Background: an optimization exercise with open tools, aiming at small area and a short achievable clock period. Do not read the settings as production practice. RTL that was checked went through simulation tests only; none was proved equivalent to the original. The series may have gaps, and a smaller design here may also do less where the tests do not look. For run 2, only the layout was checked, not whether the RTL still works. The flow treats the clock pin as an ideal source, which a real chip does not have.

==> flow/design.v <==
`default_nettype none
module fifo_queue #(
    parameter int FIFO_DATA_WIDTH = 16,
    parameter int FIFO_DEPTH = 128
)(
    input wire clk,
    input wire clk_en,
    input wire sync_rst,
    input wire wr_en,
    input wire [FIFO_DATA_WIDTH-1:0] data_in,
    input wire rd_en,
    output reg [FIFO_DATA_WIDTH-1:0] data_out,
    output reg full,
    output reg empty
);
localparam int PTR_WIDTH = $clog2(FIFO_DEPTH);
reg [PTR_WIDTH:0] wr_ptr, rd_ptr;
wire empty_msb_cmp = wr_ptr[PTR_WIDTH] ^ rd_ptr[PTR_WIDTH];
wire low_empty_chk = wr_ptr[PTR_WIDTH-1:0] == rd_ptr[PTR_WIDTH-1:0];
wire full_chk = low_empty_chk && empty_msb_cmp;
wire empty_chk = low_empty_chk && !empty_msb_cmp;
wire wr_ptr_update = sync_rst || (clk_en & wr_en & !full_chk);
wire [PTR_WIDTH:0] wr_ptr_next = sync_rst ? 0 : wr_ptr + 1;
always_ff @(posedge clk) begin : update_wr_ptr
    if (wr_ptr_update) wr_ptr <= wr_ptr_next;
end
logic [FIFO_DEPTH-1:0] wr_dec;
always_comb begin : decode
    wr_dec = 0;
    wr_dec[wr_ptr[PTR_WIDTH-1:0]] = 1'b1;
end
wire [FIFO_DATA_WIDTH-1:0] fifo_read [FIFO_DEPTH];
genvar fifo_idx;
generate
    for (fifo_idx = 0; fifo_idx < FIFO_DEPTH; fifo_idx = fifo_idx + 1) begin : gen_queue
        reg [FIFO_DATA_WIDTH-1:0] fifo_entry;
        wire [FIFO_DATA_WIDTH-1:0] fifo_entry_data = sync_rst ? 0 : data_in;
        wire write_trigger = sync_rst || (clk_en & wr_dec[fifo_idx] & wr_en & !full_chk);
        always_ff @(posedge clk) begin : update_entries
            if (write_trigger) fifo_entry <= fifo_entry_data;
        end
        assign fifo_read[fifo_idx] = fifo_entry;
    end
endgenerate
wire rd_ptr_update = sync_rst || (clk_en & rd_en & !empty_chk);
wire [PTR_WIDTH:0] rd_ptr_next = sync_rst ? 0 : rd_ptr + 1;
always_ff @(posedge clk) begin : read_fifo
    if (rd_ptr_update) begin
        data_out <= fifo_read[rd_ptr[PTR_WIDTH-1:0]];
        rd_ptr <= rd_ptr_next;
    end
end
assign full = full_chk;
assign empty = empty_chk;
endmodule
`default_nettype wire
==> flow/run.sh <==
#!/bin/bash
# synth_recipe.tcl (not shown) runs the flow's synth.tcl, then flattens the netlist and writes it again
# the make line also repeats each setting of config.mk as NAME=value (left out here)
make -C /OpenROAD-flow-scripts/flow DESIGN_CONFIG=/design/flow/config.mk WORK_HOME=/design/flow/orfs CLKGATE_MAP_FILE= SYNTH_SCRIPT=/design/flow/synth_recipe.tcl finish
==> flow/config.mk <==
export PLATFORM = sky130hd
export DESIGN_NAME = fifo_queue
export DESIGN_NICKNAME = fifo_queue
export VERILOG_FILES = /design/flow/design.v
export SDC_FILE = /design/flow/constraint.sdc
export NUM_CORES = 4
export LEC_CHECK = 0
export CAP_MARGIN = 40
export CORE_MARGIN = 2
export CORE_UTILIZATION = 35
export SLEW_MARGIN = 30
==> flow/constraint.sdc <==
create_clock -name core_clock -period 6.5 [get_ports {clk}]
set_input_delay 1.3000 -clock core_clock [delete_from_list [all_inputs] [get_ports {clk}]]
set_output_delay 1.3000 -clock core_clock [all_outputs]
set_load 0.01 [all_outputs]
**Run 1: local utilization**

24 x 24 tiles, from white (low) to dark blue (high), 0 to 100% covered.
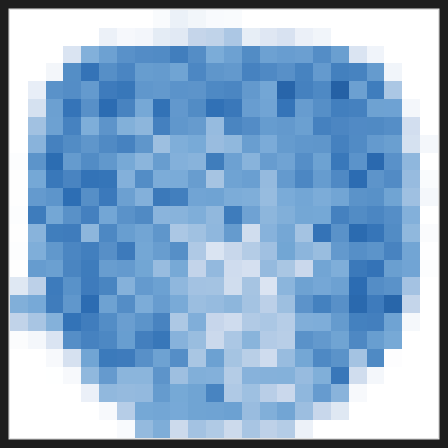
1.9% of the tiles are over 75% full. The fullest tile reaches 80%. 19% of the tiles are nearly empty.

**Run 1: met1 routing**

Bar = 100 um.
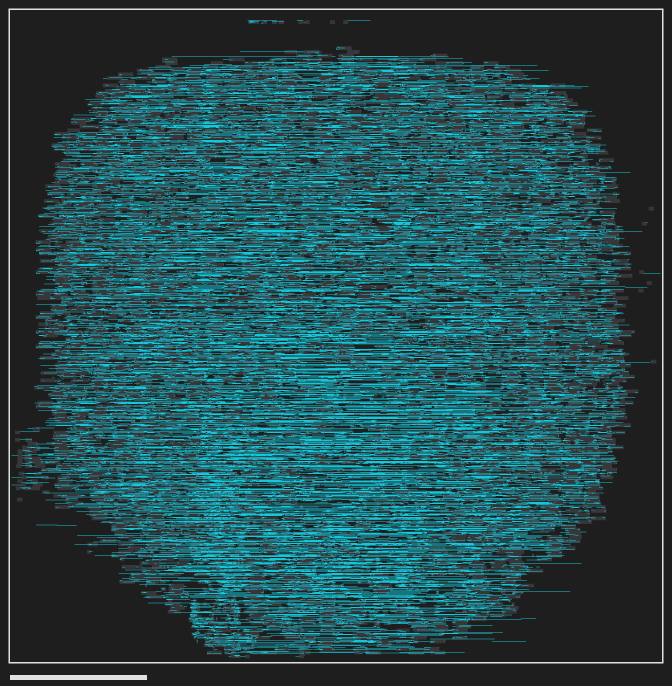
4730 nets have wire on it. The longest straight run is 279 um. The layer holds 32% of the routed length. The layer carries 156 mm of wire.

**Run 1: close-up of the layout**

Window x 94 to 144, y 331 to 381 um. Cells in grey, sequential cells in the stronger grey; small squares are vias.
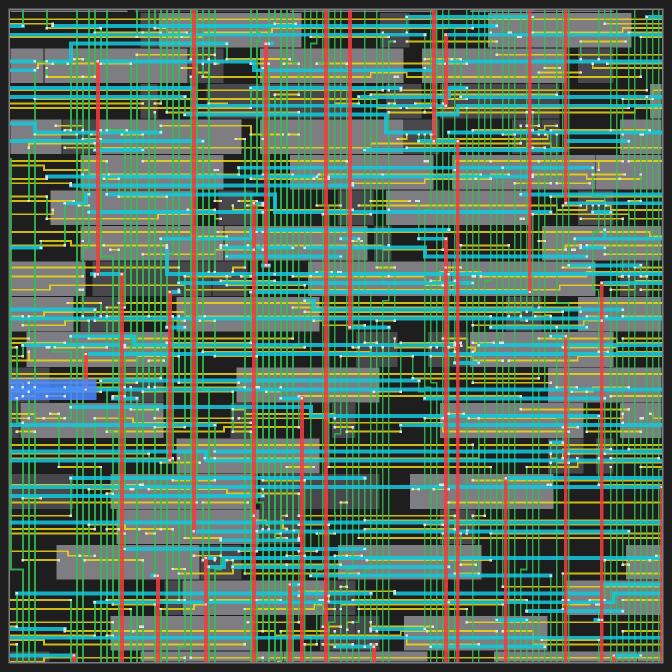
Green marks M2. Red marks M4. Yellow marks M1. Cyan marks M3. Blue marks M5.
Sequential cells in the window: 36. 74 logic cells have their middle in the window. Netlist names of flops here include `gen_queue.fifo_entry` (36). Most frequent: edfxtp_1 (36), a22oi_1 (12).

==> flow_metrics.tcl, run 1 <==
set metrics [dict create \
    port_buffers 38 \
    synth_seq_cells 2080 \
    ctsResizeCount 0 \
    endpoint "data_out[2]$_DFFE_PP_" \
    start_util_pct 35.3 \
    avgRoutedWirePerCell_um 59.3 \
    cts_buffers 213 \
    vias 59600 \
    cts_tree "yes" \
    synth_cell_types 69 \
    r2r_setup_slack_ns 1.27 \
    whs_ns 0.545 \
    largest_register_ffs 2048 \
    clkSinkCount 2080 \
    postRouteWirelength_um 480000 \
    antenna_found_initial 99 \
    cp_max_fo 15 \
    fin_skew_ns 0.110 \
    fin_ws_ns 1.27 \
    place.gp.congestion 1.10 \
    top_regs "gen_queue.fifo_entry (2048), data_out (16)" \
    rsz0062_at_grt "no" \
    cts_setup_buffers 0 \
    dpl-instance-area_um2 86500 \
    synth_area_leaders "edfxtp_1, a22oi_1, a22o_1" \
    pre_cts_ws_ns 1.59 \
    final_common_cell "edfxtp_1" \
    grt_pass1_wl_um 590000 \
    syn_avg_cell_area_um2 17.7 \
    status "no timing/DRC/antenna violations" \
    maxCapViolations 0 \
    grt_pass1_vias 50700 \
    rows 172 \
    timing.rr.end "data_out[2]$_DFFE_PP_" \
    track_usage_pct 41.8 \
    ys.flop_type "edfxtp_1" \
    regMostFlops "gen_queue.fifo_entry" \
    period_needed_ns 5.23 \
    layout_common_cells "edfxtp_1, a22oi_1, buf_4, clkbuf_16, nand2_1" \
    post-route-util_pct 42.7 \
    design_area_um2 94000 \
    whs_path_depth 1 \
    clkLatencyLatePin_ns 0.93 \
    setup_viol 0 \
    tightest_slew_ns 1.24 \
    synth.largest_area_cell "edfxtp_1" \
    critPathKind "reg -> reg" \
    async_flop_share_pct 0 \
    io_pins 39 \
    h-tree-depth 4 \
    syn_nets 4413 \
    ant_nets 0 \
    die_area_um2 226000 \
    yosys_warnings 3 \
    startpoint "rd_ptr[6]$_SDFFCE_PP0P_" \
    cts-root-buf "clkbuf_16" \
    max-slew-margin-rel_pct 17.1 \
    postSynthCellCount 4384 \
    crit_path_end_kind "flip-flop" \
    worstHoldStart "gen_queue[0].fifo_entry[14]$_DFFE_PP_" \
    nets 4901 \
    ctsHoldBuffers 0 \
    drive_above_1_share_pct 20.9 \
]
run 1: logic make-up after synthesis:
logic type      synth area share (%)
xor+xnor                       0.192
simple gates                    5.61
fa+ha+maj                      0.129
buf+inv                         1.37
mux                            0.304
compound gates                  12.0
flops                           80.4
run 1: metal layers:
layer	up-vias	wire [um]	GRT usage, %	part of all wire (%)
li1	19500	-	-	-
met1	30200	156000	48.9	32
met2	7746	185000	54.5	38
met3	2100	90700	25.3	19
met4	70	48300	33.2	10
met5	-	675	0.426	0.14
run 1: area by class of cell:
class | instances | area (um2)
multi-input cells | 2047 | 15500
flip-flops and latches | 2080 | 62500
clock buffers | 256 | 5530
fillers | 19300 | 126000
repair buffers | 516 | 5020
diodes | 89 | 223
inverters | 14 | 52.6
well taps | 2958 | 3700
clock inverters | 144 | 1550
run 1: critical path, stage by stage (launching register included):
cell and delay [ns]:
edfxtp_1 0.63, buf_4 0.30, buf_4 0.21, nand2b_1 0.70, nor2_2 0.30, buf_4 0.36, a22oi_1 0.36, nand4_1 0.63
nor4_4 0.89, buf_4 0.22, nand4_1 0.10, a2111o_1 0.30
**Run 1: routed metal per tile**

24 x 24 tiles, from white (low) to dark blue (high), scaled to the fullest tile. Values are wire area over tile area, all layers added.
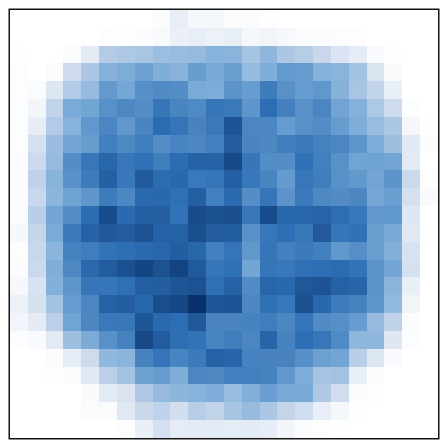

==> inputs of run 2 (changes only) <==
==> flow/design.v (replaced) <==
`default_nettype none
module fifo_queue #(
    parameter int FIFO_DATA_WIDTH = 16,
    parameter int FIFO_DEPTH = 128
)(
    input wire clk,
    input wire clk_en,
    input wire sync_rst,
    input wire wr_en,
    input wire [FIFO_DATA_WIDTH-1:0] data_in,
    input wire rd_en,
    output reg [FIFO_DATA_WIDTH-1:0] data_out,
    output reg full,
    output reg empty
);
localparam int PTR_WIDTH = $clog2(FIFO_DEPTH);
reg [PTR_WIDTH-1:0] head_idx;
wire shift = clk_en & wr_en & ~full;
wire wr_acc = shift & ~sync_rst;
wire rd_take = clk_en & rd_en & ~empty;
wire rd_acc = rd_take & ~sync_rst;
reg [FIFO_DATA_WIDTH-1:0] mem [FIFO_DEPTH];
always_ff @(posedge clk) begin : update_storage
    if (shift) begin
        mem[0] <= data_in;
        for (int i = 1; i < FIFO_DEPTH; i++) mem[i] <= mem[i-1];
    end
end
always_ff @(posedge clk) begin : read_head
    if (rd_take) data_out <= mem[head_idx];
end
wire head_is_0 = head_idx == 0;
wire head_is_top2 = head_idx == PTR_WIDTH'(FIFO_DEPTH - 2);
always_ff @(posedge clk) begin : update_count
    if (sync_rst) begin
        head_idx <= PTR_WIDTH'(FIFO_DEPTH - 1);
        empty <= 1'b1;
        full <= 1'b0;
    end else if (wr_acc & ~rd_acc) begin
        head_idx <= head_idx + 1'b1;
        empty <= 1'b0;
        full <= head_is_top2;
    end else if (rd_acc & ~wr_acc) begin
        head_idx <= head_idx - 1'b1;
        empty <= head_is_0;
        full <= 1'b0;
    end
end
endmodule
`default_nettype wire
**Run 2: routed metal per tile**

23 x 23 tiles, from white (low) to dark blue (high), scaled to the fullest tile. Values are wire area over tile area, all layers added.
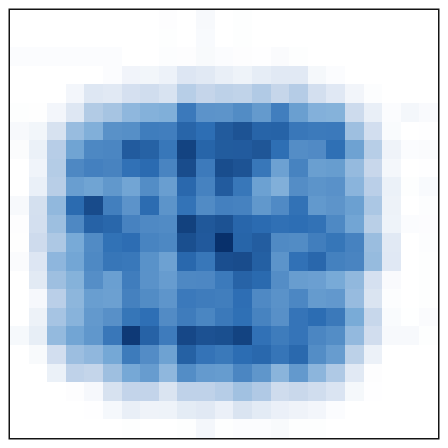
The densest ninth of the die: centre. The fullest tile reaches 0.93. The emptiest ninth of the die: north-east. 31% of the tiles are nearly empty.
Vias: 53000
GR Util All Layers: 30.8%

**Run 2: met1 routing**

Bar = 100 um.
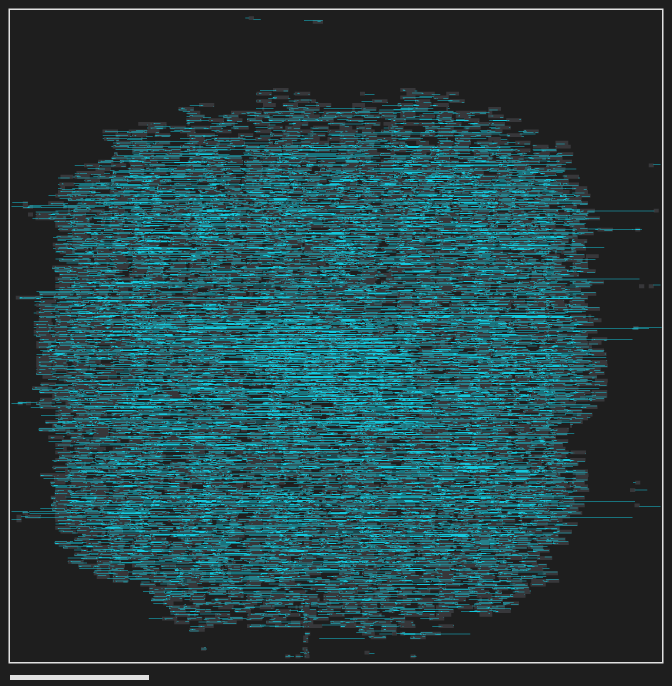
The wires run mostly horizontal. The layer holds 33% of the routed length. 4267 nets have wire on it.

==> flow_metrics.tcl, run 2 <==
set metrics [dict create \
    status "no timing/DRC/antenna violations" \
    endpoint "data_out[12]$_DFFE_PP_" \
    cts_setup_buffers 0 \
    synth_cell_types 76 \
    tightest_slew_ns 1.05 \
    period_needed_ns 4.68 \
    wl_met1_um 115000 \
    ctsResizeCount 0 \
    syn_nets 4126 \
    drcViolationCount 0 \
    period_share_pct 72.0 \
    place.gp.congestion 1.02 \
    whs_ns 0.394 \
    grt_pass1_wl_um 449000 \
    cts_buffers 203 \
    async_flop_share_pct 0 \
    cp_max_fo 27 \
    crit_path_end_kind "flip-flop" \
    top_layer_used "met5" \
    io_pins 39 \
    final_common_cell "edfxtp_1" \
    clockBufferDepth 3 \
    required_ns 7.09 \
    nets 4390 \
    r2r_cells 11 \
    syn_avg_cell_area_um2 18.5 \
    synth_area_leaders "edfxtp_1, a22oi_1, a221oi_1" \
    hpwl_um 229000 \
    largest_register_ffs 2048 \
    synth_top_area_share_pct 81.7 \
    syn_area_um2 75900 \
    fmax_mhz 214 \
    critPathKind "reg -> reg" \
    clk_pin_slew_worst_paths_ns 0.07 \
    yosys_warnings 2 \
    critPathLaunchType "flip-flop" \
    grt_max_degree 148 \
    max-slew-margin-rel_pct 29.9 \
    synth_seq_cells 2073 \
    startpoint "head_idx[2]$_SDFFE_PP1P_" \
    clkSinkCount 2073 \
    postSynthCellCount 4099 \
    setup-tns-final_ns 0 \
    avgRoutedWirePerCell_um 47.4 \
    rows 170 \
    port_buffers 38 \
    synth_xor_xnor_area_share_pct 0.0808 \
    ys.flop_type "edfxtp_1" \
    rr_startpoint "head_idx[2]$_SDFFE_PP1P_" \
    overflow 0 \
    cts-root-buf "clkbuf_16" \
    hold_path_class "reg -> reg" \
    synth.largest_area_cell "edfxtp_1" \
    start_util_pct 35.3 \
    fin_skew_ns 0.0661 \
    drive_above_1_share_pct 14.9 \
    crit_top_cell "buf_4" \
    path_cells "buf_4 > nand4bb_1 > nor2_4 > buf_4 > nor3_1 > nand4_1 > nor4_4 > buf_4 > buf_4 > nand3_1 > nand4_1" \
    worstHoldStart "mem[36][8]$_DFFE_PP_" \
    clkLatencyLatePin_ns 0.89 \
    synth_compound_area_share_pct 10.5 \
    h-tree-depth 4 \
    antenna_found_initial 52 \
    top_regs "mem (2048), data_out (16), head_idx (7)" \
    r2r_setup_slack_ns 1.82 \
    timing.rr.end "data_out[12]$_DFFE_PP_" \
    wl_met2_um 140000 \
    synthMuxAreaShare_pct 0.833 \
    synth_fa_ha_area_share_pct 0.0989 \
    ctsHoldBuffers 0 \
    syn_to_final_growth_pct 17.0 \
    whs_path_depth 0 \
    worstPathArrival_ns 5.27 \
    ys_seq_area_share_pct 81.9 \
    die-width_um 470 \
    postRouteWirelength_um 353000 \
    ant_nets 0 \
    synthSimpleGateAreaFrac_pct 5.29 \
    drt_iter0_drc 14800 \
    layout_common_cells "edfxtp_1, a22oi_1, clkbuf_16, buf_4, a221oi_1" \
    synthMostInstantiatedCell "edfxtp_1" \
    slowest_stage "dfxtp_4" \
    die_area_um2 221000 \
    rsz0062_at_grt "no" \
    grt_pass1_vias 46500 \
    regMostFlops "mem" \
    slowest_delay_ns 0.81 \
    coreArea_um2 215000 \
    synth_top_family_by_area "compound AO/OA/AOI/OAI gates" \
    cts_tree "yes" \
    synth_edf_count 2064 \
    finalHoldViolCount 0 \
    dr_wl_met3_um 67400 \
    setup_viol 0 \
    maxCapViolations 0 \
]
**Run 2: close-up of the layout**

Window x 92 to 142, y 327 to 377 um. Cells in grey, sequential cells in the stronger grey; small squares are vias.
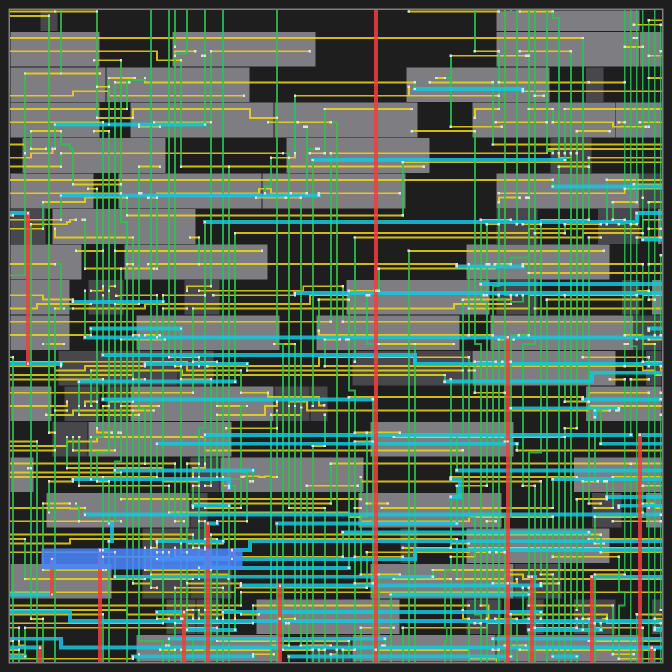
Red marks M4. Yellow marks M1. Blue marks M5. Cyan marks M3. Green marks M2.
74 logic cells have their middle in the window. Sequential cells in the window: 41. Netlist names of flops here include `mem` (39), `data_out` (2). Most frequent: edfxtp_1 (41), a22oi_1 (8), a22o_1 (4).

run 2: metal layers:
metal / GRT usage [%] / up-vias
met5: 1.17 / -
met1: 39.0 / 26300
met4: 20.3 / 31
met2: 41.3 / 6875
li1: - / 18100
met3: 14.9 / 1764
run 2: stage by stage:
step	worst slack, ns	utilization [%]	instances	instance area [um2]
3_3_place_gp	1.99	37.9	6974	81500
6_report	1.82	41.3	7446	88800
3_5_place_dp	1.99	38.1	6991	81900
5_1_grt	2.03	41.2	7374	88600
4_1_cts	1.94	41.1	7366	88500
2_1_floorplan	-25.45	-	4099	75900
run 2: critical path: cells and delay by family (launching register included):
| kind | cells | cell delay [ns] |
|---|---|---|
| buffers and inverters | 4 | 1.54 |
| DFF | 1 | 0.81 |
| and+or+nand+nor | 7 | 1.99 |
run 2: cell type report:
type | instances | area [um2]
Antenna cell | 75 | 188
Clock buffer | 246 | 5260
Clock inverter | 129 | 1290
Fill cell | 18900 | 126000
Inverter | 7 | 26.3
Multi-Input combinational cell | 1821 | 13600
Sequential cell | 2073 | 62200
Tap cell | 2838 | 3550
Timing Repair Buffer | 257 | 2640
**Run 2: local utilization**

23 x 23 tiles, from white (low) to dark blue (high), 0 to 100% covered.
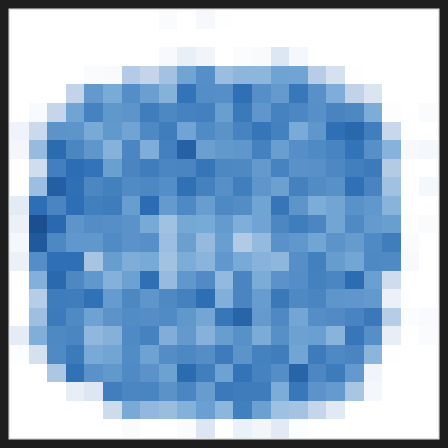

==> inputs of run 3 (changes only) <==
--- a/flow/design.v
+++ b/flow/design.v
@@ -13,8 +13,10 @@
     output reg full,
     output reg empty
 );
-localparam int PTR_WIDTH = $clog2(FIFO_DEPTH);
-reg [PTR_WIDTH-1:0] head_idx;
+localparam int LO = 8;
+localparam int HI = FIFO_DEPTH / LO;
+reg [LO-1:0] head_lo;
+reg [HI-1:0] head_hi;
 wire shift = clk_en & wr_en & ~full;
 wire wr_acc = shift & ~sync_rst;
 wire rd_take = clk_en & rd_en & ~empty;
@@ -26,22 +28,35 @@
         for (int i = 1; i < FIFO_DEPTH; i++) mem[i] <= mem[i-1];
     end
 end
+logic [FIFO_DATA_WIDTH-1:0] head_data;
+always_comb begin : read_mux
+    logic [FIFO_DATA_WIDTH-1:0] grp;
+    head_data = '0;
+    for (int h = 0; h < HI; h++) begin
+        grp = '0;
+        for (int l = 0; l < LO; l++) grp = grp | ({FIFO_DATA_WIDTH{head_lo[l]}} & mem[h*LO+l]);
+        head_data = head_data | ({FIFO_DATA_WIDTH{head_hi[h]}} & grp);
+    end
+end
 always_ff @(posedge clk) begin : read_head
-    if (rd_take) data_out <= mem[head_idx];
+    if (rd_take) data_out <= head_data;
 end
-wire head_is_0 = head_idx == 0;
-wire head_is_top2 = head_idx == PTR_WIDTH'(FIFO_DEPTH - 2);
+wire head_is_0 = head_lo[0] & head_hi[0];
+wire head_is_top2 = head_lo[LO-2] & head_hi[HI-1];
 always_ff @(posedge clk) begin : update_count
     if (sync_rst) begin
-        head_idx <= PTR_WIDTH'(FIFO_DEPTH - 1);
+        head_lo <= LO'(1) << (LO - 1);
+        head_hi <= HI'(1) << (HI - 1);
         empty <= 1'b1;
         full <= 1'b0;
     end else if (wr_acc & ~rd_acc) begin
-        head_idx <= head_idx + 1'b1;
+        head_lo <= {head_lo[LO-2:0], head_lo[LO-1]};
+        if (head_lo[LO-1]) head_hi <= {head_hi[HI-2:0], head_hi[HI-1]};
         empty <= 1'b0;
         full <= head_is_top2;
     end else if (rd_acc & ~wr_acc) begin
-        head_idx <= head_idx - 1'b1;
+        head_lo <= {head_lo[0], head_lo[LO-1:1]};
+        if (head_lo[0]) head_hi <= {head_hi[0], head_hi[HI-1:1]};
         empty <= head_is_0;
         full <= 1'b0;
     end
--- a/flow/config.mk
+++ b/flow/config.mk
@@ -7,5 +7,6 @@
 export LEC_CHECK = 0
 export CAP_MARGIN = 40
 export CORE_MARGIN = 2
-export CORE_UTILIZATION = 35
+export CORE_UTILIZATION = 55
+export SETUP_SLACK_MARGIN = 3.7
 export SLEW_MARGIN = 30
**Run 3: local utilization**

37 x 37 tiles, from white (low) to dark blue (high), 0 to 100% covered.
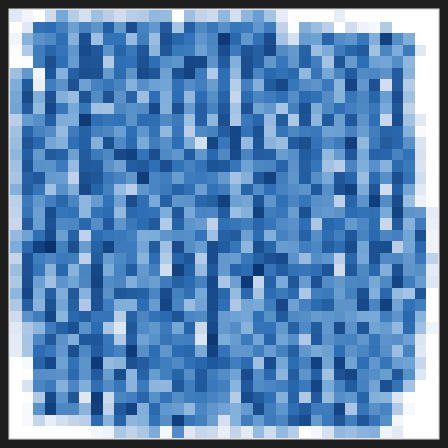
28% of the tiles are over 75% full. The fullest tile reaches 100%. The mean over all tiles is 59%. 5.8% of the tiles are nearly empty.
core area: 136000 um2
Final Util: 62.0%
Initial Utilization: 55.5%

**Run 3: routed metal per tile**

37 x 37 tiles, from white (low) to dark blue (high), scaled to the fullest tile. Values are wire area over tile area, all layers added.
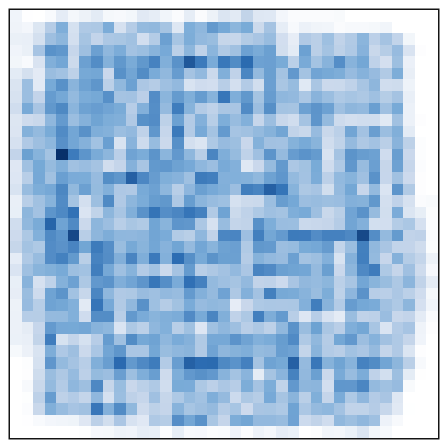
6.5% of the tiles are nearly empty. The fullest tile reaches 0.60. 24% of the tiles are over half the peak. The mean over all tiles is 0.22. The emptiest ninth of the die: north-east.

==> flow_metrics.tcl, run 3 <==
set metrics [dict create \
    syn_to_final_growth_pct 11.7 \
    period_share_pct 44.9 \
    async_flop_share_pct 0 \
    synth_area_leaders "edfxtp_1, a22oi_1, a41oi_1" \
    yosys_warnings 2 \
    drt_iter0_drc 5885 \
    layout_common_cells "edfxtp_1, a22oi_1, clkbuf_16, a41oi_1, nand4_1" \
    regMostFlops "mem" \
    overflow 0 \
    fin_skew_ns 0.0209 \
    status "no timing/DRC/antenna violations" \
    final_common_cell "edfxtp_1" \
    synth_top_area_share_pct 82.4 \
    rsz0062_at_grt "yes" \
    fillers 9306 \
    fin_ws_ns 3.58 \
    synthMostInstantiatedCell "edfxtp_1" \
    critical_path_depth 1 \
    crit_buf_inv 1 \
    fmax_mhz 343 \
    dp.cells 5476 \
    worstPathArrival_ns 1.62 \
    postRouteWirelength_um 182000 \
    synth_cell_types 28 \
    dpl-instance-area_um2 77500 \
    tightest_slew_ns 0.937 \
    port_buffers 38 \
    whs_ns 0.439 \
    die-width_um 374 \
    crit_family "flip-flops" \
    endpoint "data_out[11]" \
    period_needed_ns 2.92 \
    hpwl_um 93200 \
    ant_nets 0 \
    max-slew-margin-rel_pct 37.5 \
    postSynthCellCount 3821 \
    drcViolationCount 0 \
    setup-tns-final_ns 0 \
    startpoint "data_out[11]$_DFFE_PP_" \
    setup_viol 0 \
    nets 3929 \
    cp_max_fo 1 \
    slowest_stage "edfxtp_1" \
    ys_seq_area_share_pct 83.1 \
    clockBufferDepth 3 \
    register_area_um2 62500 \
    clkLatencyLatePin_ns 0.83 \
    num_antenna_cells 0 \
    clkSinkCount 2090 \
    syn_avg_cell_area_um2 19.7 \
    finalHoldViolCount 0 \
    multiInputGateArea_um2 11200 \
    grt_pass1_vias 40900 \
    top_regs "mem (2048), data_out (16), head_hi (16)" \
    fin_cells 5853 \
    hold_path_class "reg -> reg" \
    cts_tree "yes" \
    track_usage_pct 25.5 \
    maxCapViolations 0 \
    synth.largest_area_cell "edfxtp_1" \
    synth_common_cells "edfxtp_1, a22oi_1, a41oi_1" \
    drive_above_1_share_pct 10.8 \
    slowest_delay_ns 0.59 \
    timing.rr.end "data_out[12]$_DFFE_PP_" \
    crit_path_end_kind "primary output" \
    pre_cts_ws_ns 1.83 \
    worstHoldStart "mem[84][11]$_DFFE_PP_" \
    avgRoutedWirePerCell_um 31.2 \
    ys.flop_type "edfxtp_1" \
    antenna_found_initial 7 \
    syn_area_um2 75200 \
    cts_buffers 203 \
    required_ns 5.20 \
    critPathKind "reg -> out" \
    largest_register_ffs 2048 \
    synth_edf_count 2064 \
    die_area_um2 140000 \
    ctsHoldBuffers 0 \
    min_to "mem[85][11]$_DFFE_PP_" \
    grt_pass1_wl_um 267000 \
    critPathLaunchType "flip-flop" \
    h-tree-depth 4 \
    clk_pin_slew_worst_paths_ns 0.06 \
    synth_seq_cells 2090 \
    cts-root-buf "clkbuf_16" \
    path_cells "buf_6" \
    design_area_um2 84000 \
    r2r_cells 5 \
    r2r_setup_slack_ns 3.72 \
    syn_nets 3843 \
    whs_path_depth 0 \
    grt_max_degree 176 \
    io_pins 39 \
]
**Run 3: close-up of the layout**

Window x 68 to 118, y 255 to 305 um. Cells in grey, sequential cells in the stronger grey; small squares are vias.
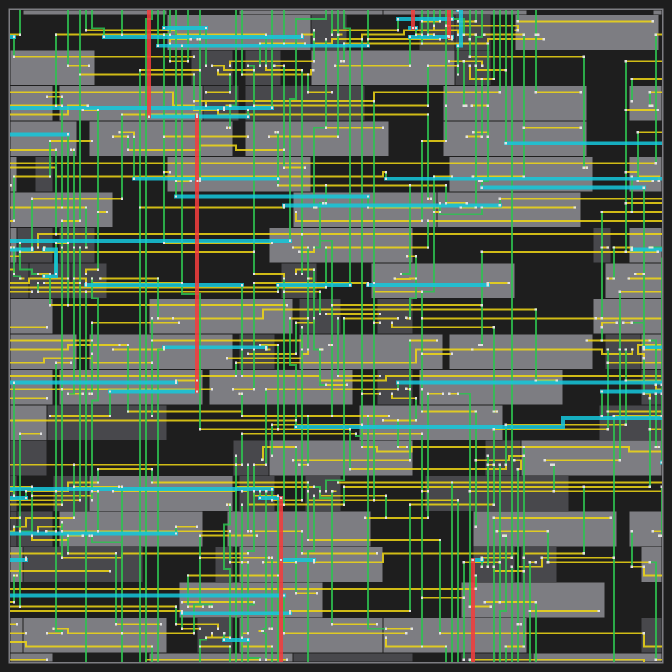
Cyan marks M3. Green marks M2. Yellow marks M1. Red marks M4.
73 logic cells have their middle in the window. Netlist names of flops here include `mem` (36). Sequential cells in the window: 36. Most frequent: edfxtp_1 (36), a22oi_1 (23).

[run 3: metal layers]
| metal | vias up | GRT usage [%] | wire length [um] |
|---|---|---|---|
| met3 | 317 | 5.04 | 18000 |
| met5 | - | 0 | 13 |
| met4 | 2 | 8.01 | 4730 |
| li1 | 16800 | - | - |
| met1 | 21300 | 39.0 | 77100 |
| met2 | 2472 | 37.4 | 82600 |
[run 3: area by class of cell]
type	count	area share, %
sequential	2090	74.4
multi-input combinational	1457	13.4
clock buffer	265	6.54
tap	1781	2.65
timing repair buffer	143	2.02
clock inverter	105	0.947
inverter	12	0.0581
[run 3: cells by family after synthesis]
logic type,share of synthesized area [%]
flops,83.1
fa+ha+maj,0.0166
compound gates,13.5
buf+inv,2.17
mux,0.293
simple gates,0.900
[run 3: what timing repair did]
action | 4_1_cts | 5_1_grt
pin swaps | 1 | 4
endpoints found under the setup margin | 50 | 52
endpoints found under the hold margin | 0 | 0
setup buffers | 2 | 2
resized for setup | 94 | 35
cloned | 1 | 2
**Run 3: met1 routing**

Bar = 100 um.
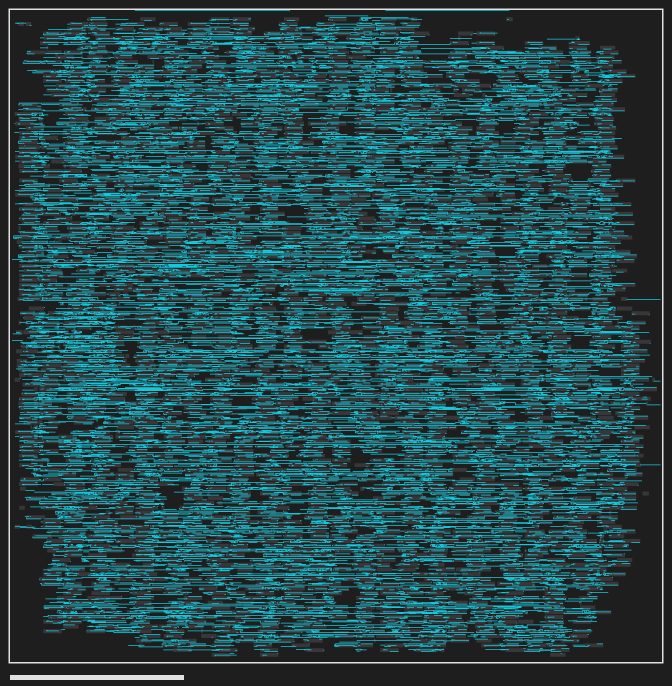

==> inputs of run 4 (changes only) <==
--- a/flow/config.mk
+++ b/flow/config.mk
@@ -7,6 +7,8 @@
 export LEC_CHECK = 0
 export CAP_MARGIN = 40
 export CORE_MARGIN = 2
-export CORE_UTILIZATION = 55
+export CORE_UTILIZATION = 70
+export CTS_CLUSTER_DIAMETER = 100
+export CTS_CLUSTER_SIZE = 30
 export SETUP_SLACK_MARGIN = 3.7
 export SLEW_MARGIN = 30
**Run 4: met1 routing**

Bar = 100 um.
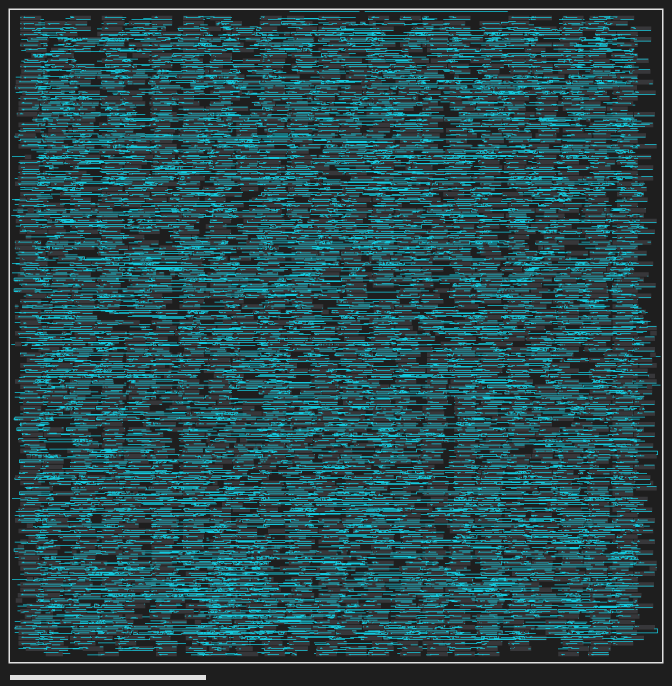
3649 nets have wire on it. The layer carries 67.1 mm of wire. The longest straight run is 84.6 um. The wires run mostly horizontal. The layer holds 39% of the routed length.
Vias: 39800
final wirelength: 172000 um
met1 Usage GRT: 45.5%

**Run 4: routed metal per tile**

33 x 33 tiles, from white (low) to dark blue (high), scaled to the fullest tile. Values are wire area over tile area, all layers added.
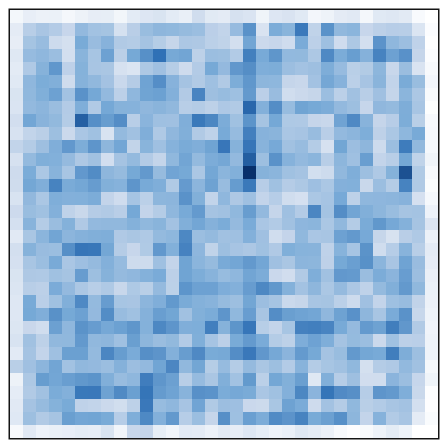
22% of the tiles are over half the peak. The fullest tile reaches 0.68. The mean over all tiles is 0.26. 0.90% of the tiles are nearly empty.
GR Util All Layers: 30.2%
Avg WL per Cell: 33.1 um

**Run 4: close-up of the layout**

Window x 58 to 108, y 224 to 274 um. Cells in grey, sequential cells in the stronger grey; small squares are vias.
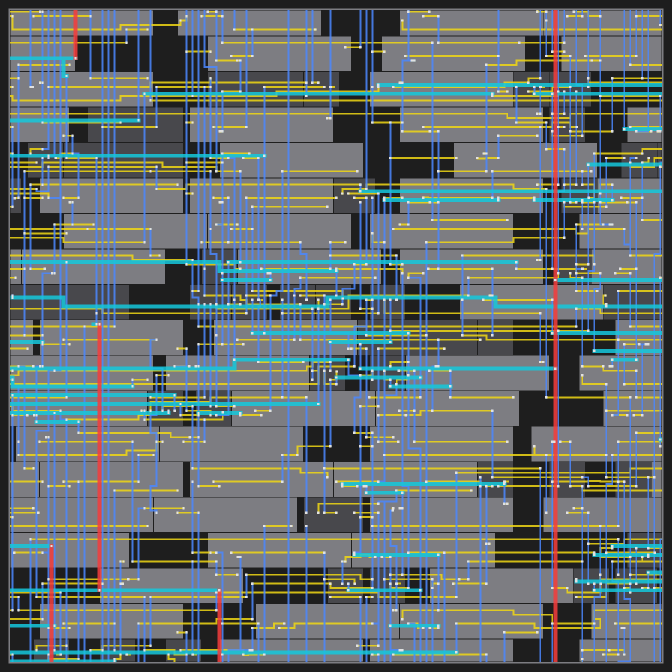
Blue marks M2. Yellow marks M1. Cyan marks M3. Red marks M4.
Netlist names of flops here include `mem` (55). Sequential cells in the window: 55. 92 logic cells have their middle in the window. Most frequent: edfxtp_1 (55), a22oi_1 (23).

==> flow_metrics.tcl, run 4 <==
set metrics [dict create \
    finalHoldViolCount 0 \
    critical_path_depth 9 \
    worstPathArrival_ns 3.42 \
    r2r_cells 6 \
    cp_max_fo 26 \
    required_ns 7.10 \
    maxCapViolations 0 \
    yosys_warnings 2 \
    postSynthCellCount 3821 \
    cts-root-buf "clkbuf_16" \
    die_area_um2 110000 \
    synth_cell_types 28 \
    fin_ws_ns 3.68 \
    io_pins 39 \
    max-slew-margin-rel_pct 34.7 \
    post-route-util_pct 74.4 \
    top_layer_used "met4" \
    status "no timing/DRC/antenna violations" \
    grtUsageMet3_pct 5.03 \
    whs_path_depth 0 \
    wl_met1_um 67100 \
    fin_cells 5195 \
    period_share_pct 43.3 \
    syn_area_um2 75200 \
    synth_common_cells "edfxtp_1, a22oi_1, a41oi_1" \
    cts_buffers 79 \
    synth_top_family_by_area "compound AO/OA/AOI/OAI gates" \
    coreArea_um2 107000 \
    crit_path_end_kind "flip-flop" \
    clk_pin_slew_worst_paths_ns 0.11 \
    ctsResizeCount 53 \
    path_cells "clkdlybuf4s15_1 > nor3_2 > ha_4 > buf_8 > nand2_2 > a21oi_4 > buf_12 > nor2_1 > a211o_1" \
    ctsHoldBuffers 0 \
    grt_pass1_wl_um 250000 \
    rsz0062_at_grt "yes" \
    clkSinkCount 2090 \
    cts_setup_buffers 5 \
    syn_to_final_growth_pct 5.56 \
    fin_skew_ns 0.0258 \
    clkLatencyLatePin_ns 0.70 \
    synthMuxAreaShare_pct 0.293 \
    critPathKind "in -> reg" \
    synth.largest_area_cell "edfxtp_1" \
    regMostFlops "mem" \
    crit_buf_inv 3 \
    synth_edf_count 2064 \
    design_area_um2 79400 \
    slowest_delay_ns 0.46 \
]
[run 4: cell types whose count changed in the layout (fill, tap and decap cells not counted), moves of 6 or more]
| cell | change |
|---|---|
| buf_2 | -8 |
| clkbuf_16 | -126 |
| buf_4 | -14 |
| buf_6 | -6 |
| clkinv_2 | -40 |
| bufinv_16 | -11 |
| clkbuf_1 | -44 |
| clkinv_1 | -46 |
| dlygate4sd2_1 | +7 |
| diode_2 | +7 |
| clkdlybuf4s15_1 | +7 |
[run 4: cell type report]
| cell class | count | area, um2 | area share, % |
|---|---|---|---|
| Sequential cell | 2090 | 62500 | 78.8 |
| Multi-Input combinational cell | 1457 | 11200 | 14.1 |
| Clock buffer | 89 | 2060 | 2.59 |
| Timing Repair Buffer | 136 | 1780 | 2.24 |
| Tap cell | 1403 | 1760 | 2.21 |
| Inverter | 12 | 45.0 | 0.0567 |
| Antenna cell | 7 | 17.5 | 0.0221 |
| Clock inverter | 1 | 11.3 | 0.0142 |
**Run 4: local utilization**

33 x 33 tiles, from white (low) to dark blue (high), 0 to 100% covered.
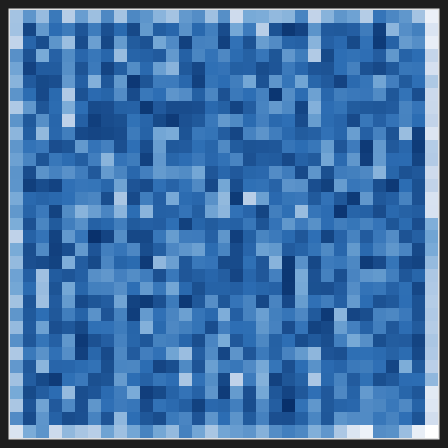

==> inputs of run 5 (changes only) <==
==> flow/design.v (replaced) <==
`default_nettype none
module fifo_queue #(
    parameter int FIFO_DATA_WIDTH = 16,
    parameter int FIFO_DEPTH = 128
)(
    input wire clk,
    input wire clk_en,
    input wire sync_rst,
    input wire wr_en,
    input wire [FIFO_DATA_WIDTH-1:0] data_in,
    input wire rd_en,
    output reg [FIFO_DATA_WIDTH-1:0] data_out,
    output reg full,
    output reg empty
);
localparam int CHAIN = FIFO_DEPTH + 1;
localparam int LO = 8;
localparam int HI = (CHAIN + LO - 1) / LO;
wire wr_acc = clk_en & wr_en & ~full & ~sync_rst;
wire rd_acc = clk_en & rd_en & ~empty & ~sync_rst;
wire rd_take = clk_en & rd_en & ~empty;
reg pending;
reg [FIFO_DATA_WIDTH-1:0] stage;
reg [FIFO_DATA_WIDTH-1:0] mem [FIFO_DEPTH];
always_ff @(posedge clk) begin : update_stage
    pending <= wr_acc;
    if (wr_acc) stage <= data_in;
end
always_ff @(posedge clk) begin : update_storage
    if (pending) begin
        mem[0] <= stage;
        for (int i = 1; i < FIFO_DEPTH; i++) mem[i] <= mem[i-1];
    end
end
reg [LO-1:0] head_lo;
reg [HI-1:0] head_hi;
logic [FIFO_DATA_WIDTH-1:0] head_data;
always_comb begin : read_mux
    logic [FIFO_DATA_WIDTH-1:0] grp;
    logic [FIFO_DATA_WIDTH-1:0] ent;
    head_data = '0;
    for (int l = 0; l < LO; l++) begin
        grp = '0;
        for (int h = 0; h < HI; h++) begin
            if (h * LO + l < CHAIN) begin
                ent = (h * LO + l == 0) ? stage : mem[h * LO + l - 1];
                grp = grp | ({FIFO_DATA_WIDTH{head_hi[h]}} & ent);
            end
        end
        head_data = head_data | ({FIFO_DATA_WIDTH{head_lo[l]}} & grp);
    end
end
reg [FIFO_DATA_WIDTH-1:0] out_hold_n;
always_ff @(posedge clk) begin : read_head
    if (rd_take) out_hold_n <= ~head_data;
    data_out <= rd_take ? head_data : ~out_hold_n;
end
wire [LO-1:0] lo_inc = {head_lo[LO-2:0], head_lo[LO-1]};
wire [LO-1:0] lo_dec = {head_lo[0], head_lo[LO-1:1]};
wire [HI-1:0] hi_inc = head_lo[LO-1] ? {head_hi[HI-2:0], head_hi[HI-1]} : head_hi;
wire [HI-1:0] hi_dec = head_lo[0] ? {head_hi[0], head_hi[HI-1:1]} : head_hi;
wire idx_0 = head_lo[0] & head_hi[0];
wire idx_1 = head_lo[1] & head_hi[0];
wire idx_126 = head_lo[6] & head_hi[15];
wire idx_127 = head_lo[7] & head_hi[15];
wire count_is_1 = pending ? idx_0 : idx_1;
wire count_is_127 = pending ? idx_126 : idx_127;
always_ff @(posedge clk) begin : update_index
    if (sync_rst) begin
        head_lo <= LO'(1);
        head_hi <= HI'(1);
    end else if (pending & ~rd_acc) begin
        head_lo <= lo_inc;
        head_hi <= hi_inc;
    end else if (~pending & rd_acc) begin
        head_lo <= lo_dec;
        head_hi <= hi_dec;
    end
end
always_ff @(posedge clk) begin : update_flags
    if (sync_rst) begin
        empty <= 1'b1;
        full <= 1'b0;
    end else if (wr_acc & ~rd_acc) begin
        empty <= 1'b0;
        full <= count_is_127;
    end else if (rd_acc & ~wr_acc) begin
        empty <= count_is_1;
        full <= 1'b0;
    end
end
endmodule
`default_nettype wire
--- a/flow/config.mk
+++ b/flow/config.mk
@@ -8,7 +8,7 @@
 export CAP_MARGIN = 40
 export CORE_MARGIN = 2
 export CORE_UTILIZATION = 70
-export CTS_CLUSTER_DIAMETER = 100
-export CTS_CLUSTER_SIZE = 30
-export SETUP_SLACK_MARGIN = 3.7
+export CTS_CLUSTER_DIAMETER = 80
+export CTS_CLUSTER_SIZE = 25
+export SETUP_SLACK_MARGIN = 4.0
 export SLEW_MARGIN = 30
**Run 5: local utilization**

33 x 33 tiles, from white (low) to dark blue (high), 0 to 100% covered.
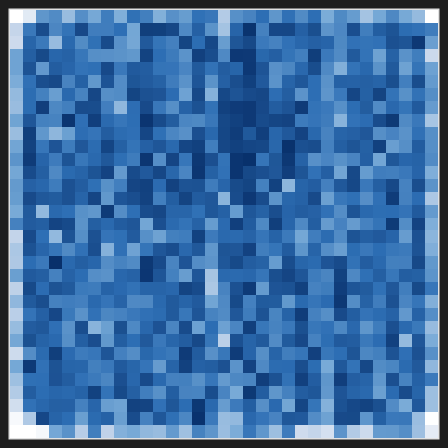
The mean over all tiles is 73%. The fullest tile reaches 100%. 0.50% of the tiles are nearly empty.
core area: 108000 um2
Initial Utilization: 70.3%
Final Util: 76.4%

**Run 5: close-up of the layout**

Window x 58 to 108, y 225 to 275 um. Cells in grey, sequential cells in the stronger grey; small squares are vias.
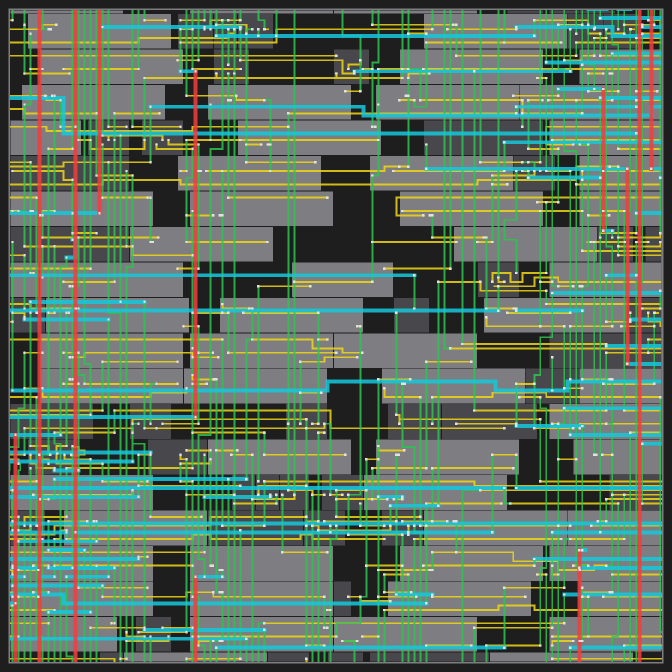
Yellow marks M1. Green marks M2. Cyan marks M3. Red marks M4.
Netlist names of flops here include `mem` (51). Most frequent: edfxtp_1 (53), a22oi_1 (9). Sequential cells in the window: 54. 92 logic cells have their middle in the window.

**Run 5: routed metal per tile**

33 x 33 tiles, from white (low) to dark blue (high), scaled to the fullest tile. Values are wire area over tile area, all layers added.
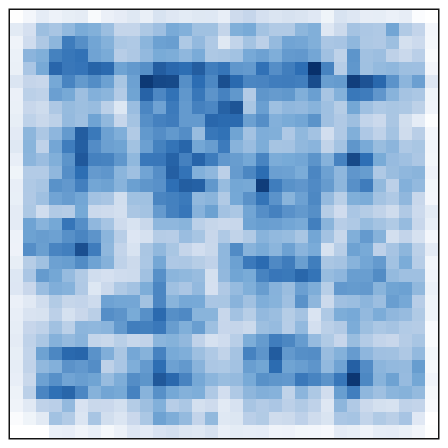
34% of the tiles are over half the peak. The fullest tile reaches 0.77. 0.80% of the tiles are nearly empty. The mean over all tiles is 0.32.

==> flow_metrics.tcl, run 5 <==
set metrics [dict create \
    status "no timing/DRC/antenna violations" \
    fin_cells 5341 \
    design.seq.count 2124 \
    dominant_cells "sequential cells" \
    tap_cells 1414 \
    dp.cells 5069 \
    grt_pass1_wl_um 277000 \
    register_area_um2 63400 \
    postRouteWirelength_um 202000 \
    crit_path_end_kind "flip-flop" \
    vias 41800 \
    top_layer_used "met5" \
    finalHoldViolCount 0 \
    nets 3871 \
    wl_met1_um 72100 \
    period_share_pct 39.9 \
    syn_area_um2 76200 \
    seq_share_pct 76.6 \
    postSynthCellCount 3814 \
    synthMuxAreaShare_pct 0.407 \
    area_share_nonclk_buffers_pct 3.82 \
    inverters 3 \
    synth.largest_area_cell "edfxtp_1" \
    synth_common_cells "edfxtp_1, a22o_1, a221oi_1" \
    track_usage_pct 35.0 \
    endpoint "head_hi[1]$_SDFFE_PP0P_" \
    synth_seq_cells 2124 \
    worstPathArrival_ns 3.21 \
    io_pins 39 \
    grtUsageMet3_pct 7.75 \
    synth_top_family_by_area "compound AO/OA/AOI/OAI gates" \
    avgRoutedWirePerCell_um 37.9 \
    syn_to_final_growth_pct 8.69 \
    regMostFlops "mem" \
    r2r_cells 9 \
    max-slew-margin-rel_pct 39.1 \
    ctsHoldBuffers 0 \
    num-clock-buffers 170 \
    multiInputGateArea_um2 11700 \
    cts_buffers 94 \
    grt_max_degree 208 \
    path_cells "buf_8 > buf_12 > or3_4 > ha_4 > buf_12 > buf_12 > nand2_1 > a21oi_4 > buf_12 > a211oi_2" \
    critical_path_depth 10 \
    dr_wl_met3_um 28000 \
    syn_avg_cell_area_um2 20.0 \
    required_ns 7.11 \
    multi_input_area_share_pct 14.1 \
    first_pass_iters 7 \
    clock_area_share_pct 3.26 \
    multi_input_comb_cells 1425 \
    grt_util_met1_pct 50.6 \
    maxCapViolations 0 \
    cts-root-buf "clkbuf_16" \
    rsz0062_at_grt "yes" \
    clkSinkCount 2124 \
    crit_buf_inv 5 \
    synth_edf_count 2080 \
    cp_max_fo 8 \
    fin_skew_ns 0.0247 \
    routed_via_density 7.83 \
    whs_path_depth 1 \
    hold_path_class "reg -> reg" \
    yosys_warnings 2 \
    synth_cell_types 39 \
    num_antenna_cells 5 \
    critPathKind "in -> reg" \
    clkLatencyLatePin_ns 0.72 \
    slowest_delay_ns 0.39 \
    die_area_um2 111000 \
    async_flop_share_pct 0 \
    clk_pin_slew_worst_paths_ns 0.10 \
    signal_buffers 200 \
]
-- run 5: changes by cell type in the layout (fill, tap and decap cells not counted), moves of 16 or more --
cell	change
a22oi_1	-784
a22o_1	+414
a221oi_1	+375
a41oi_1	-192
clkbuf_1	+64
nand3_1	+47
a2111oi_0	-45
nand4_1	+42
a221oi_2	+29
o21ai_0	+24
a222oi_1	+23
buf_6	+23
buf_16	+21
edfxtp_1	+16
-- run 5: what timing repair did --
item	4_1_cts	5_1_grt
setup endpoints to repair	966	438
resized for setup	183	41
gates cloned	17	4
setup buffers	42	32
pin swaps	9	19
-- run 5: stage by stage --
step / hold slack (ns) / instance area [um2] / worst slack, ns / utilization, %
after floorplan: 0.404 / 76200 / -10.07 / -
after global placement: 0.414 / 77600 / 2.21 / 71.6
after detailed placement: 0.414 / 77900 / 2.12 / 71.9
after CTS: 0.426 / 82100 / 3.96 / 75.7
after global routing: 0.442 / 82800 / 3.88 / 76.4
final: 0.428 / 82800 / 3.90 / 76.4
**Run 5: met1 routing**

Bar = 100 um.
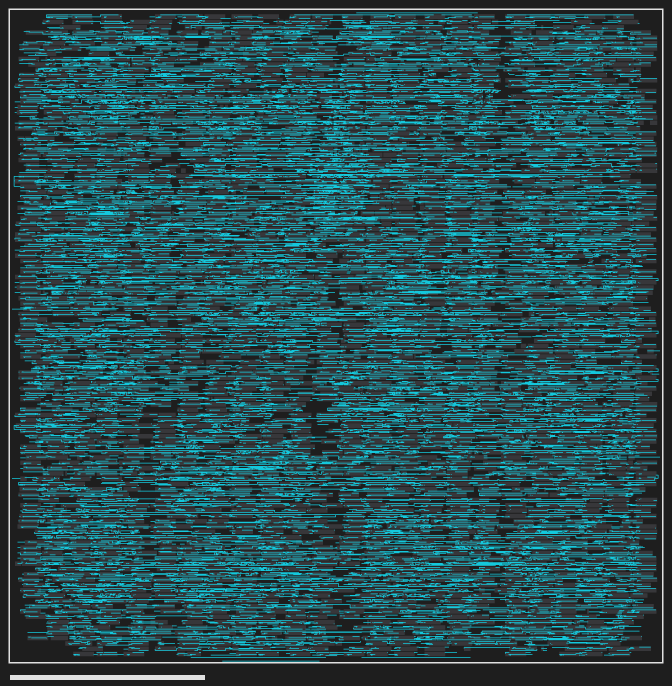

==> inputs of run 6 (changes only) <==
--- a/flow/design.v
+++ b/flow/design.v
@@ -16,15 +16,14 @@
 localparam int CHAIN = FIFO_DEPTH + 1;
 localparam int LO = 8;
 localparam int HI = (CHAIN + LO - 1) / LO;
-wire wr_acc = clk_en & wr_en & ~full & ~sync_rst;
-wire rd_acc = clk_en & rd_en & ~empty & ~sync_rst;
-wire rd_take = clk_en & rd_en & ~empty;
+wire wr_go = clk_en & wr_en & ~full;
+wire rd_go = clk_en & rd_en & ~empty;
 reg pending;
 reg [FIFO_DATA_WIDTH-1:0] stage;
 reg [FIFO_DATA_WIDTH-1:0] mem [FIFO_DEPTH];
 always_ff @(posedge clk) begin : update_stage
-    pending <= wr_acc;
-    if (wr_acc) stage <= data_in;
+    pending <= wr_go & ~sync_rst;
+    if (wr_go) stage <= data_in;
 end
 always_ff @(posedge clk) begin : update_storage
     if (pending) begin
@@ -52,8 +51,8 @@
 end
 reg [FIFO_DATA_WIDTH-1:0] out_hold_n;
 always_ff @(posedge clk) begin : read_head
-    if (rd_take) out_hold_n <= ~head_data;
-    data_out <= rd_take ? head_data : ~out_hold_n;
+    if (rd_go) out_hold_n <= ~head_data;
+    data_out <= rd_go ? head_data : ~out_hold_n;
 end
 wire [LO-1:0] lo_inc = {head_lo[LO-2:0], head_lo[LO-1]};
 wire [LO-1:0] lo_dec = {head_lo[0], head_lo[LO-1:1]};
@@ -65,28 +64,26 @@
 wire idx_127 = head_lo[7] & head_hi[15];
 wire count_is_1 = pending ? idx_0 : idx_1;
 wire count_is_127 = pending ? idx_126 : idx_127;
+wire [LO-1:0] lo_if_rd = pending ? head_lo : lo_dec;
+wire [LO-1:0] lo_if_nrd = pending ? lo_inc : head_lo;
+wire [HI-1:0] hi_if_rd = pending ? head_hi : hi_dec;
+wire [HI-1:0] hi_if_nrd = pending ? hi_inc : head_hi;
 always_ff @(posedge clk) begin : update_index
     if (sync_rst) begin
         head_lo <= LO'(1);
         head_hi <= HI'(1);
-    end else if (pending & ~rd_acc) begin
-        head_lo <= lo_inc;
-        head_hi <= hi_inc;
-    end else if (~pending & rd_acc) begin
-        head_lo <= lo_dec;
-        head_hi <= hi_dec;
+    end else begin
+        head_lo <= rd_go ? lo_if_rd : lo_if_nrd;
+        head_hi <= rd_go ? hi_if_rd : hi_if_nrd;
     end
 end
 always_ff @(posedge clk) begin : update_flags
     if (sync_rst) begin
         empty <= 1'b1;
         full <= 1'b0;
-    end else if (wr_acc & ~rd_acc) begin
-        empty <= 1'b0;
-        full <= count_is_127;
-    end else if (rd_acc & ~wr_acc) begin
-        empty <= count_is_1;
-        full <= 1'b0;
+    end else begin
+        empty <= ~wr_go & (empty | (rd_go & count_is_1));
+        full <= ~rd_go & (full | (wr_go & count_is_127));
     end
 end
 endmodule
**Run 6: met1 routing**

Bar = 100 um.
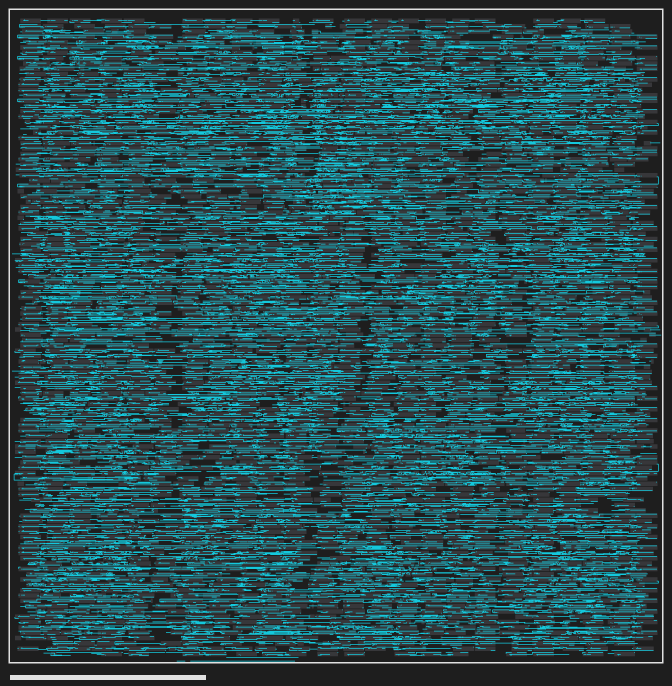
The layer carries 70.8 mm of wire. 3723 nets have wire on it. The layer holds 36% of the routed length. The wires run mostly horizontal.

**Run 6: local utilization**

33 x 33 tiles, from white (low) to dark blue (high), 0 to 100% covered.
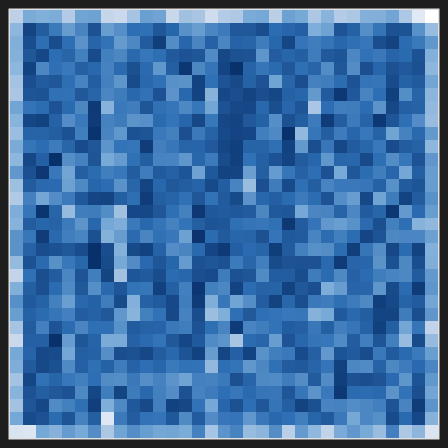
The mean over all tiles is 72%. The fullest tile reaches 100%. 0.10% of the tiles are nearly empty. 50% of the tiles are over 75% full.
Final Util: 76.3%
Initial Utilization: 70.7%

==> flow_metrics.tcl, run 6 <==
set metrics [dict create \
    fin_ws_ns 3.78 \
    synth.largest_area_cell "edfxtp_1" \
    max-slew-margin-rel_pct 33.5 \
    status "no timing/DRC/antenna violations" \
    synth_seq_cells 2124 \
    wl_met1_um 70800 \
    avgRoutedWirePerCell_um 37.6 \
    io_pins 39 \
    synth_edf_count 2080 \
    syn_to_final_growth_pct 7.88 \
    postSynthCellCount 3824 \
    ctsHoldBuffers 0 \
    whs_path_depth 1 \
    track_usage_pct 34.5 \
    yosys_warnings 2 \
    clkLatencyLatePin_ns 0.72 \
    dp.cells 5059 \
    worstPathArrival_ns 3.06 \
    routed_via_density 7.90 \
    whs_ns 0.411 \
    register_area_um2 63500 \
    grt_util_met1_pct 50.6 \
    rsz0062_at_grt "yes" \
    top_layer_used "met5" \
    period_share_pct 41.8 \
    pre_cts_ws_ns 2.32 \
    clkSinkCount 2124 \
    design_area_um2 81900 \
    cts_buffers 94 \
    cts-root-buf "clkbuf_16" \
    finalHoldViolCount 0 \
    hold_path_class "reg -> reg" \
    dr_wl_met3_um 27300 \
    syn_area_um2 75900 \
    endpoint "mem[10][0]$_DFFE_PP_" \
    r2r_cells 2 \
    syn_avg_cell_area_um2 19.9 \
]
**Run 6: routed metal per tile**

33 x 33 tiles, from white (low) to dark blue (high), scaled to the fullest tile. Values are wire area over tile area, all layers added.
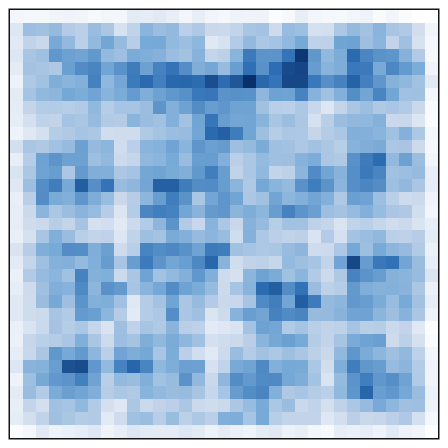
The mean over all tiles is 0.31. 0.60% of the tiles are nearly empty. The fullest tile reaches 0.80. 27% of the tiles are over half the peak.
final wirelength: 199000 um
Vias: 41900

==> run 6: worst max-delay path, cell delays in order, from the launching register on <==
cell and delay [ns]:
dfxtp_4 0.69, buf_16 0.65, buf_16 0.63
==> run 6: final cells by class <==
cell class | count | share of cell area [%]
Tap cell | 1403 | 2.14
Clock inverter | 1 | 0.0107
Multi-Input combinational cell | 1429 | 14.0
Antenna cell | 6 | 0.0183
Clock buffer | 166 | 3.23
Timing Repair Buffer | 165 | 3.08
Inverter | 2 | 0.0183
Sequential cell | 2124 | 77.5
==> run 6: cell families after synthesis <==
family                 after synthesis  share of synthesized area, %
AOI/OAI and AO/OA                 1148                          12.8
buffers and inverters              271                          1.69
DFF                               2124                          83.4
muxes                                8                         0.109
and+or+nand+nor                    273                          1.99
==> run 6: repair_timing <==
action | 4_1_cts | 5_1_grt
endpoints found under the setup margin | 1234 | 818
buffers inserted | 19 | 30
hold endpoints to repair | 0 | 0
pin swaps | 1 | 8
cloned | 7 | 7
gates resized for setup | 178 | 38
**Run 6: close-up of the layout**

Window x 58 to 108, y 225 to 275 um. Cells in grey, sequential cells in the stronger grey; small squares are vias.
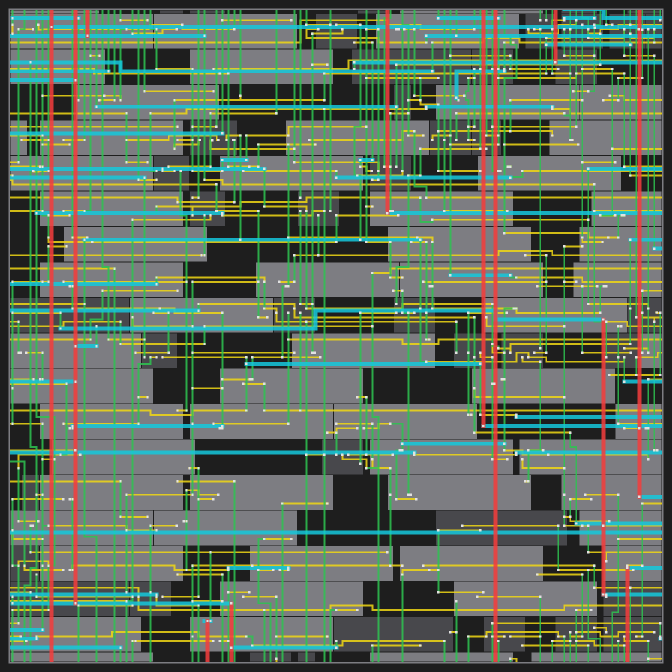

==> inputs of run 7 (changes only) <==
==> flow/flow/run.sh (new file) <==
#!/bin/bash
set -euo pipefail
# synthesis exactly as the standard flow runs it
bash standard.sh synth > synth.log 2>&1
export BUFFER_PORTS_ARGS="-buffer_cell sky130_fd_sc_hd__buf_4"
export CTS_ARGS="-sink_clustering_enable -repair_clock_nets -sink_clustering_size 25 -sink_clustering_max_diameter 80 -dont_use_dummy_load"
bash standard.sh finish > layout.log 2>&1
==> flow/standard.sh (new file) <==
#!/bin/bash
# synth_recipe.tcl (not shown) runs the flow's synth.tcl, then flattens the netlist and writes it again
# the make line also repeats each setting of config.mk as NAME=value (left out here)
make -C /OpenROAD-flow-scripts/flow DESIGN_CONFIG=/design/flow/config.mk WORK_HOME=/design/flow/orfs CLKGATE_MAP_FILE= SYNTH_SCRIPT=/design/flow/synth_recipe.tcl "${@:-finish}"
removed: flow/run.sh
**Run 7: close-up of the layout**

Window x 58 to 108, y 225 to 275 um. Cells in grey, sequential cells in the stronger grey; small squares are vias.
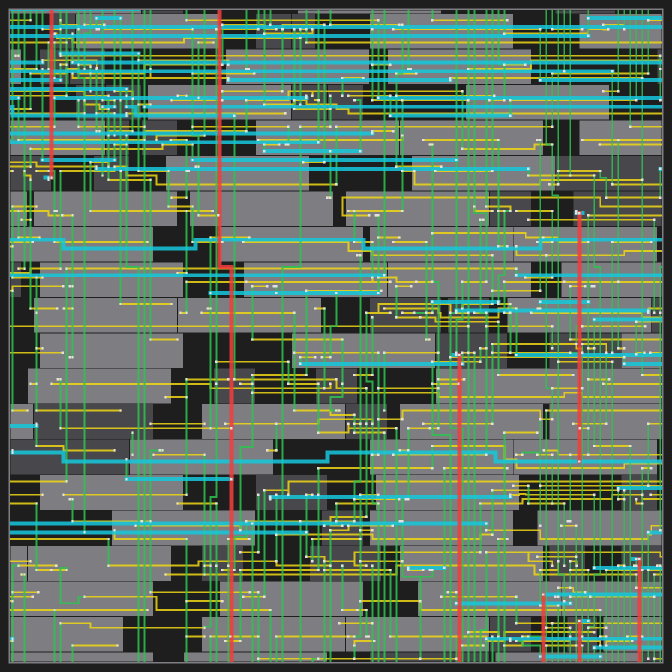
Green marks M2. Red marks M4. Yellow marks M1. Cyan marks M3.
Sequential cells in the window: 52. Most frequent: edfxtp_1 (51), a22oi_1 (9), a22o_1 (8). Netlist names of flops here include `mem` (51), `data_out` (1). 86 logic cells have their middle in the window.

**Run 7: routed metal per tile**

33 x 33 tiles, from white (low) to dark blue (high), scaled to the fullest tile. Values are wire area over tile area, all layers added.
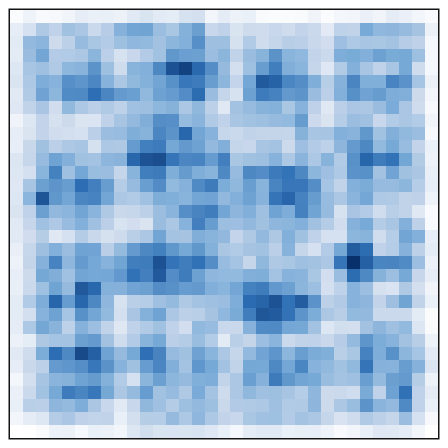
The fullest tile reaches 0.81. The mean over all tiles is 0.32. 26% of the tiles are over half the peak. The densest ninth of the die: centre. 0.30% of the tiles are nearly empty.

**Run 7: local utilization**

33 x 33 tiles, from white (low) to dark blue (high), 0 to 100% covered.
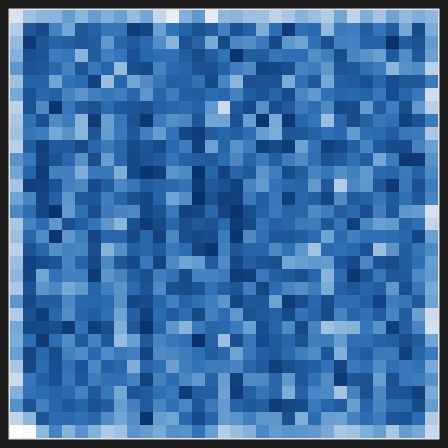
The mean over all tiles is 72%. The densest ninth of the die: centre. 0.10% of the tiles are nearly empty.
Final Util: 76.0%
core area: 107000 um2

==> flow_metrics.tcl, run 7 <==
set metrics [dict create \
    dp.cells 5050 \
    ctsResizeCount 92 \
    slowest_delay_ns 0.46 \
    yosys_warnings 2 \
    synth_cell_types 40 \
    synth_xor_xnor_area_share_pct 0 \
    nets 3818 \
    synth_top_area_share_pct 82.3 \
    worstPathArrival_ns 3.13 \
    fin_ws_ns 3.97 \
    r2r_setup_slack_ns 4.00 \
    hold_path_class "reg -> reg" \
    fmax_mhz 396 \
    synth_fa_ha_area_share_pct 0 \
    synthSimpleGateAreaFrac_pct 1.99 \
    synth_common_cells "edfxtp_1, a22o_1, a221oi_1" \
    crit_path_end_kind "flip-flop" \
    synth_top_family_by_area "compound AO/OA/AOI/OAI gates" \
    vias 41500 \
    cts_setup_buffers 17 \
    pre_cts_ws_ns 2.81 \
    cts_tree "yes" \
    top_regs "mem (2048), head_hi (17)" \
    status "no timing/DRC/antenna violations" \
    clkSinkCount 2124 \
    worstHoldStart "out_hold_n[13]$_DFFE_PP_" \
    whs_path_depth 1 \
    synth_edf_count 2080 \
    syn_area_um2 75900 \
    io_pins 39 \
    r2r_cells 7 \
    crit_buf_inv 4 \
    endpoint "head_hi[4]$_SDFFE_PP0P_" \
    critical_path_depth 7 \
    rsz0062_at_grt "yes" \
    die-width_um 333 \
    port_buffers 38 \
    crit_top_cell "buf_4" \
    cts-root-buf "clkbuf_16" \
    start_util_pct 70.7 \
    synth.largest_area_cell "edfxtp_1" \
    die_area_um2 111000 \
    syn_nets 3845 \
    max-slew-margin-rel_pct 44.8 \
    synth_area_leaders "edfxtp_1, a22o_1, a221oi_1" \
    postRouteWirelength_um 200000 \
    syn_to_final_growth_pct 7.41 \
    overflow 0 \
    path_cells "buf_4 > nand3b_1 > buf_12 > inv_4 > buf_4 > nand2_1 > a311oi_1" \
    finalHoldViolCount 0 \
    layout_common_cells "edfxtp_1, a22o_1, a221oi_1, a22oi_1, nand4_1" \
    tightest_slew_ns 0.829 \
    hpwl_um 105000 \
    synthMuxAreaShare_pct 0.109 \
    period_share_pct 38.9 \
    critPathLaunchType "primary input" \
    routed_via_density 7.98 \
    rows 120 \
    syn_avg_cell_area_um2 19.9 \
    async_flop_share_pct 0 \
    postSynthCellCount 3824 \
    track_usage_pct 34.7 \
    synth_compound_area_share_pct 12.8 \
    ctsHoldBuffers 0 \
    cts_buffers 94 \
    crit_family "buffers and inverters" \
    grt_pass1_vias 39500 \
    avgRoutedWirePerCell_um 38.4 \
    final_common_cell "edfxtp_1" \
    synth_seq_cells 2124 \
    grt_max_degree 201 \
    clkLatencyLatePin_ns 0.72 \
    slowest_stage "buf_4" \
]
==> run 7: cell families (layout without fill, tap and decap cells) <==
family,after synthesis,in the layout
buffers and inverters,271,242
DFF,2124,2124
AOI/OAI and AO/OA,1148,1148
muxes,8,8
other,0,3
and+or+nand+nor,273,273
==> run 7: layer usage <==
| metal | GRT usage [%] | vias to the layer above | share of wire (%) |
|---|---|---|---|
| li1 | - | 16400 | - |
| met1 | 50.3 | 21000 | 35 |
| met2 | 52.7 | 3540 | 46 |
| met3 | 7.31 | 509 | 14 |
| met4 | 14.4 | 2 | 4.4 |
| met5 | 0 | - | 0.0050 |
==> run 7: metrics by stage <==
step                instance area (um2)  hold slack (ns)
detailed placement                77600            0.418
finish                            81500            0.416
CTS                               80900            0.418
floorplan                         76000            0.404
global route                      81500            0.423
global placement                  77300            0.422
==> run 7: cell type report <==
class / count / area, um2 / area share (%)
diodes: 3 / 7.51 / 0.00921
clock buffers: 94 / 2350 / 2.88
inverters: 2 / 10.0 / 0.0123
multi-input cells: 1429 / 11600 / 14.2
flip-flops and latches: 2124 / 63500 / 77.8
well taps: 1403 / 1760 / 2.15
repair buffers: 146 / 2400 / 2.94
**Run 7: met1 routing**

Bar = 100 um.
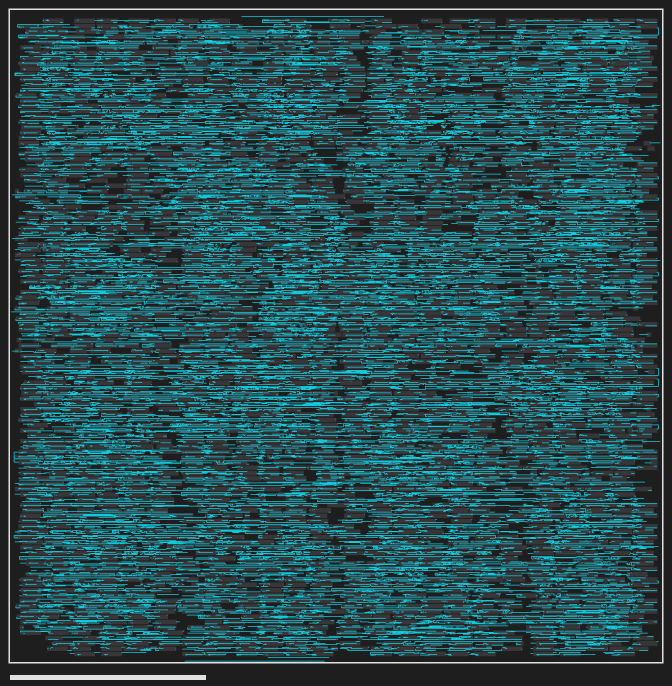

==> inputs of run 8 (changes only) <==
--- a/flow/design.v
+++ b/flow/design.v
@@ -64,6 +64,8 @@
 wire idx_127 = head_lo[7] & head_hi[15];
 wire count_is_1 = pending ? idx_0 : idx_1;
 wire count_is_127 = pending ? idx_126 : idx_127;
+reg not_empty_idx;
+wire rd_go_idx = clk_en & rd_en & not_empty_idx;
 wire [LO-1:0] lo_if_rd = pending ? head_lo : lo_dec;
 wire [LO-1:0] lo_if_nrd = pending ? lo_inc : head_lo;
 wire [HI-1:0] hi_if_rd = pending ? head_hi : hi_dec;
@@ -73,16 +75,18 @@
         head_lo <= LO'(1);
         head_hi <= HI'(1);
     end else begin
-        head_lo <= rd_go ? lo_if_rd : lo_if_nrd;
-        head_hi <= rd_go ? hi_if_rd : hi_if_nrd;
+        head_lo <= rd_go_idx ? lo_if_rd : lo_if_nrd;
+        head_hi <= rd_go_idx ? hi_if_rd : hi_if_nrd;
     end
 end
 always_ff @(posedge clk) begin : update_flags
     if (sync_rst) begin
         empty <= 1'b1;
+        not_empty_idx <= 1'b0;
         full <= 1'b0;
     end else begin
         empty <= ~wr_go & (empty | (rd_go & count_is_1));
+        not_empty_idx <= wr_go | (~empty & ~(rd_go & count_is_1));
         full <= ~rd_go & (full | (wr_go & count_is_127));
     end
 end
**Run 8: met1 routing**

Bar = 100 um.
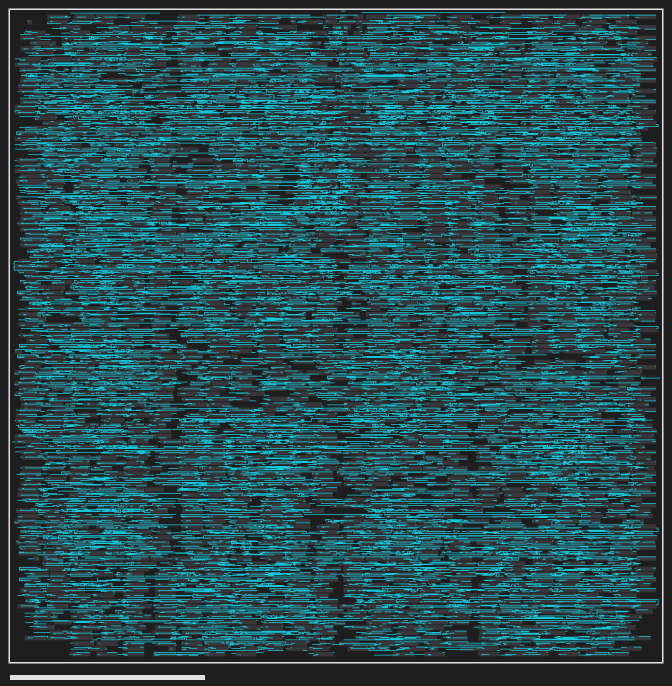
The layer carries 71.3 mm of wire. The wires run mostly horizontal.
Vias: 41900
final wirelength: 201000 um
met1 Usage GRT: 49.8%

**Run 8: close-up of the layout**

Window x 58 to 108, y 225 to 275 um. Cells in grey, sequential cells in the stronger grey; small squares are vias.
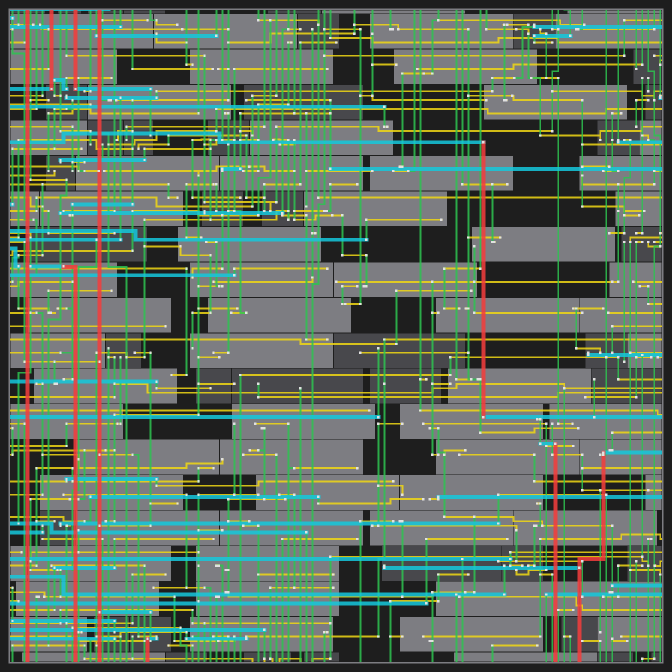
Yellow marks M1. Cyan marks M3. Red marks M4. Green marks M2.
Netlist names of flops here include `mem` (53), `stage` (1). 82 logic cells have their middle in the window. Sequential cells in the window: 54. Most frequent: edfxtp_1 (54), a22o_1 (8).

==> flow_metrics.tcl, run 8 <==
set metrics [dict create \
    dr_wl_met3_um 27000 \
    crit_path_end_kind "primary output" \
    port_buffers 38 \
    clk_pin_slew_worst_paths_ns 0.10 \
    synth_cell_types 40 \
    clkLatencyLatePin_ns 0.72 \
    post-route-util_pct 75.5 \
    period_share_pct 38.7 \
    slowest_delay_ns 0.38 \
    finalHoldViolCount 0 \
    io_pins 39 \
    ctsHoldBuffers 0 \
    critPathLaunchType "flip-flop" \
    syn_avg_cell_area_um2 19.9 \
    yosys_warnings 2 \
    syn_area_um2 76200 \
    synth_top_area_share_pct 82.0 \
    hold_path_class "reg -> reg" \
    worstPathArrival_ns 1.22 \
    pre_cts_ws_ns 2.95 \
    hpwl_um 108000 \
    grt_max_degree 153 \
    ys.flop_type "edfxtp_1" \
    dp.cells 5085 \
    cts_tree "yes" \
    cts_buffers 95 \
    rsz0062_at_grt "yes" \
    tightest_slew_ns 0.732 \
    grt_use_met2_pct 52.7 \
    routed_via_density 7.97 \
    overflow 0 \
    synth_area_leaders "edfxtp_1, a22o_1, a221oi_1" \
    max-slew-margin-rel_pct 51.2 \
    coreArea_um2 108000 \
    syn_nets 3849 \
    critical_path_depth 1 \
    syn_to_final_growth_pct 7.43 \
    grtUsageMet3_pct 7.12 \
    grt_pass1_vias 39800 \
    design_area_um2 81900 \
    cts-root-buf "clkbuf_16" \
    clkSinkCount 2125 \
    die_area_um2 112000 \
    whs_path_depth 1 \
    top_layer_used "met5" \
    avgRoutedWirePerCell_um 38.2 \
    top_regs "mem (2048), head_hi (17)" \
    crit_buf_inv 1 \
    r2r_cells 7 \
    fin_ws_ns 3.98 \
    nets 3857 \
    r2r_setup_slack_ns 4.02 \
    worstHoldStart "out_hold_n[0]$_DFFE_PP_" \
    synth_seq_cells 2125 \
    synth.largest_area_cell "edfxtp_1" \
    start_util_pct 70.3 \
    endpoint "data_out[11]" \
    layout_common_cells "edfxtp_1, a22o_1, a221oi_1, a22oi_1, nand4_1" \
    period_needed_ns 2.52 \
    min_to "data_out[0]$_DFF_P_" \
    rows 121 \
    fmax_mhz 398 \
    postSynthCellCount 3828 \
    slowest_stage "dfxtp_4" \
    crit_family "flip-flops" \
    busiest_layer "met2" \
    die-width_um 334 \
    track_usage_pct 34.5 \
    final_common_cell "edfxtp_1" \
    status "no timing/DRC/antenna violations" \
    async_flop_share_pct 0 \
    wl_met1_um 71300 \
    dpl-instance-area_um2 77900 \
    whs_ns 0.428 \
    wl_met2_um 92900 \
    synth_common_cells "edfxtp_1, a22o_1, a221oi_1" \
    synth_edf_count 2080 \
    path_cells "buf_6" \
]
**Run 8: routed metal per tile**

33 x 33 tiles, from white (low) to dark blue (high), scaled to the fullest tile. Values are wire area over tile area, all layers added.
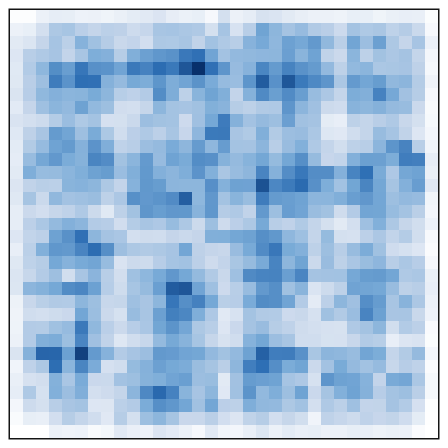
0.70% of the tiles are nearly empty. The mean over all tiles is 0.32. 23% of the tiles are over half the peak. The densest ninth of the die: centre. The fullest tile reaches 0.86.

[run 8: cell type report]
| class | instances | area, um2 |
|---|---|---|
| repair buffers | 177 | 2660 |
| well taps | 1414 | 1770 |
| inverters | 3 | 11.3 |
| diodes | 10 | 25.0 |
| flip-flops and latches | 2125 | 63500 |
| fillers | 5949 | 26500 |
| multi-input cells | 1434 | 11500 |
| clock buffers | 95 | 2380 |
[run 8: cell families (layout without fill, tap and decap cells)]
| family | Yosys count | count (layout) | share of synthesized area [%] |
|---|---|---|---|
| other | 0 | 10 | 0 |
| flip-flops | 2125 | 2125 | 83.2 |
| buffers and inverters | 269 | 275 | 1.85 |
| multiplexers | 23 | 23 | 0.305 |
| AO/OA/AOI/OAI | 1156 | 1156 | 12.7 |
| AND/OR/NAND/NOR | 255 | 255 | 1.98 |
[run 8: repair_timing]
action / 4_1_cts / 5_1_grt
gates cloned: 9 / 8
endpoints found under the hold margin: 0 / 0
endpoints found under the setup margin: 1312 / 124
pin swaps: 2 / 5
setup buffers: 20 / 31
resized for setup: 73 / 41
**Run 8: local utilization**

33 x 33 tiles, from white (low) to dark blue (high), 0 to 100% covered.
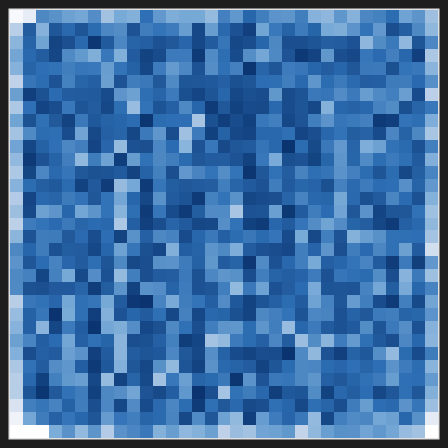

==> inputs of run 9 (changes only) <==
--- a/flow/config.mk
+++ b/flow/config.mk
@@ -10,5 +10,5 @@
 export CORE_UTILIZATION = 70
 export CTS_CLUSTER_DIAMETER = 80
 export CTS_CLUSTER_SIZE = 25
-export SETUP_SLACK_MARGIN = 4.0
+export SETUP_SLACK_MARGIN = 3.9
 export SLEW_MARGIN = 30
**Run 9: local utilization**

33 x 33 tiles, from white (low) to dark blue (high), 0 to 100% covered.
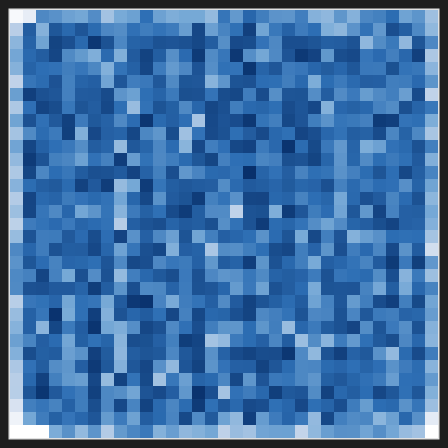
The fullest tile reaches 100%. 0.40% of the tiles are nearly empty. 48% of the tiles are over 75% full. The mean over all tiles is 71%.
Initial Utilization: 70.3%
Final Util: 75.1%
core area: 108000 um2

**Run 9: close-up of the layout**

Window x 58 to 108, y 225 to 275 um. Cells in grey, sequential cells in the stronger grey; small squares are vias.
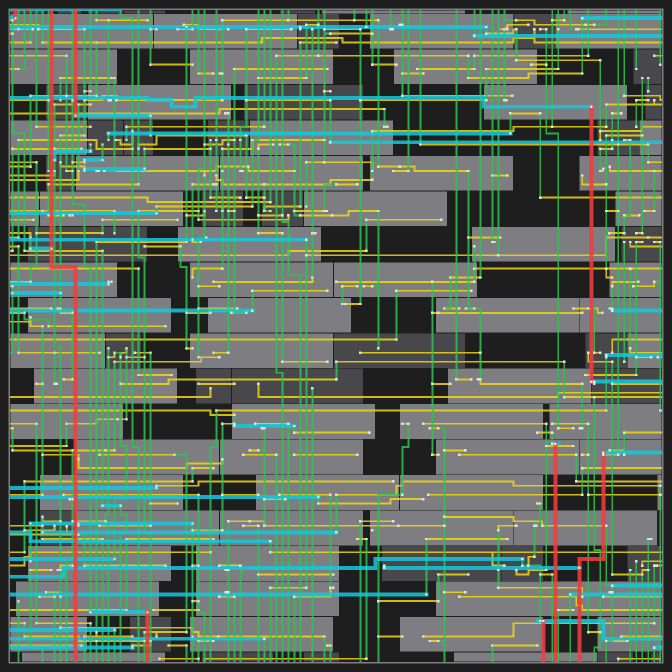
Yellow marks M1. Green marks M2. Cyan marks M3. Red marks M4.
Most frequent: edfxtp_1 (54), a22o_1 (8). Sequential cells in the window: 54. 79 logic cells have their middle in the window. Netlist names of flops here include `mem` (53), `stage` (1).

==> flow_metrics.tcl, run 9 <==
set metrics [dict create \
    finalHoldViolCount 0 \
    min_to "data_out[0]$_DFF_P_" \
    dp.cells 5085 \
    crit_family "buffers and inverters" \
    r2r_cells 7 \
    die-width_um 334 \
    async_flop_share_pct 0 \
    rsz0062_at_grt "no" \
    slowest_delay_ns 0.57 \
    die_area_um2 112000 \
    max-slew-margin-rel_pct 47.8 \
    hold_path_class "reg -> reg" \
    cts-root-buf "clkbuf_16" \
    fillers 6017 \
    pre_cts_ws_ns 2.95 \
    ys.flop_type "edfxtp_1" \
    rows 121 \
    whs_path_depth 1 \
    track_usage_pct 33.2 \
    syn_to_final_growth_pct 6.79 \
    critPathLaunchType "primary input" \
    design_area_um2 81400 \
    critical_path_depth 8 \
    io_pins 39 \
    endpoint "data_out[1]$_DFF_P_" \
    grt_max_degree 208 \
    worstHoldStart "out_hold_n[0]$_DFFE_PP_" \
    period_share_pct 40.0 \
    routed_via_density 7.92 \
    status "no timing/DRC/antenna violations" \
    ctsResizeCount 24 \
    overflow 0 \
    period_needed_ns 2.60 \
    final_common_cell "edfxtp_1" \
    dpl-instance-area_um2 77900 \
    synth_edf_count 2080 \
    grt_util_met1_pct 48.2 \
    layout_common_cells "edfxtp_1, a22o_1, a221oi_1, a22oi_1, nand4_1" \
    ctsHoldBuffers 0 \
]
**Run 9: routed metal per tile**

33 x 33 tiles, from white (low) to dark blue (high), scaled to the fullest tile. Values are wire area over tile area, all layers added.
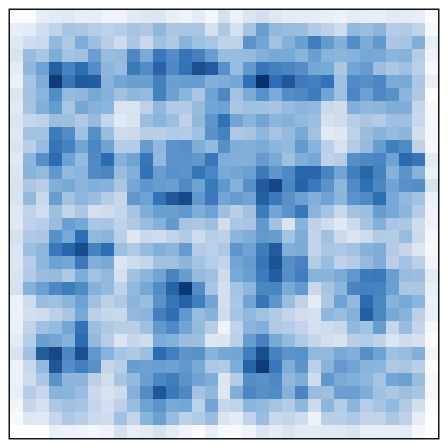
32% of the tiles are over half the peak. 0.70% of the tiles are nearly empty. The mean over all tiles is 0.31. The densest ninth of the die: centre. The fullest tile reaches 0.75.

[run 9: changes by cell type in the layout (fill, tap and decap cells not counted), sizes merged]
cell    previous run  this run
diode             10         7
bufbuf             9         1
buf              160       134
clkbuf           103       110
[run 9: logic make-up (layout without fill, tap and decap cells)]
kind of cell / Yosys count / in the layout / synth area share [%]
AO/OA/AOI/OAI: 1156 / 1156 / 12.7
buffers and inverters: 269 / 248 / 1.85
flip-flops: 2125 / 2125 / 83.2
multiplexers: 23 / 23 / 0.305
other: 0 / 7 / 0
AND/OR/NAND/NOR: 255 / 255 / 1.98
[run 9: final cells by class]
cell class	instances	area, um2	share of cell area (%)
multi-input cells	1434	11500	14.1
inverters	3	11.3	0.0138
repair buffers	150	2250	2.77
flip-flops and latches	2125	63400	78.0
well taps	1414	1770	2.17
clock buffers	95	2380	2.92
diodes	7	17.5	0.0215
[run 9: layer usage]
layer	vias to the layer above	wire length, um	share of wire, %
met4	8	8320	4.2
met5	-	55	0.028
met2	3490	92100	47
met1	21000	69800	35
li1	16400	-	-
met3	533	26300	13
**Run 9: met1 routing**

Bar = 100 um.
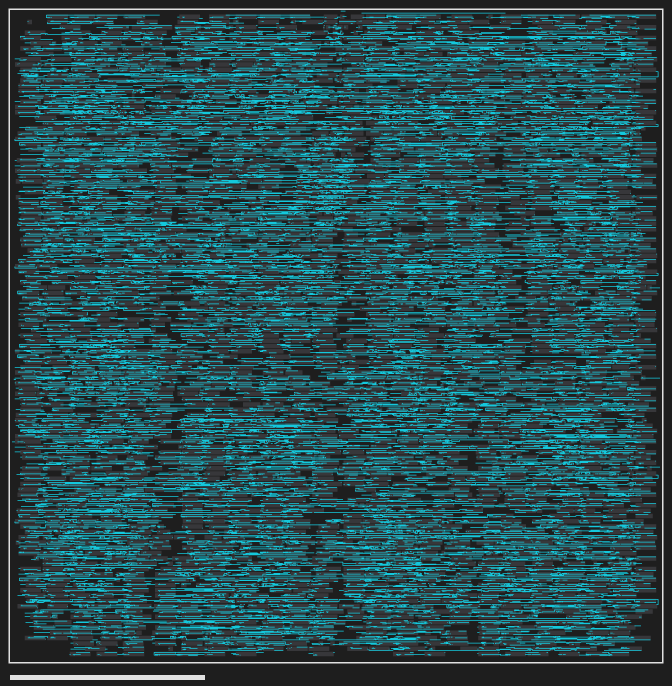

==> inputs of run 10 (changes only) <==
--- a/flow/config.mk
+++ b/flow/config.mk
@@ -7,8 +7,8 @@
 export LEC_CHECK = 0
 export CAP_MARGIN = 40
 export CORE_MARGIN = 2
-export CORE_UTILIZATION = 70
+export CORE_UTILIZATION = 78
 export CTS_CLUSTER_DIAMETER = 80
 export CTS_CLUSTER_SIZE = 25
-export SETUP_SLACK_MARGIN = 3.9
+export SETUP_SLACK_MARGIN = 4.0
 export SLEW_MARGIN = 30
**Run 10: met1 routing**

Bar = 100 um.
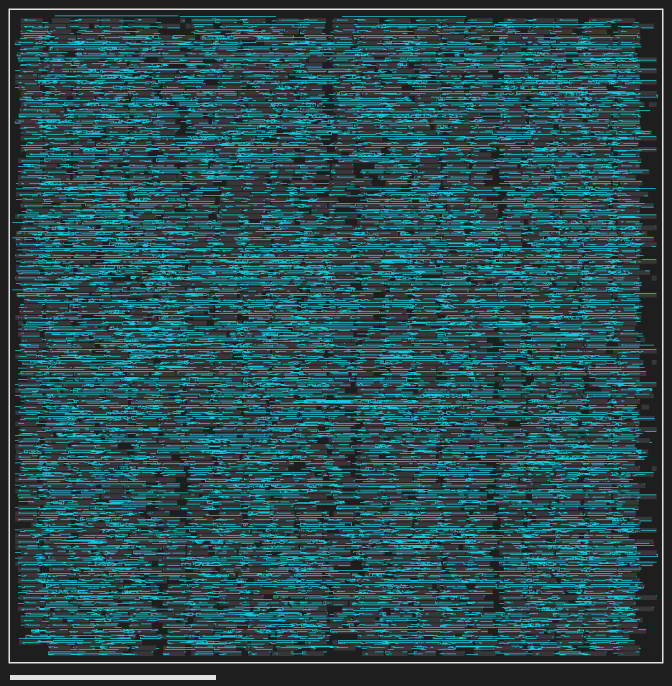
3694 nets have wire on it. The layer carries 64.4 mm of wire. The wires run mostly horizontal.
Vias: 42800
met1 Usage GRT: 54.6%
final wirelength: 200000 um

**Run 10: close-up of the layout**

Window x 54 to 104, y 212 to 262 um. Cells in grey, sequential cells in the stronger grey; small squares are vias.
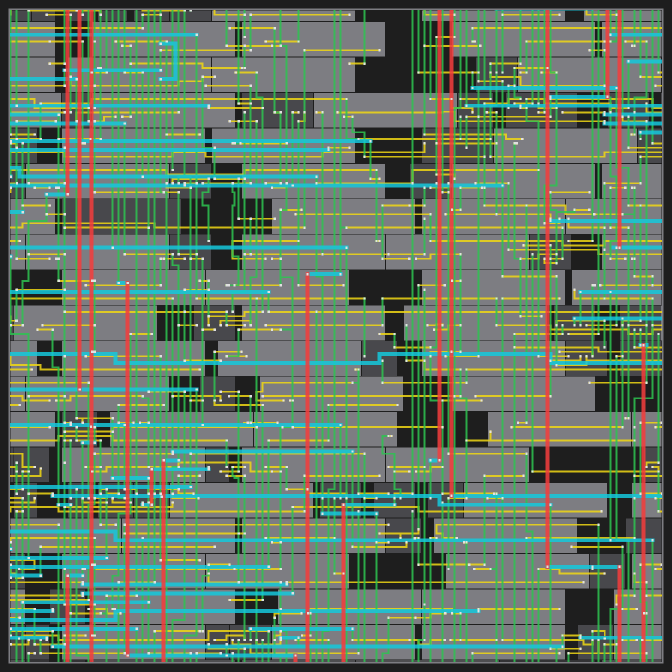
Red marks M4. Green marks M2. Cyan marks M3. Yellow marks M1.
91 logic cells have their middle in the window. Most frequent: edfxtp_1 (53), a22o_1 (11), a22oi_1 (8). Netlist names of flops here include `mem` (53), `full` (1). Sequential cells in the window: 54.

==> flow_metrics.tcl, run 10 <==
set metrics [dict create \
    synthMuxAreaShare_pct 0.305 \
    ys.flop_type "edfxtp_1" \
    routed_via_density 8.40 \
    coreArea_um2 96700 \
    dpl-instance-area_um2 77700 \
    cts-root-buf "clkbuf_16" \
    max-slew-margin-rel_pct 36.4 \
    final_common_cell "edfxtp_1" \
    period_needed_ns 2.54 \
    status "no timing/DRC/antenna violations" \
    top_layer_used "met5" \
    die_area_um2 100000 \
    whs_ns 0.433 \
    die-width_um 317 \
    register_area_um2 63500 \
    clock_area_share_pct 2.89 \
    syn_to_final_growth_pct 6.91 \
    place.gp.congestion 0.910 \
    ctsHoldBuffers 0 \
    area_share_nonclk_buffers_pct 2.99 \
    synth_fa_ha_area_share_pct 0 \
    overflow 0 \
    synthSimpleGateAreaFrac_pct 1.98 \
    io_pins 39 \
    signal_buffers 148 \
    grt_max_degree 212 \
    tap_cells 1276 \
    multi_input_area_share_pct 14.2 \
    synth_edf_count 2080 \
    wl_met1_um 64400 \
    dp.cells 4940 \
    finalHoldViolCount 0 \
    synth_xor_xnor_area_share_pct 0 \
    num-clock-buffers 94 \
    critPathLaunchType "flip-flop" \
    final_max_slew_viol_count 0 \
    design.seq.count 2125 \
    period_share_pct 39.1 \
    rsz0062_at_grt "yes" \
    seq_share_pct 77.9 \
    layout_common_cells "edfxtp_1, a22o_1, a221oi_1, a22oi_1, nand4_1" \
    fillers 4000 \
    synth_compound_area_share_pct 12.7 \
    synth_top_family_by_area "compound AO/OA/AOI/OAI gates" \
    dominant_cells "sequential cells" \
    whs_path_depth 1 \
    num_antenna_cells 13 \
    wl_met2_um 91600 \
    multiInputGateArea_um2 11600 \
]
**Run 10: routed metal per tile**

32 x 32 tiles, from white (low) to dark blue (high), scaled to the fullest tile. Values are wire area over tile area, all layers added.
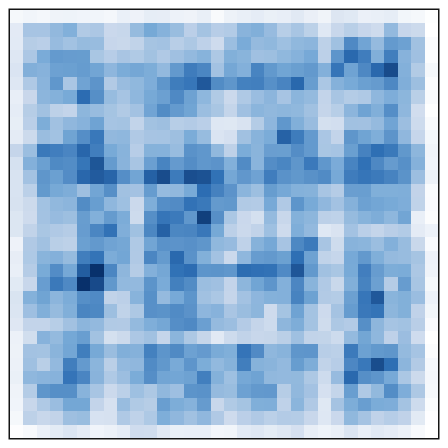
The densest ninth of the die: centre. 32% of the tiles are over half the peak. The mean over all tiles is 0.36. 1.1% of the tiles are nearly empty.
Avg WL per Cell: 39.3 um
GR Util All Layers: 38.7%

==> run 10: cell counts after synthesis <==
Identical to the previous run, type by type.
==> run 10: worst paths after layout <==
check	start	to	slack, ns
worst max-delay path	head_hi[15]$_SDFFE_PP0P_	out_hold_n[11]$_DFFE_PP_	3.96
worst min-delay path	out_hold_n[0]$_DFFE_PP_	data_out[0]$_DFF_P_	0.43
worst max register to register	head_hi[15]$_SDFFE_PP0P_	out_hold_n[11]$_DFFE_PP_	3.96
worst min register to register	out_hold_n[0]$_DFFE_PP_	data_out[0]$_DFF_P_	0.43
==> run 10: worst max-delay path, stage by stage, from the launching register on <==
cell and delay, ns:
dfxtp_4 0.45, buf_6 0.24, buf_16 0.23, a22o_1 0.25, a221oi_1 0.29, nand4_1 0.19, a22oi_2 0.17, and4_1 0.28
nor3b_2 0.19
==> run 10: what timing repair did <==
action	in CTS	in global routing
setup buffers	17	11
endpoints found under the setup margin	1273	886
pin swaps	1	3
cloned	6	9
gates resized for setup	78	38
**Run 10: local utilization**

32 x 32 tiles, from white (low) to dark blue (high), 0 to 100% covered.
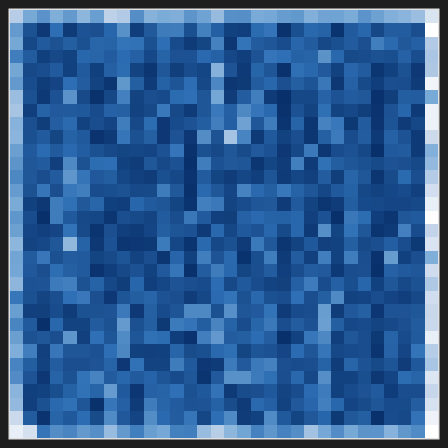

==> inputs of run 11 (changes only) <==
==> flow/flow/run.sh (replaced) <==
#!/bin/bash
set -euo pipefail
# synthesis exactly as the standard flow runs it
bash standard.sh synth > synth.log 2>&1
export BUFFER_PORTS_ARGS="-buffer_cell sky130_fd_sc_hd__buf_4"
export CTS_ARGS="-sink_clustering_enable -repair_clock_nets -sink_clustering_size 30 -sink_clustering_max_diameter 100 -dont_use_dummy_load"
bash standard.sh finish > layout.log 2>&1
--- a/flow/config.mk
+++ b/flow/config.mk
@@ -7,8 +7,8 @@
 export LEC_CHECK = 0
 export CAP_MARGIN = 40
 export CORE_MARGIN = 2
-export CORE_UTILIZATION = 78
-export CTS_CLUSTER_DIAMETER = 80
-export CTS_CLUSTER_SIZE = 25
+export CORE_UTILIZATION = 70
+export CTS_CLUSTER_DIAMETER = 100
+export CTS_CLUSTER_SIZE = 30
 export SETUP_SLACK_MARGIN = 4.0
 export SLEW_MARGIN = 30
**Run 11: local utilization**

33 x 33 tiles, from white (low) to dark blue (high), 0 to 100% covered.
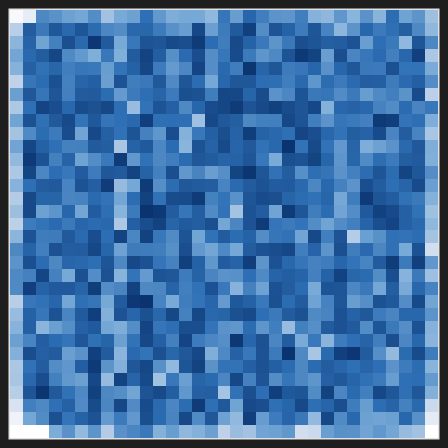
The mean over all tiles is 71%. 47% of the tiles are over 75% full. 0.40% of the tiles are nearly empty. The fullest tile reaches 99%.

**Run 11: close-up of the layout**

Window x 58 to 108, y 225 to 275 um. Cells in grey, sequential cells in the stronger grey; small squares are vias.
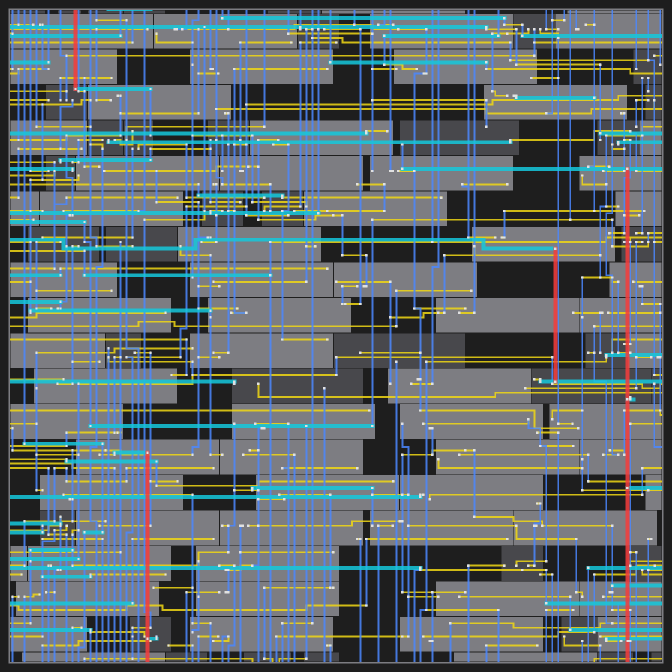
Cyan marks M3. Blue marks M2. Yellow marks M1. Red marks M4.
79 logic cells have their middle in the window. Netlist names of flops here include `mem` (53), `stage` (1). Most frequent: edfxtp_1 (54), a22o_1 (8), a22oi_1 (4). Sequential cells in the window: 54.

==> flow_metrics.tcl, run 11 <==
set metrics [dict create \
    status "no timing/DRC/antenna violations" \
    synth_seq_cells 2125 \
    fin_skew_ns 0.0407 \
    drcViolationCount 0 \
    hpwl_um 108000 \
    coreArea_um2 108000 \
    synth_area_leaders "edfxtp_1, a22o_1, a221oi_1" \
    whs_path_depth 1 \
    setup_viol 0 \
    synth_top_family_by_area "compound AO/OA/AOI/OAI gates" \
    grt_max_degree 153 \
    track_usage_pct 34.1 \
    r2r_cells 7 \
    grt_util_met1_pct 48.9 \
    synth_common_cells "edfxtp_1, a22o_1, a221oi_1" \
    syn_avg_cell_area_um2 19.9 \
    synth_cell_types 40 \
    grt_pass1_wl_um 272000 \
    wl_met1_um 70500 \
    worstHoldStart "out_hold_n[14]$_DFFE_PP_" \
    final_common_cell "edfxtp_1" \
    max-slew-margin-rel_pct 52.3 \
    dpl-instance-area_um2 77900 \
    wl_met2_um 92700 \
    slowest_stage "dfxtp_4" \
    top_regs "mem (2048), head_hi (17)" \
    path_cells "buf_16 > a22o_1 > a221oi_1 > nand4_1 > a22oi_1 > and4_1 > nor3b_2" \
    period_needed_ns 2.55 \
    clk_pin_slew_worst_paths_ns 0.11 \
    synth_top_area_share_pct 82.0 \
    rr_startpoint "head_hi[7]$_SDFFE_PP0P_" \
    cts_setup_buffers 14 \
    cts-root-buf "clkbuf_16" \
    crit_family "compound AO/OA/AOI/OAI gates" \
    startpoint "head_hi[7]$_SDFFE_PP0P_" \
    hold_path_class "reg -> reg" \
    vias 41300 \
    ant_nets 0 \
    finalHoldViolCount 0 \
    ctsResizeCount 72 \
    critPathLaunchType "flip-flop" \
    fmax_mhz 392 \
    ctsHoldBuffers 0 \
    routed_via_density 7.92 \
    nets 3820 \
    syn_nets 3849 \
    slowest_delay_ns 0.51 \
    timing.rr.end "out_hold_n[3]$_DFFE_PP_" \
    regMostFlops "mem" \
    crit_path_end_kind "flip-flop" \
    antenna_found_initial 5 \
    synthMuxAreaShare_pct 0.305 \
    rsz0062_at_grt "yes" \
    synthSimpleGateAreaFrac_pct 1.98 \
    avgRoutedWirePerCell_um 37.9 \
    final_max_slew_viol_count 0 \
    endpoint "out_hold_n[3]$_DFFE_PP_" \
    layout_common_cells "edfxtp_1, a22o_1, a221oi_1, a22oi_1, nand4_1" \
    fillers 6031 \
    yosys_warnings 2 \
    clkSinkCount 2125 \
    synth_edf_count 2080 \
    critPathKind "reg -> reg" \
    top_layer_used "met4" \
    start_util_pct 70.3 \
    overflow 0 \
    dr_wl_met3_um 26300 \
    ys.flop_type "edfxtp_1" \
    synth_compound_area_share_pct 12.7 \
    tightest_slew_ns 0.715 \
    period_share_pct 39.3 \
    synthMostInstantiatedCell "edfxtp_1" \
    maxCapViolations 0 \
    syn_area_um2 76200 \
    synth_xor_xnor_area_share_pct 0 \
    die-width_um 334 \
    grt_pass1_vias 39600 \
    required_ns 7.05 \
    drive_above_1_share_pct 8.27 \
    crit_buf_inv 1 \
    synth.largest_area_cell "edfxtp_1" \
    syn_to_final_growth_pct 6.53 \
    design_area_um2 81200 \
    io_pins 39 \
    first_pass_iters 10 \
    ys_seq_area_share_pct 83.2 \
    postRouteWirelength_um 198000 \
    r2r_setup_slack_ns 3.95 \
    place.gp.congestion 0.879 \
    largest_register_ffs 2048 \
    synth_fa_ha_area_share_pct 0 \
    critical_path_depth 7 \
    clkLatencyLatePin_ns 0.72 \
    die_area_um2 112000 \
    min_to "data_out[14]$_DFF_P_" \
    whs_ns 0.424 \
    grt_use_met2_pct 52.8 \
]
**Run 11: met1 routing**

Bar = 100 um.
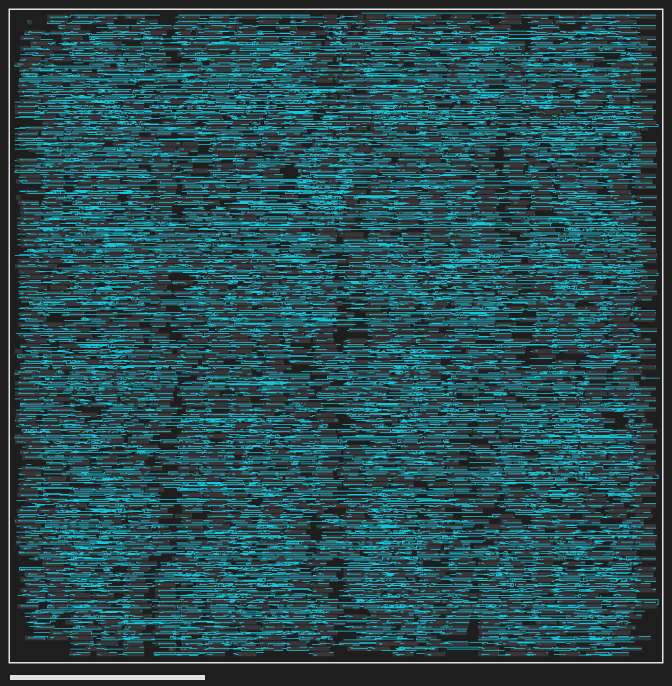
The wires run mostly horizontal. The layer holds 36% of the routed length. The longest straight run is 104 um. The layer carries 70.5 mm of wire.

-- run 11: cell counts after synthesis --
No cell type changed its count.
-- run 11: cell type report --
cell class,count,area [um2],area share [%]
timing repair buffer,155,2410,2.97
multi-input combinational,1434,11500,14.2
inverter,3,11.3,0.0139
sequential,2125,63500,78.2
clock buffer,80,2000,2.47
antenna,3,7.51,0.00925
tap,1414,1770,2.18
-- run 11: logic make-up (layout without fill, tap and decap cells) --
logic type / count (synthesis) / after routing
AO/OA/AOI/OAI: 1156 / 1156
buffers and inverters: 269 / 238
flip-flops: 2125 / 2125
multiplexers: 23 / 23
other: 0 / 3
AND/OR/NAND/NOR: 255 / 255
-- run 11: through the flow --
step | instances | utilization (%) | setup slack, ns
finish | 5214 | 74.9 | 3.95
global route | 5211 | 74.9 | 3.93
CTS | 5188 | 74.4 | 3.97
detailed placement | 5085 | 71.9 | 2.95
global placement | 5071 | 71.5 | 2.73
floorplan | 3828 | - | -9.57

[separate check: timing with driven ports]
Ports are ideal in the flow. The routed layouts listed here were re-timed in OpenROAD.
Step 1 (the two cells are an assumption about what drives the block):
set clk [get_ports {clk}]
set_driving_cell -lib_cell sky130_fd_sc_hd__clkbuf_16 $clk
set_driving_cell -lib_cell sky130_fd_sc_hd__buf_2 [delete_from_list [all_inputs] $clk]
Step 2 adds t to the input delays and takes it off the output delays; t is the mean of the earliest and latest rising clock arrival at the registers after step 1. Input paths then give back, and output paths get back, about the clock's delay inside the block.
Three values: ideal ports, drivers, drivers and shift; two values: the first two.
run	t, ns	setup slack, ns	cell pins on the clock port's net
run 1	0.972	1.266 / 1.266 / 1.266	1
run 2	0.949	1.817 / 1.817 / 1.817	1
run 3	0.888	3.581 / 3.502 / 2.898	1
run 4	0.760	3.683 / 3.687 / 2.969	1
run 5	0.792	3.905 / 3.911 / 3.144	1
run 6	0.786	3.782 / 3.782 / 3.221	1
run 7	0.782	3.973 / 3.924 / 3.233	1
run 8	0.776	3.984 / 3.914 / 3.295	1
run 9	0.778	3.902 / 3.884 / 3.161	1
run 10	0.774	3.959 / 3.908 / 3.269	1
run 11	0.774	3.947 / 3.907 / 3.335	1
After both steps every run listed still meets setup and hold. For run 5, which loses most, drivers alone change the setup slack by +0.006 ns; drivers and shift together by -0.761 ns.
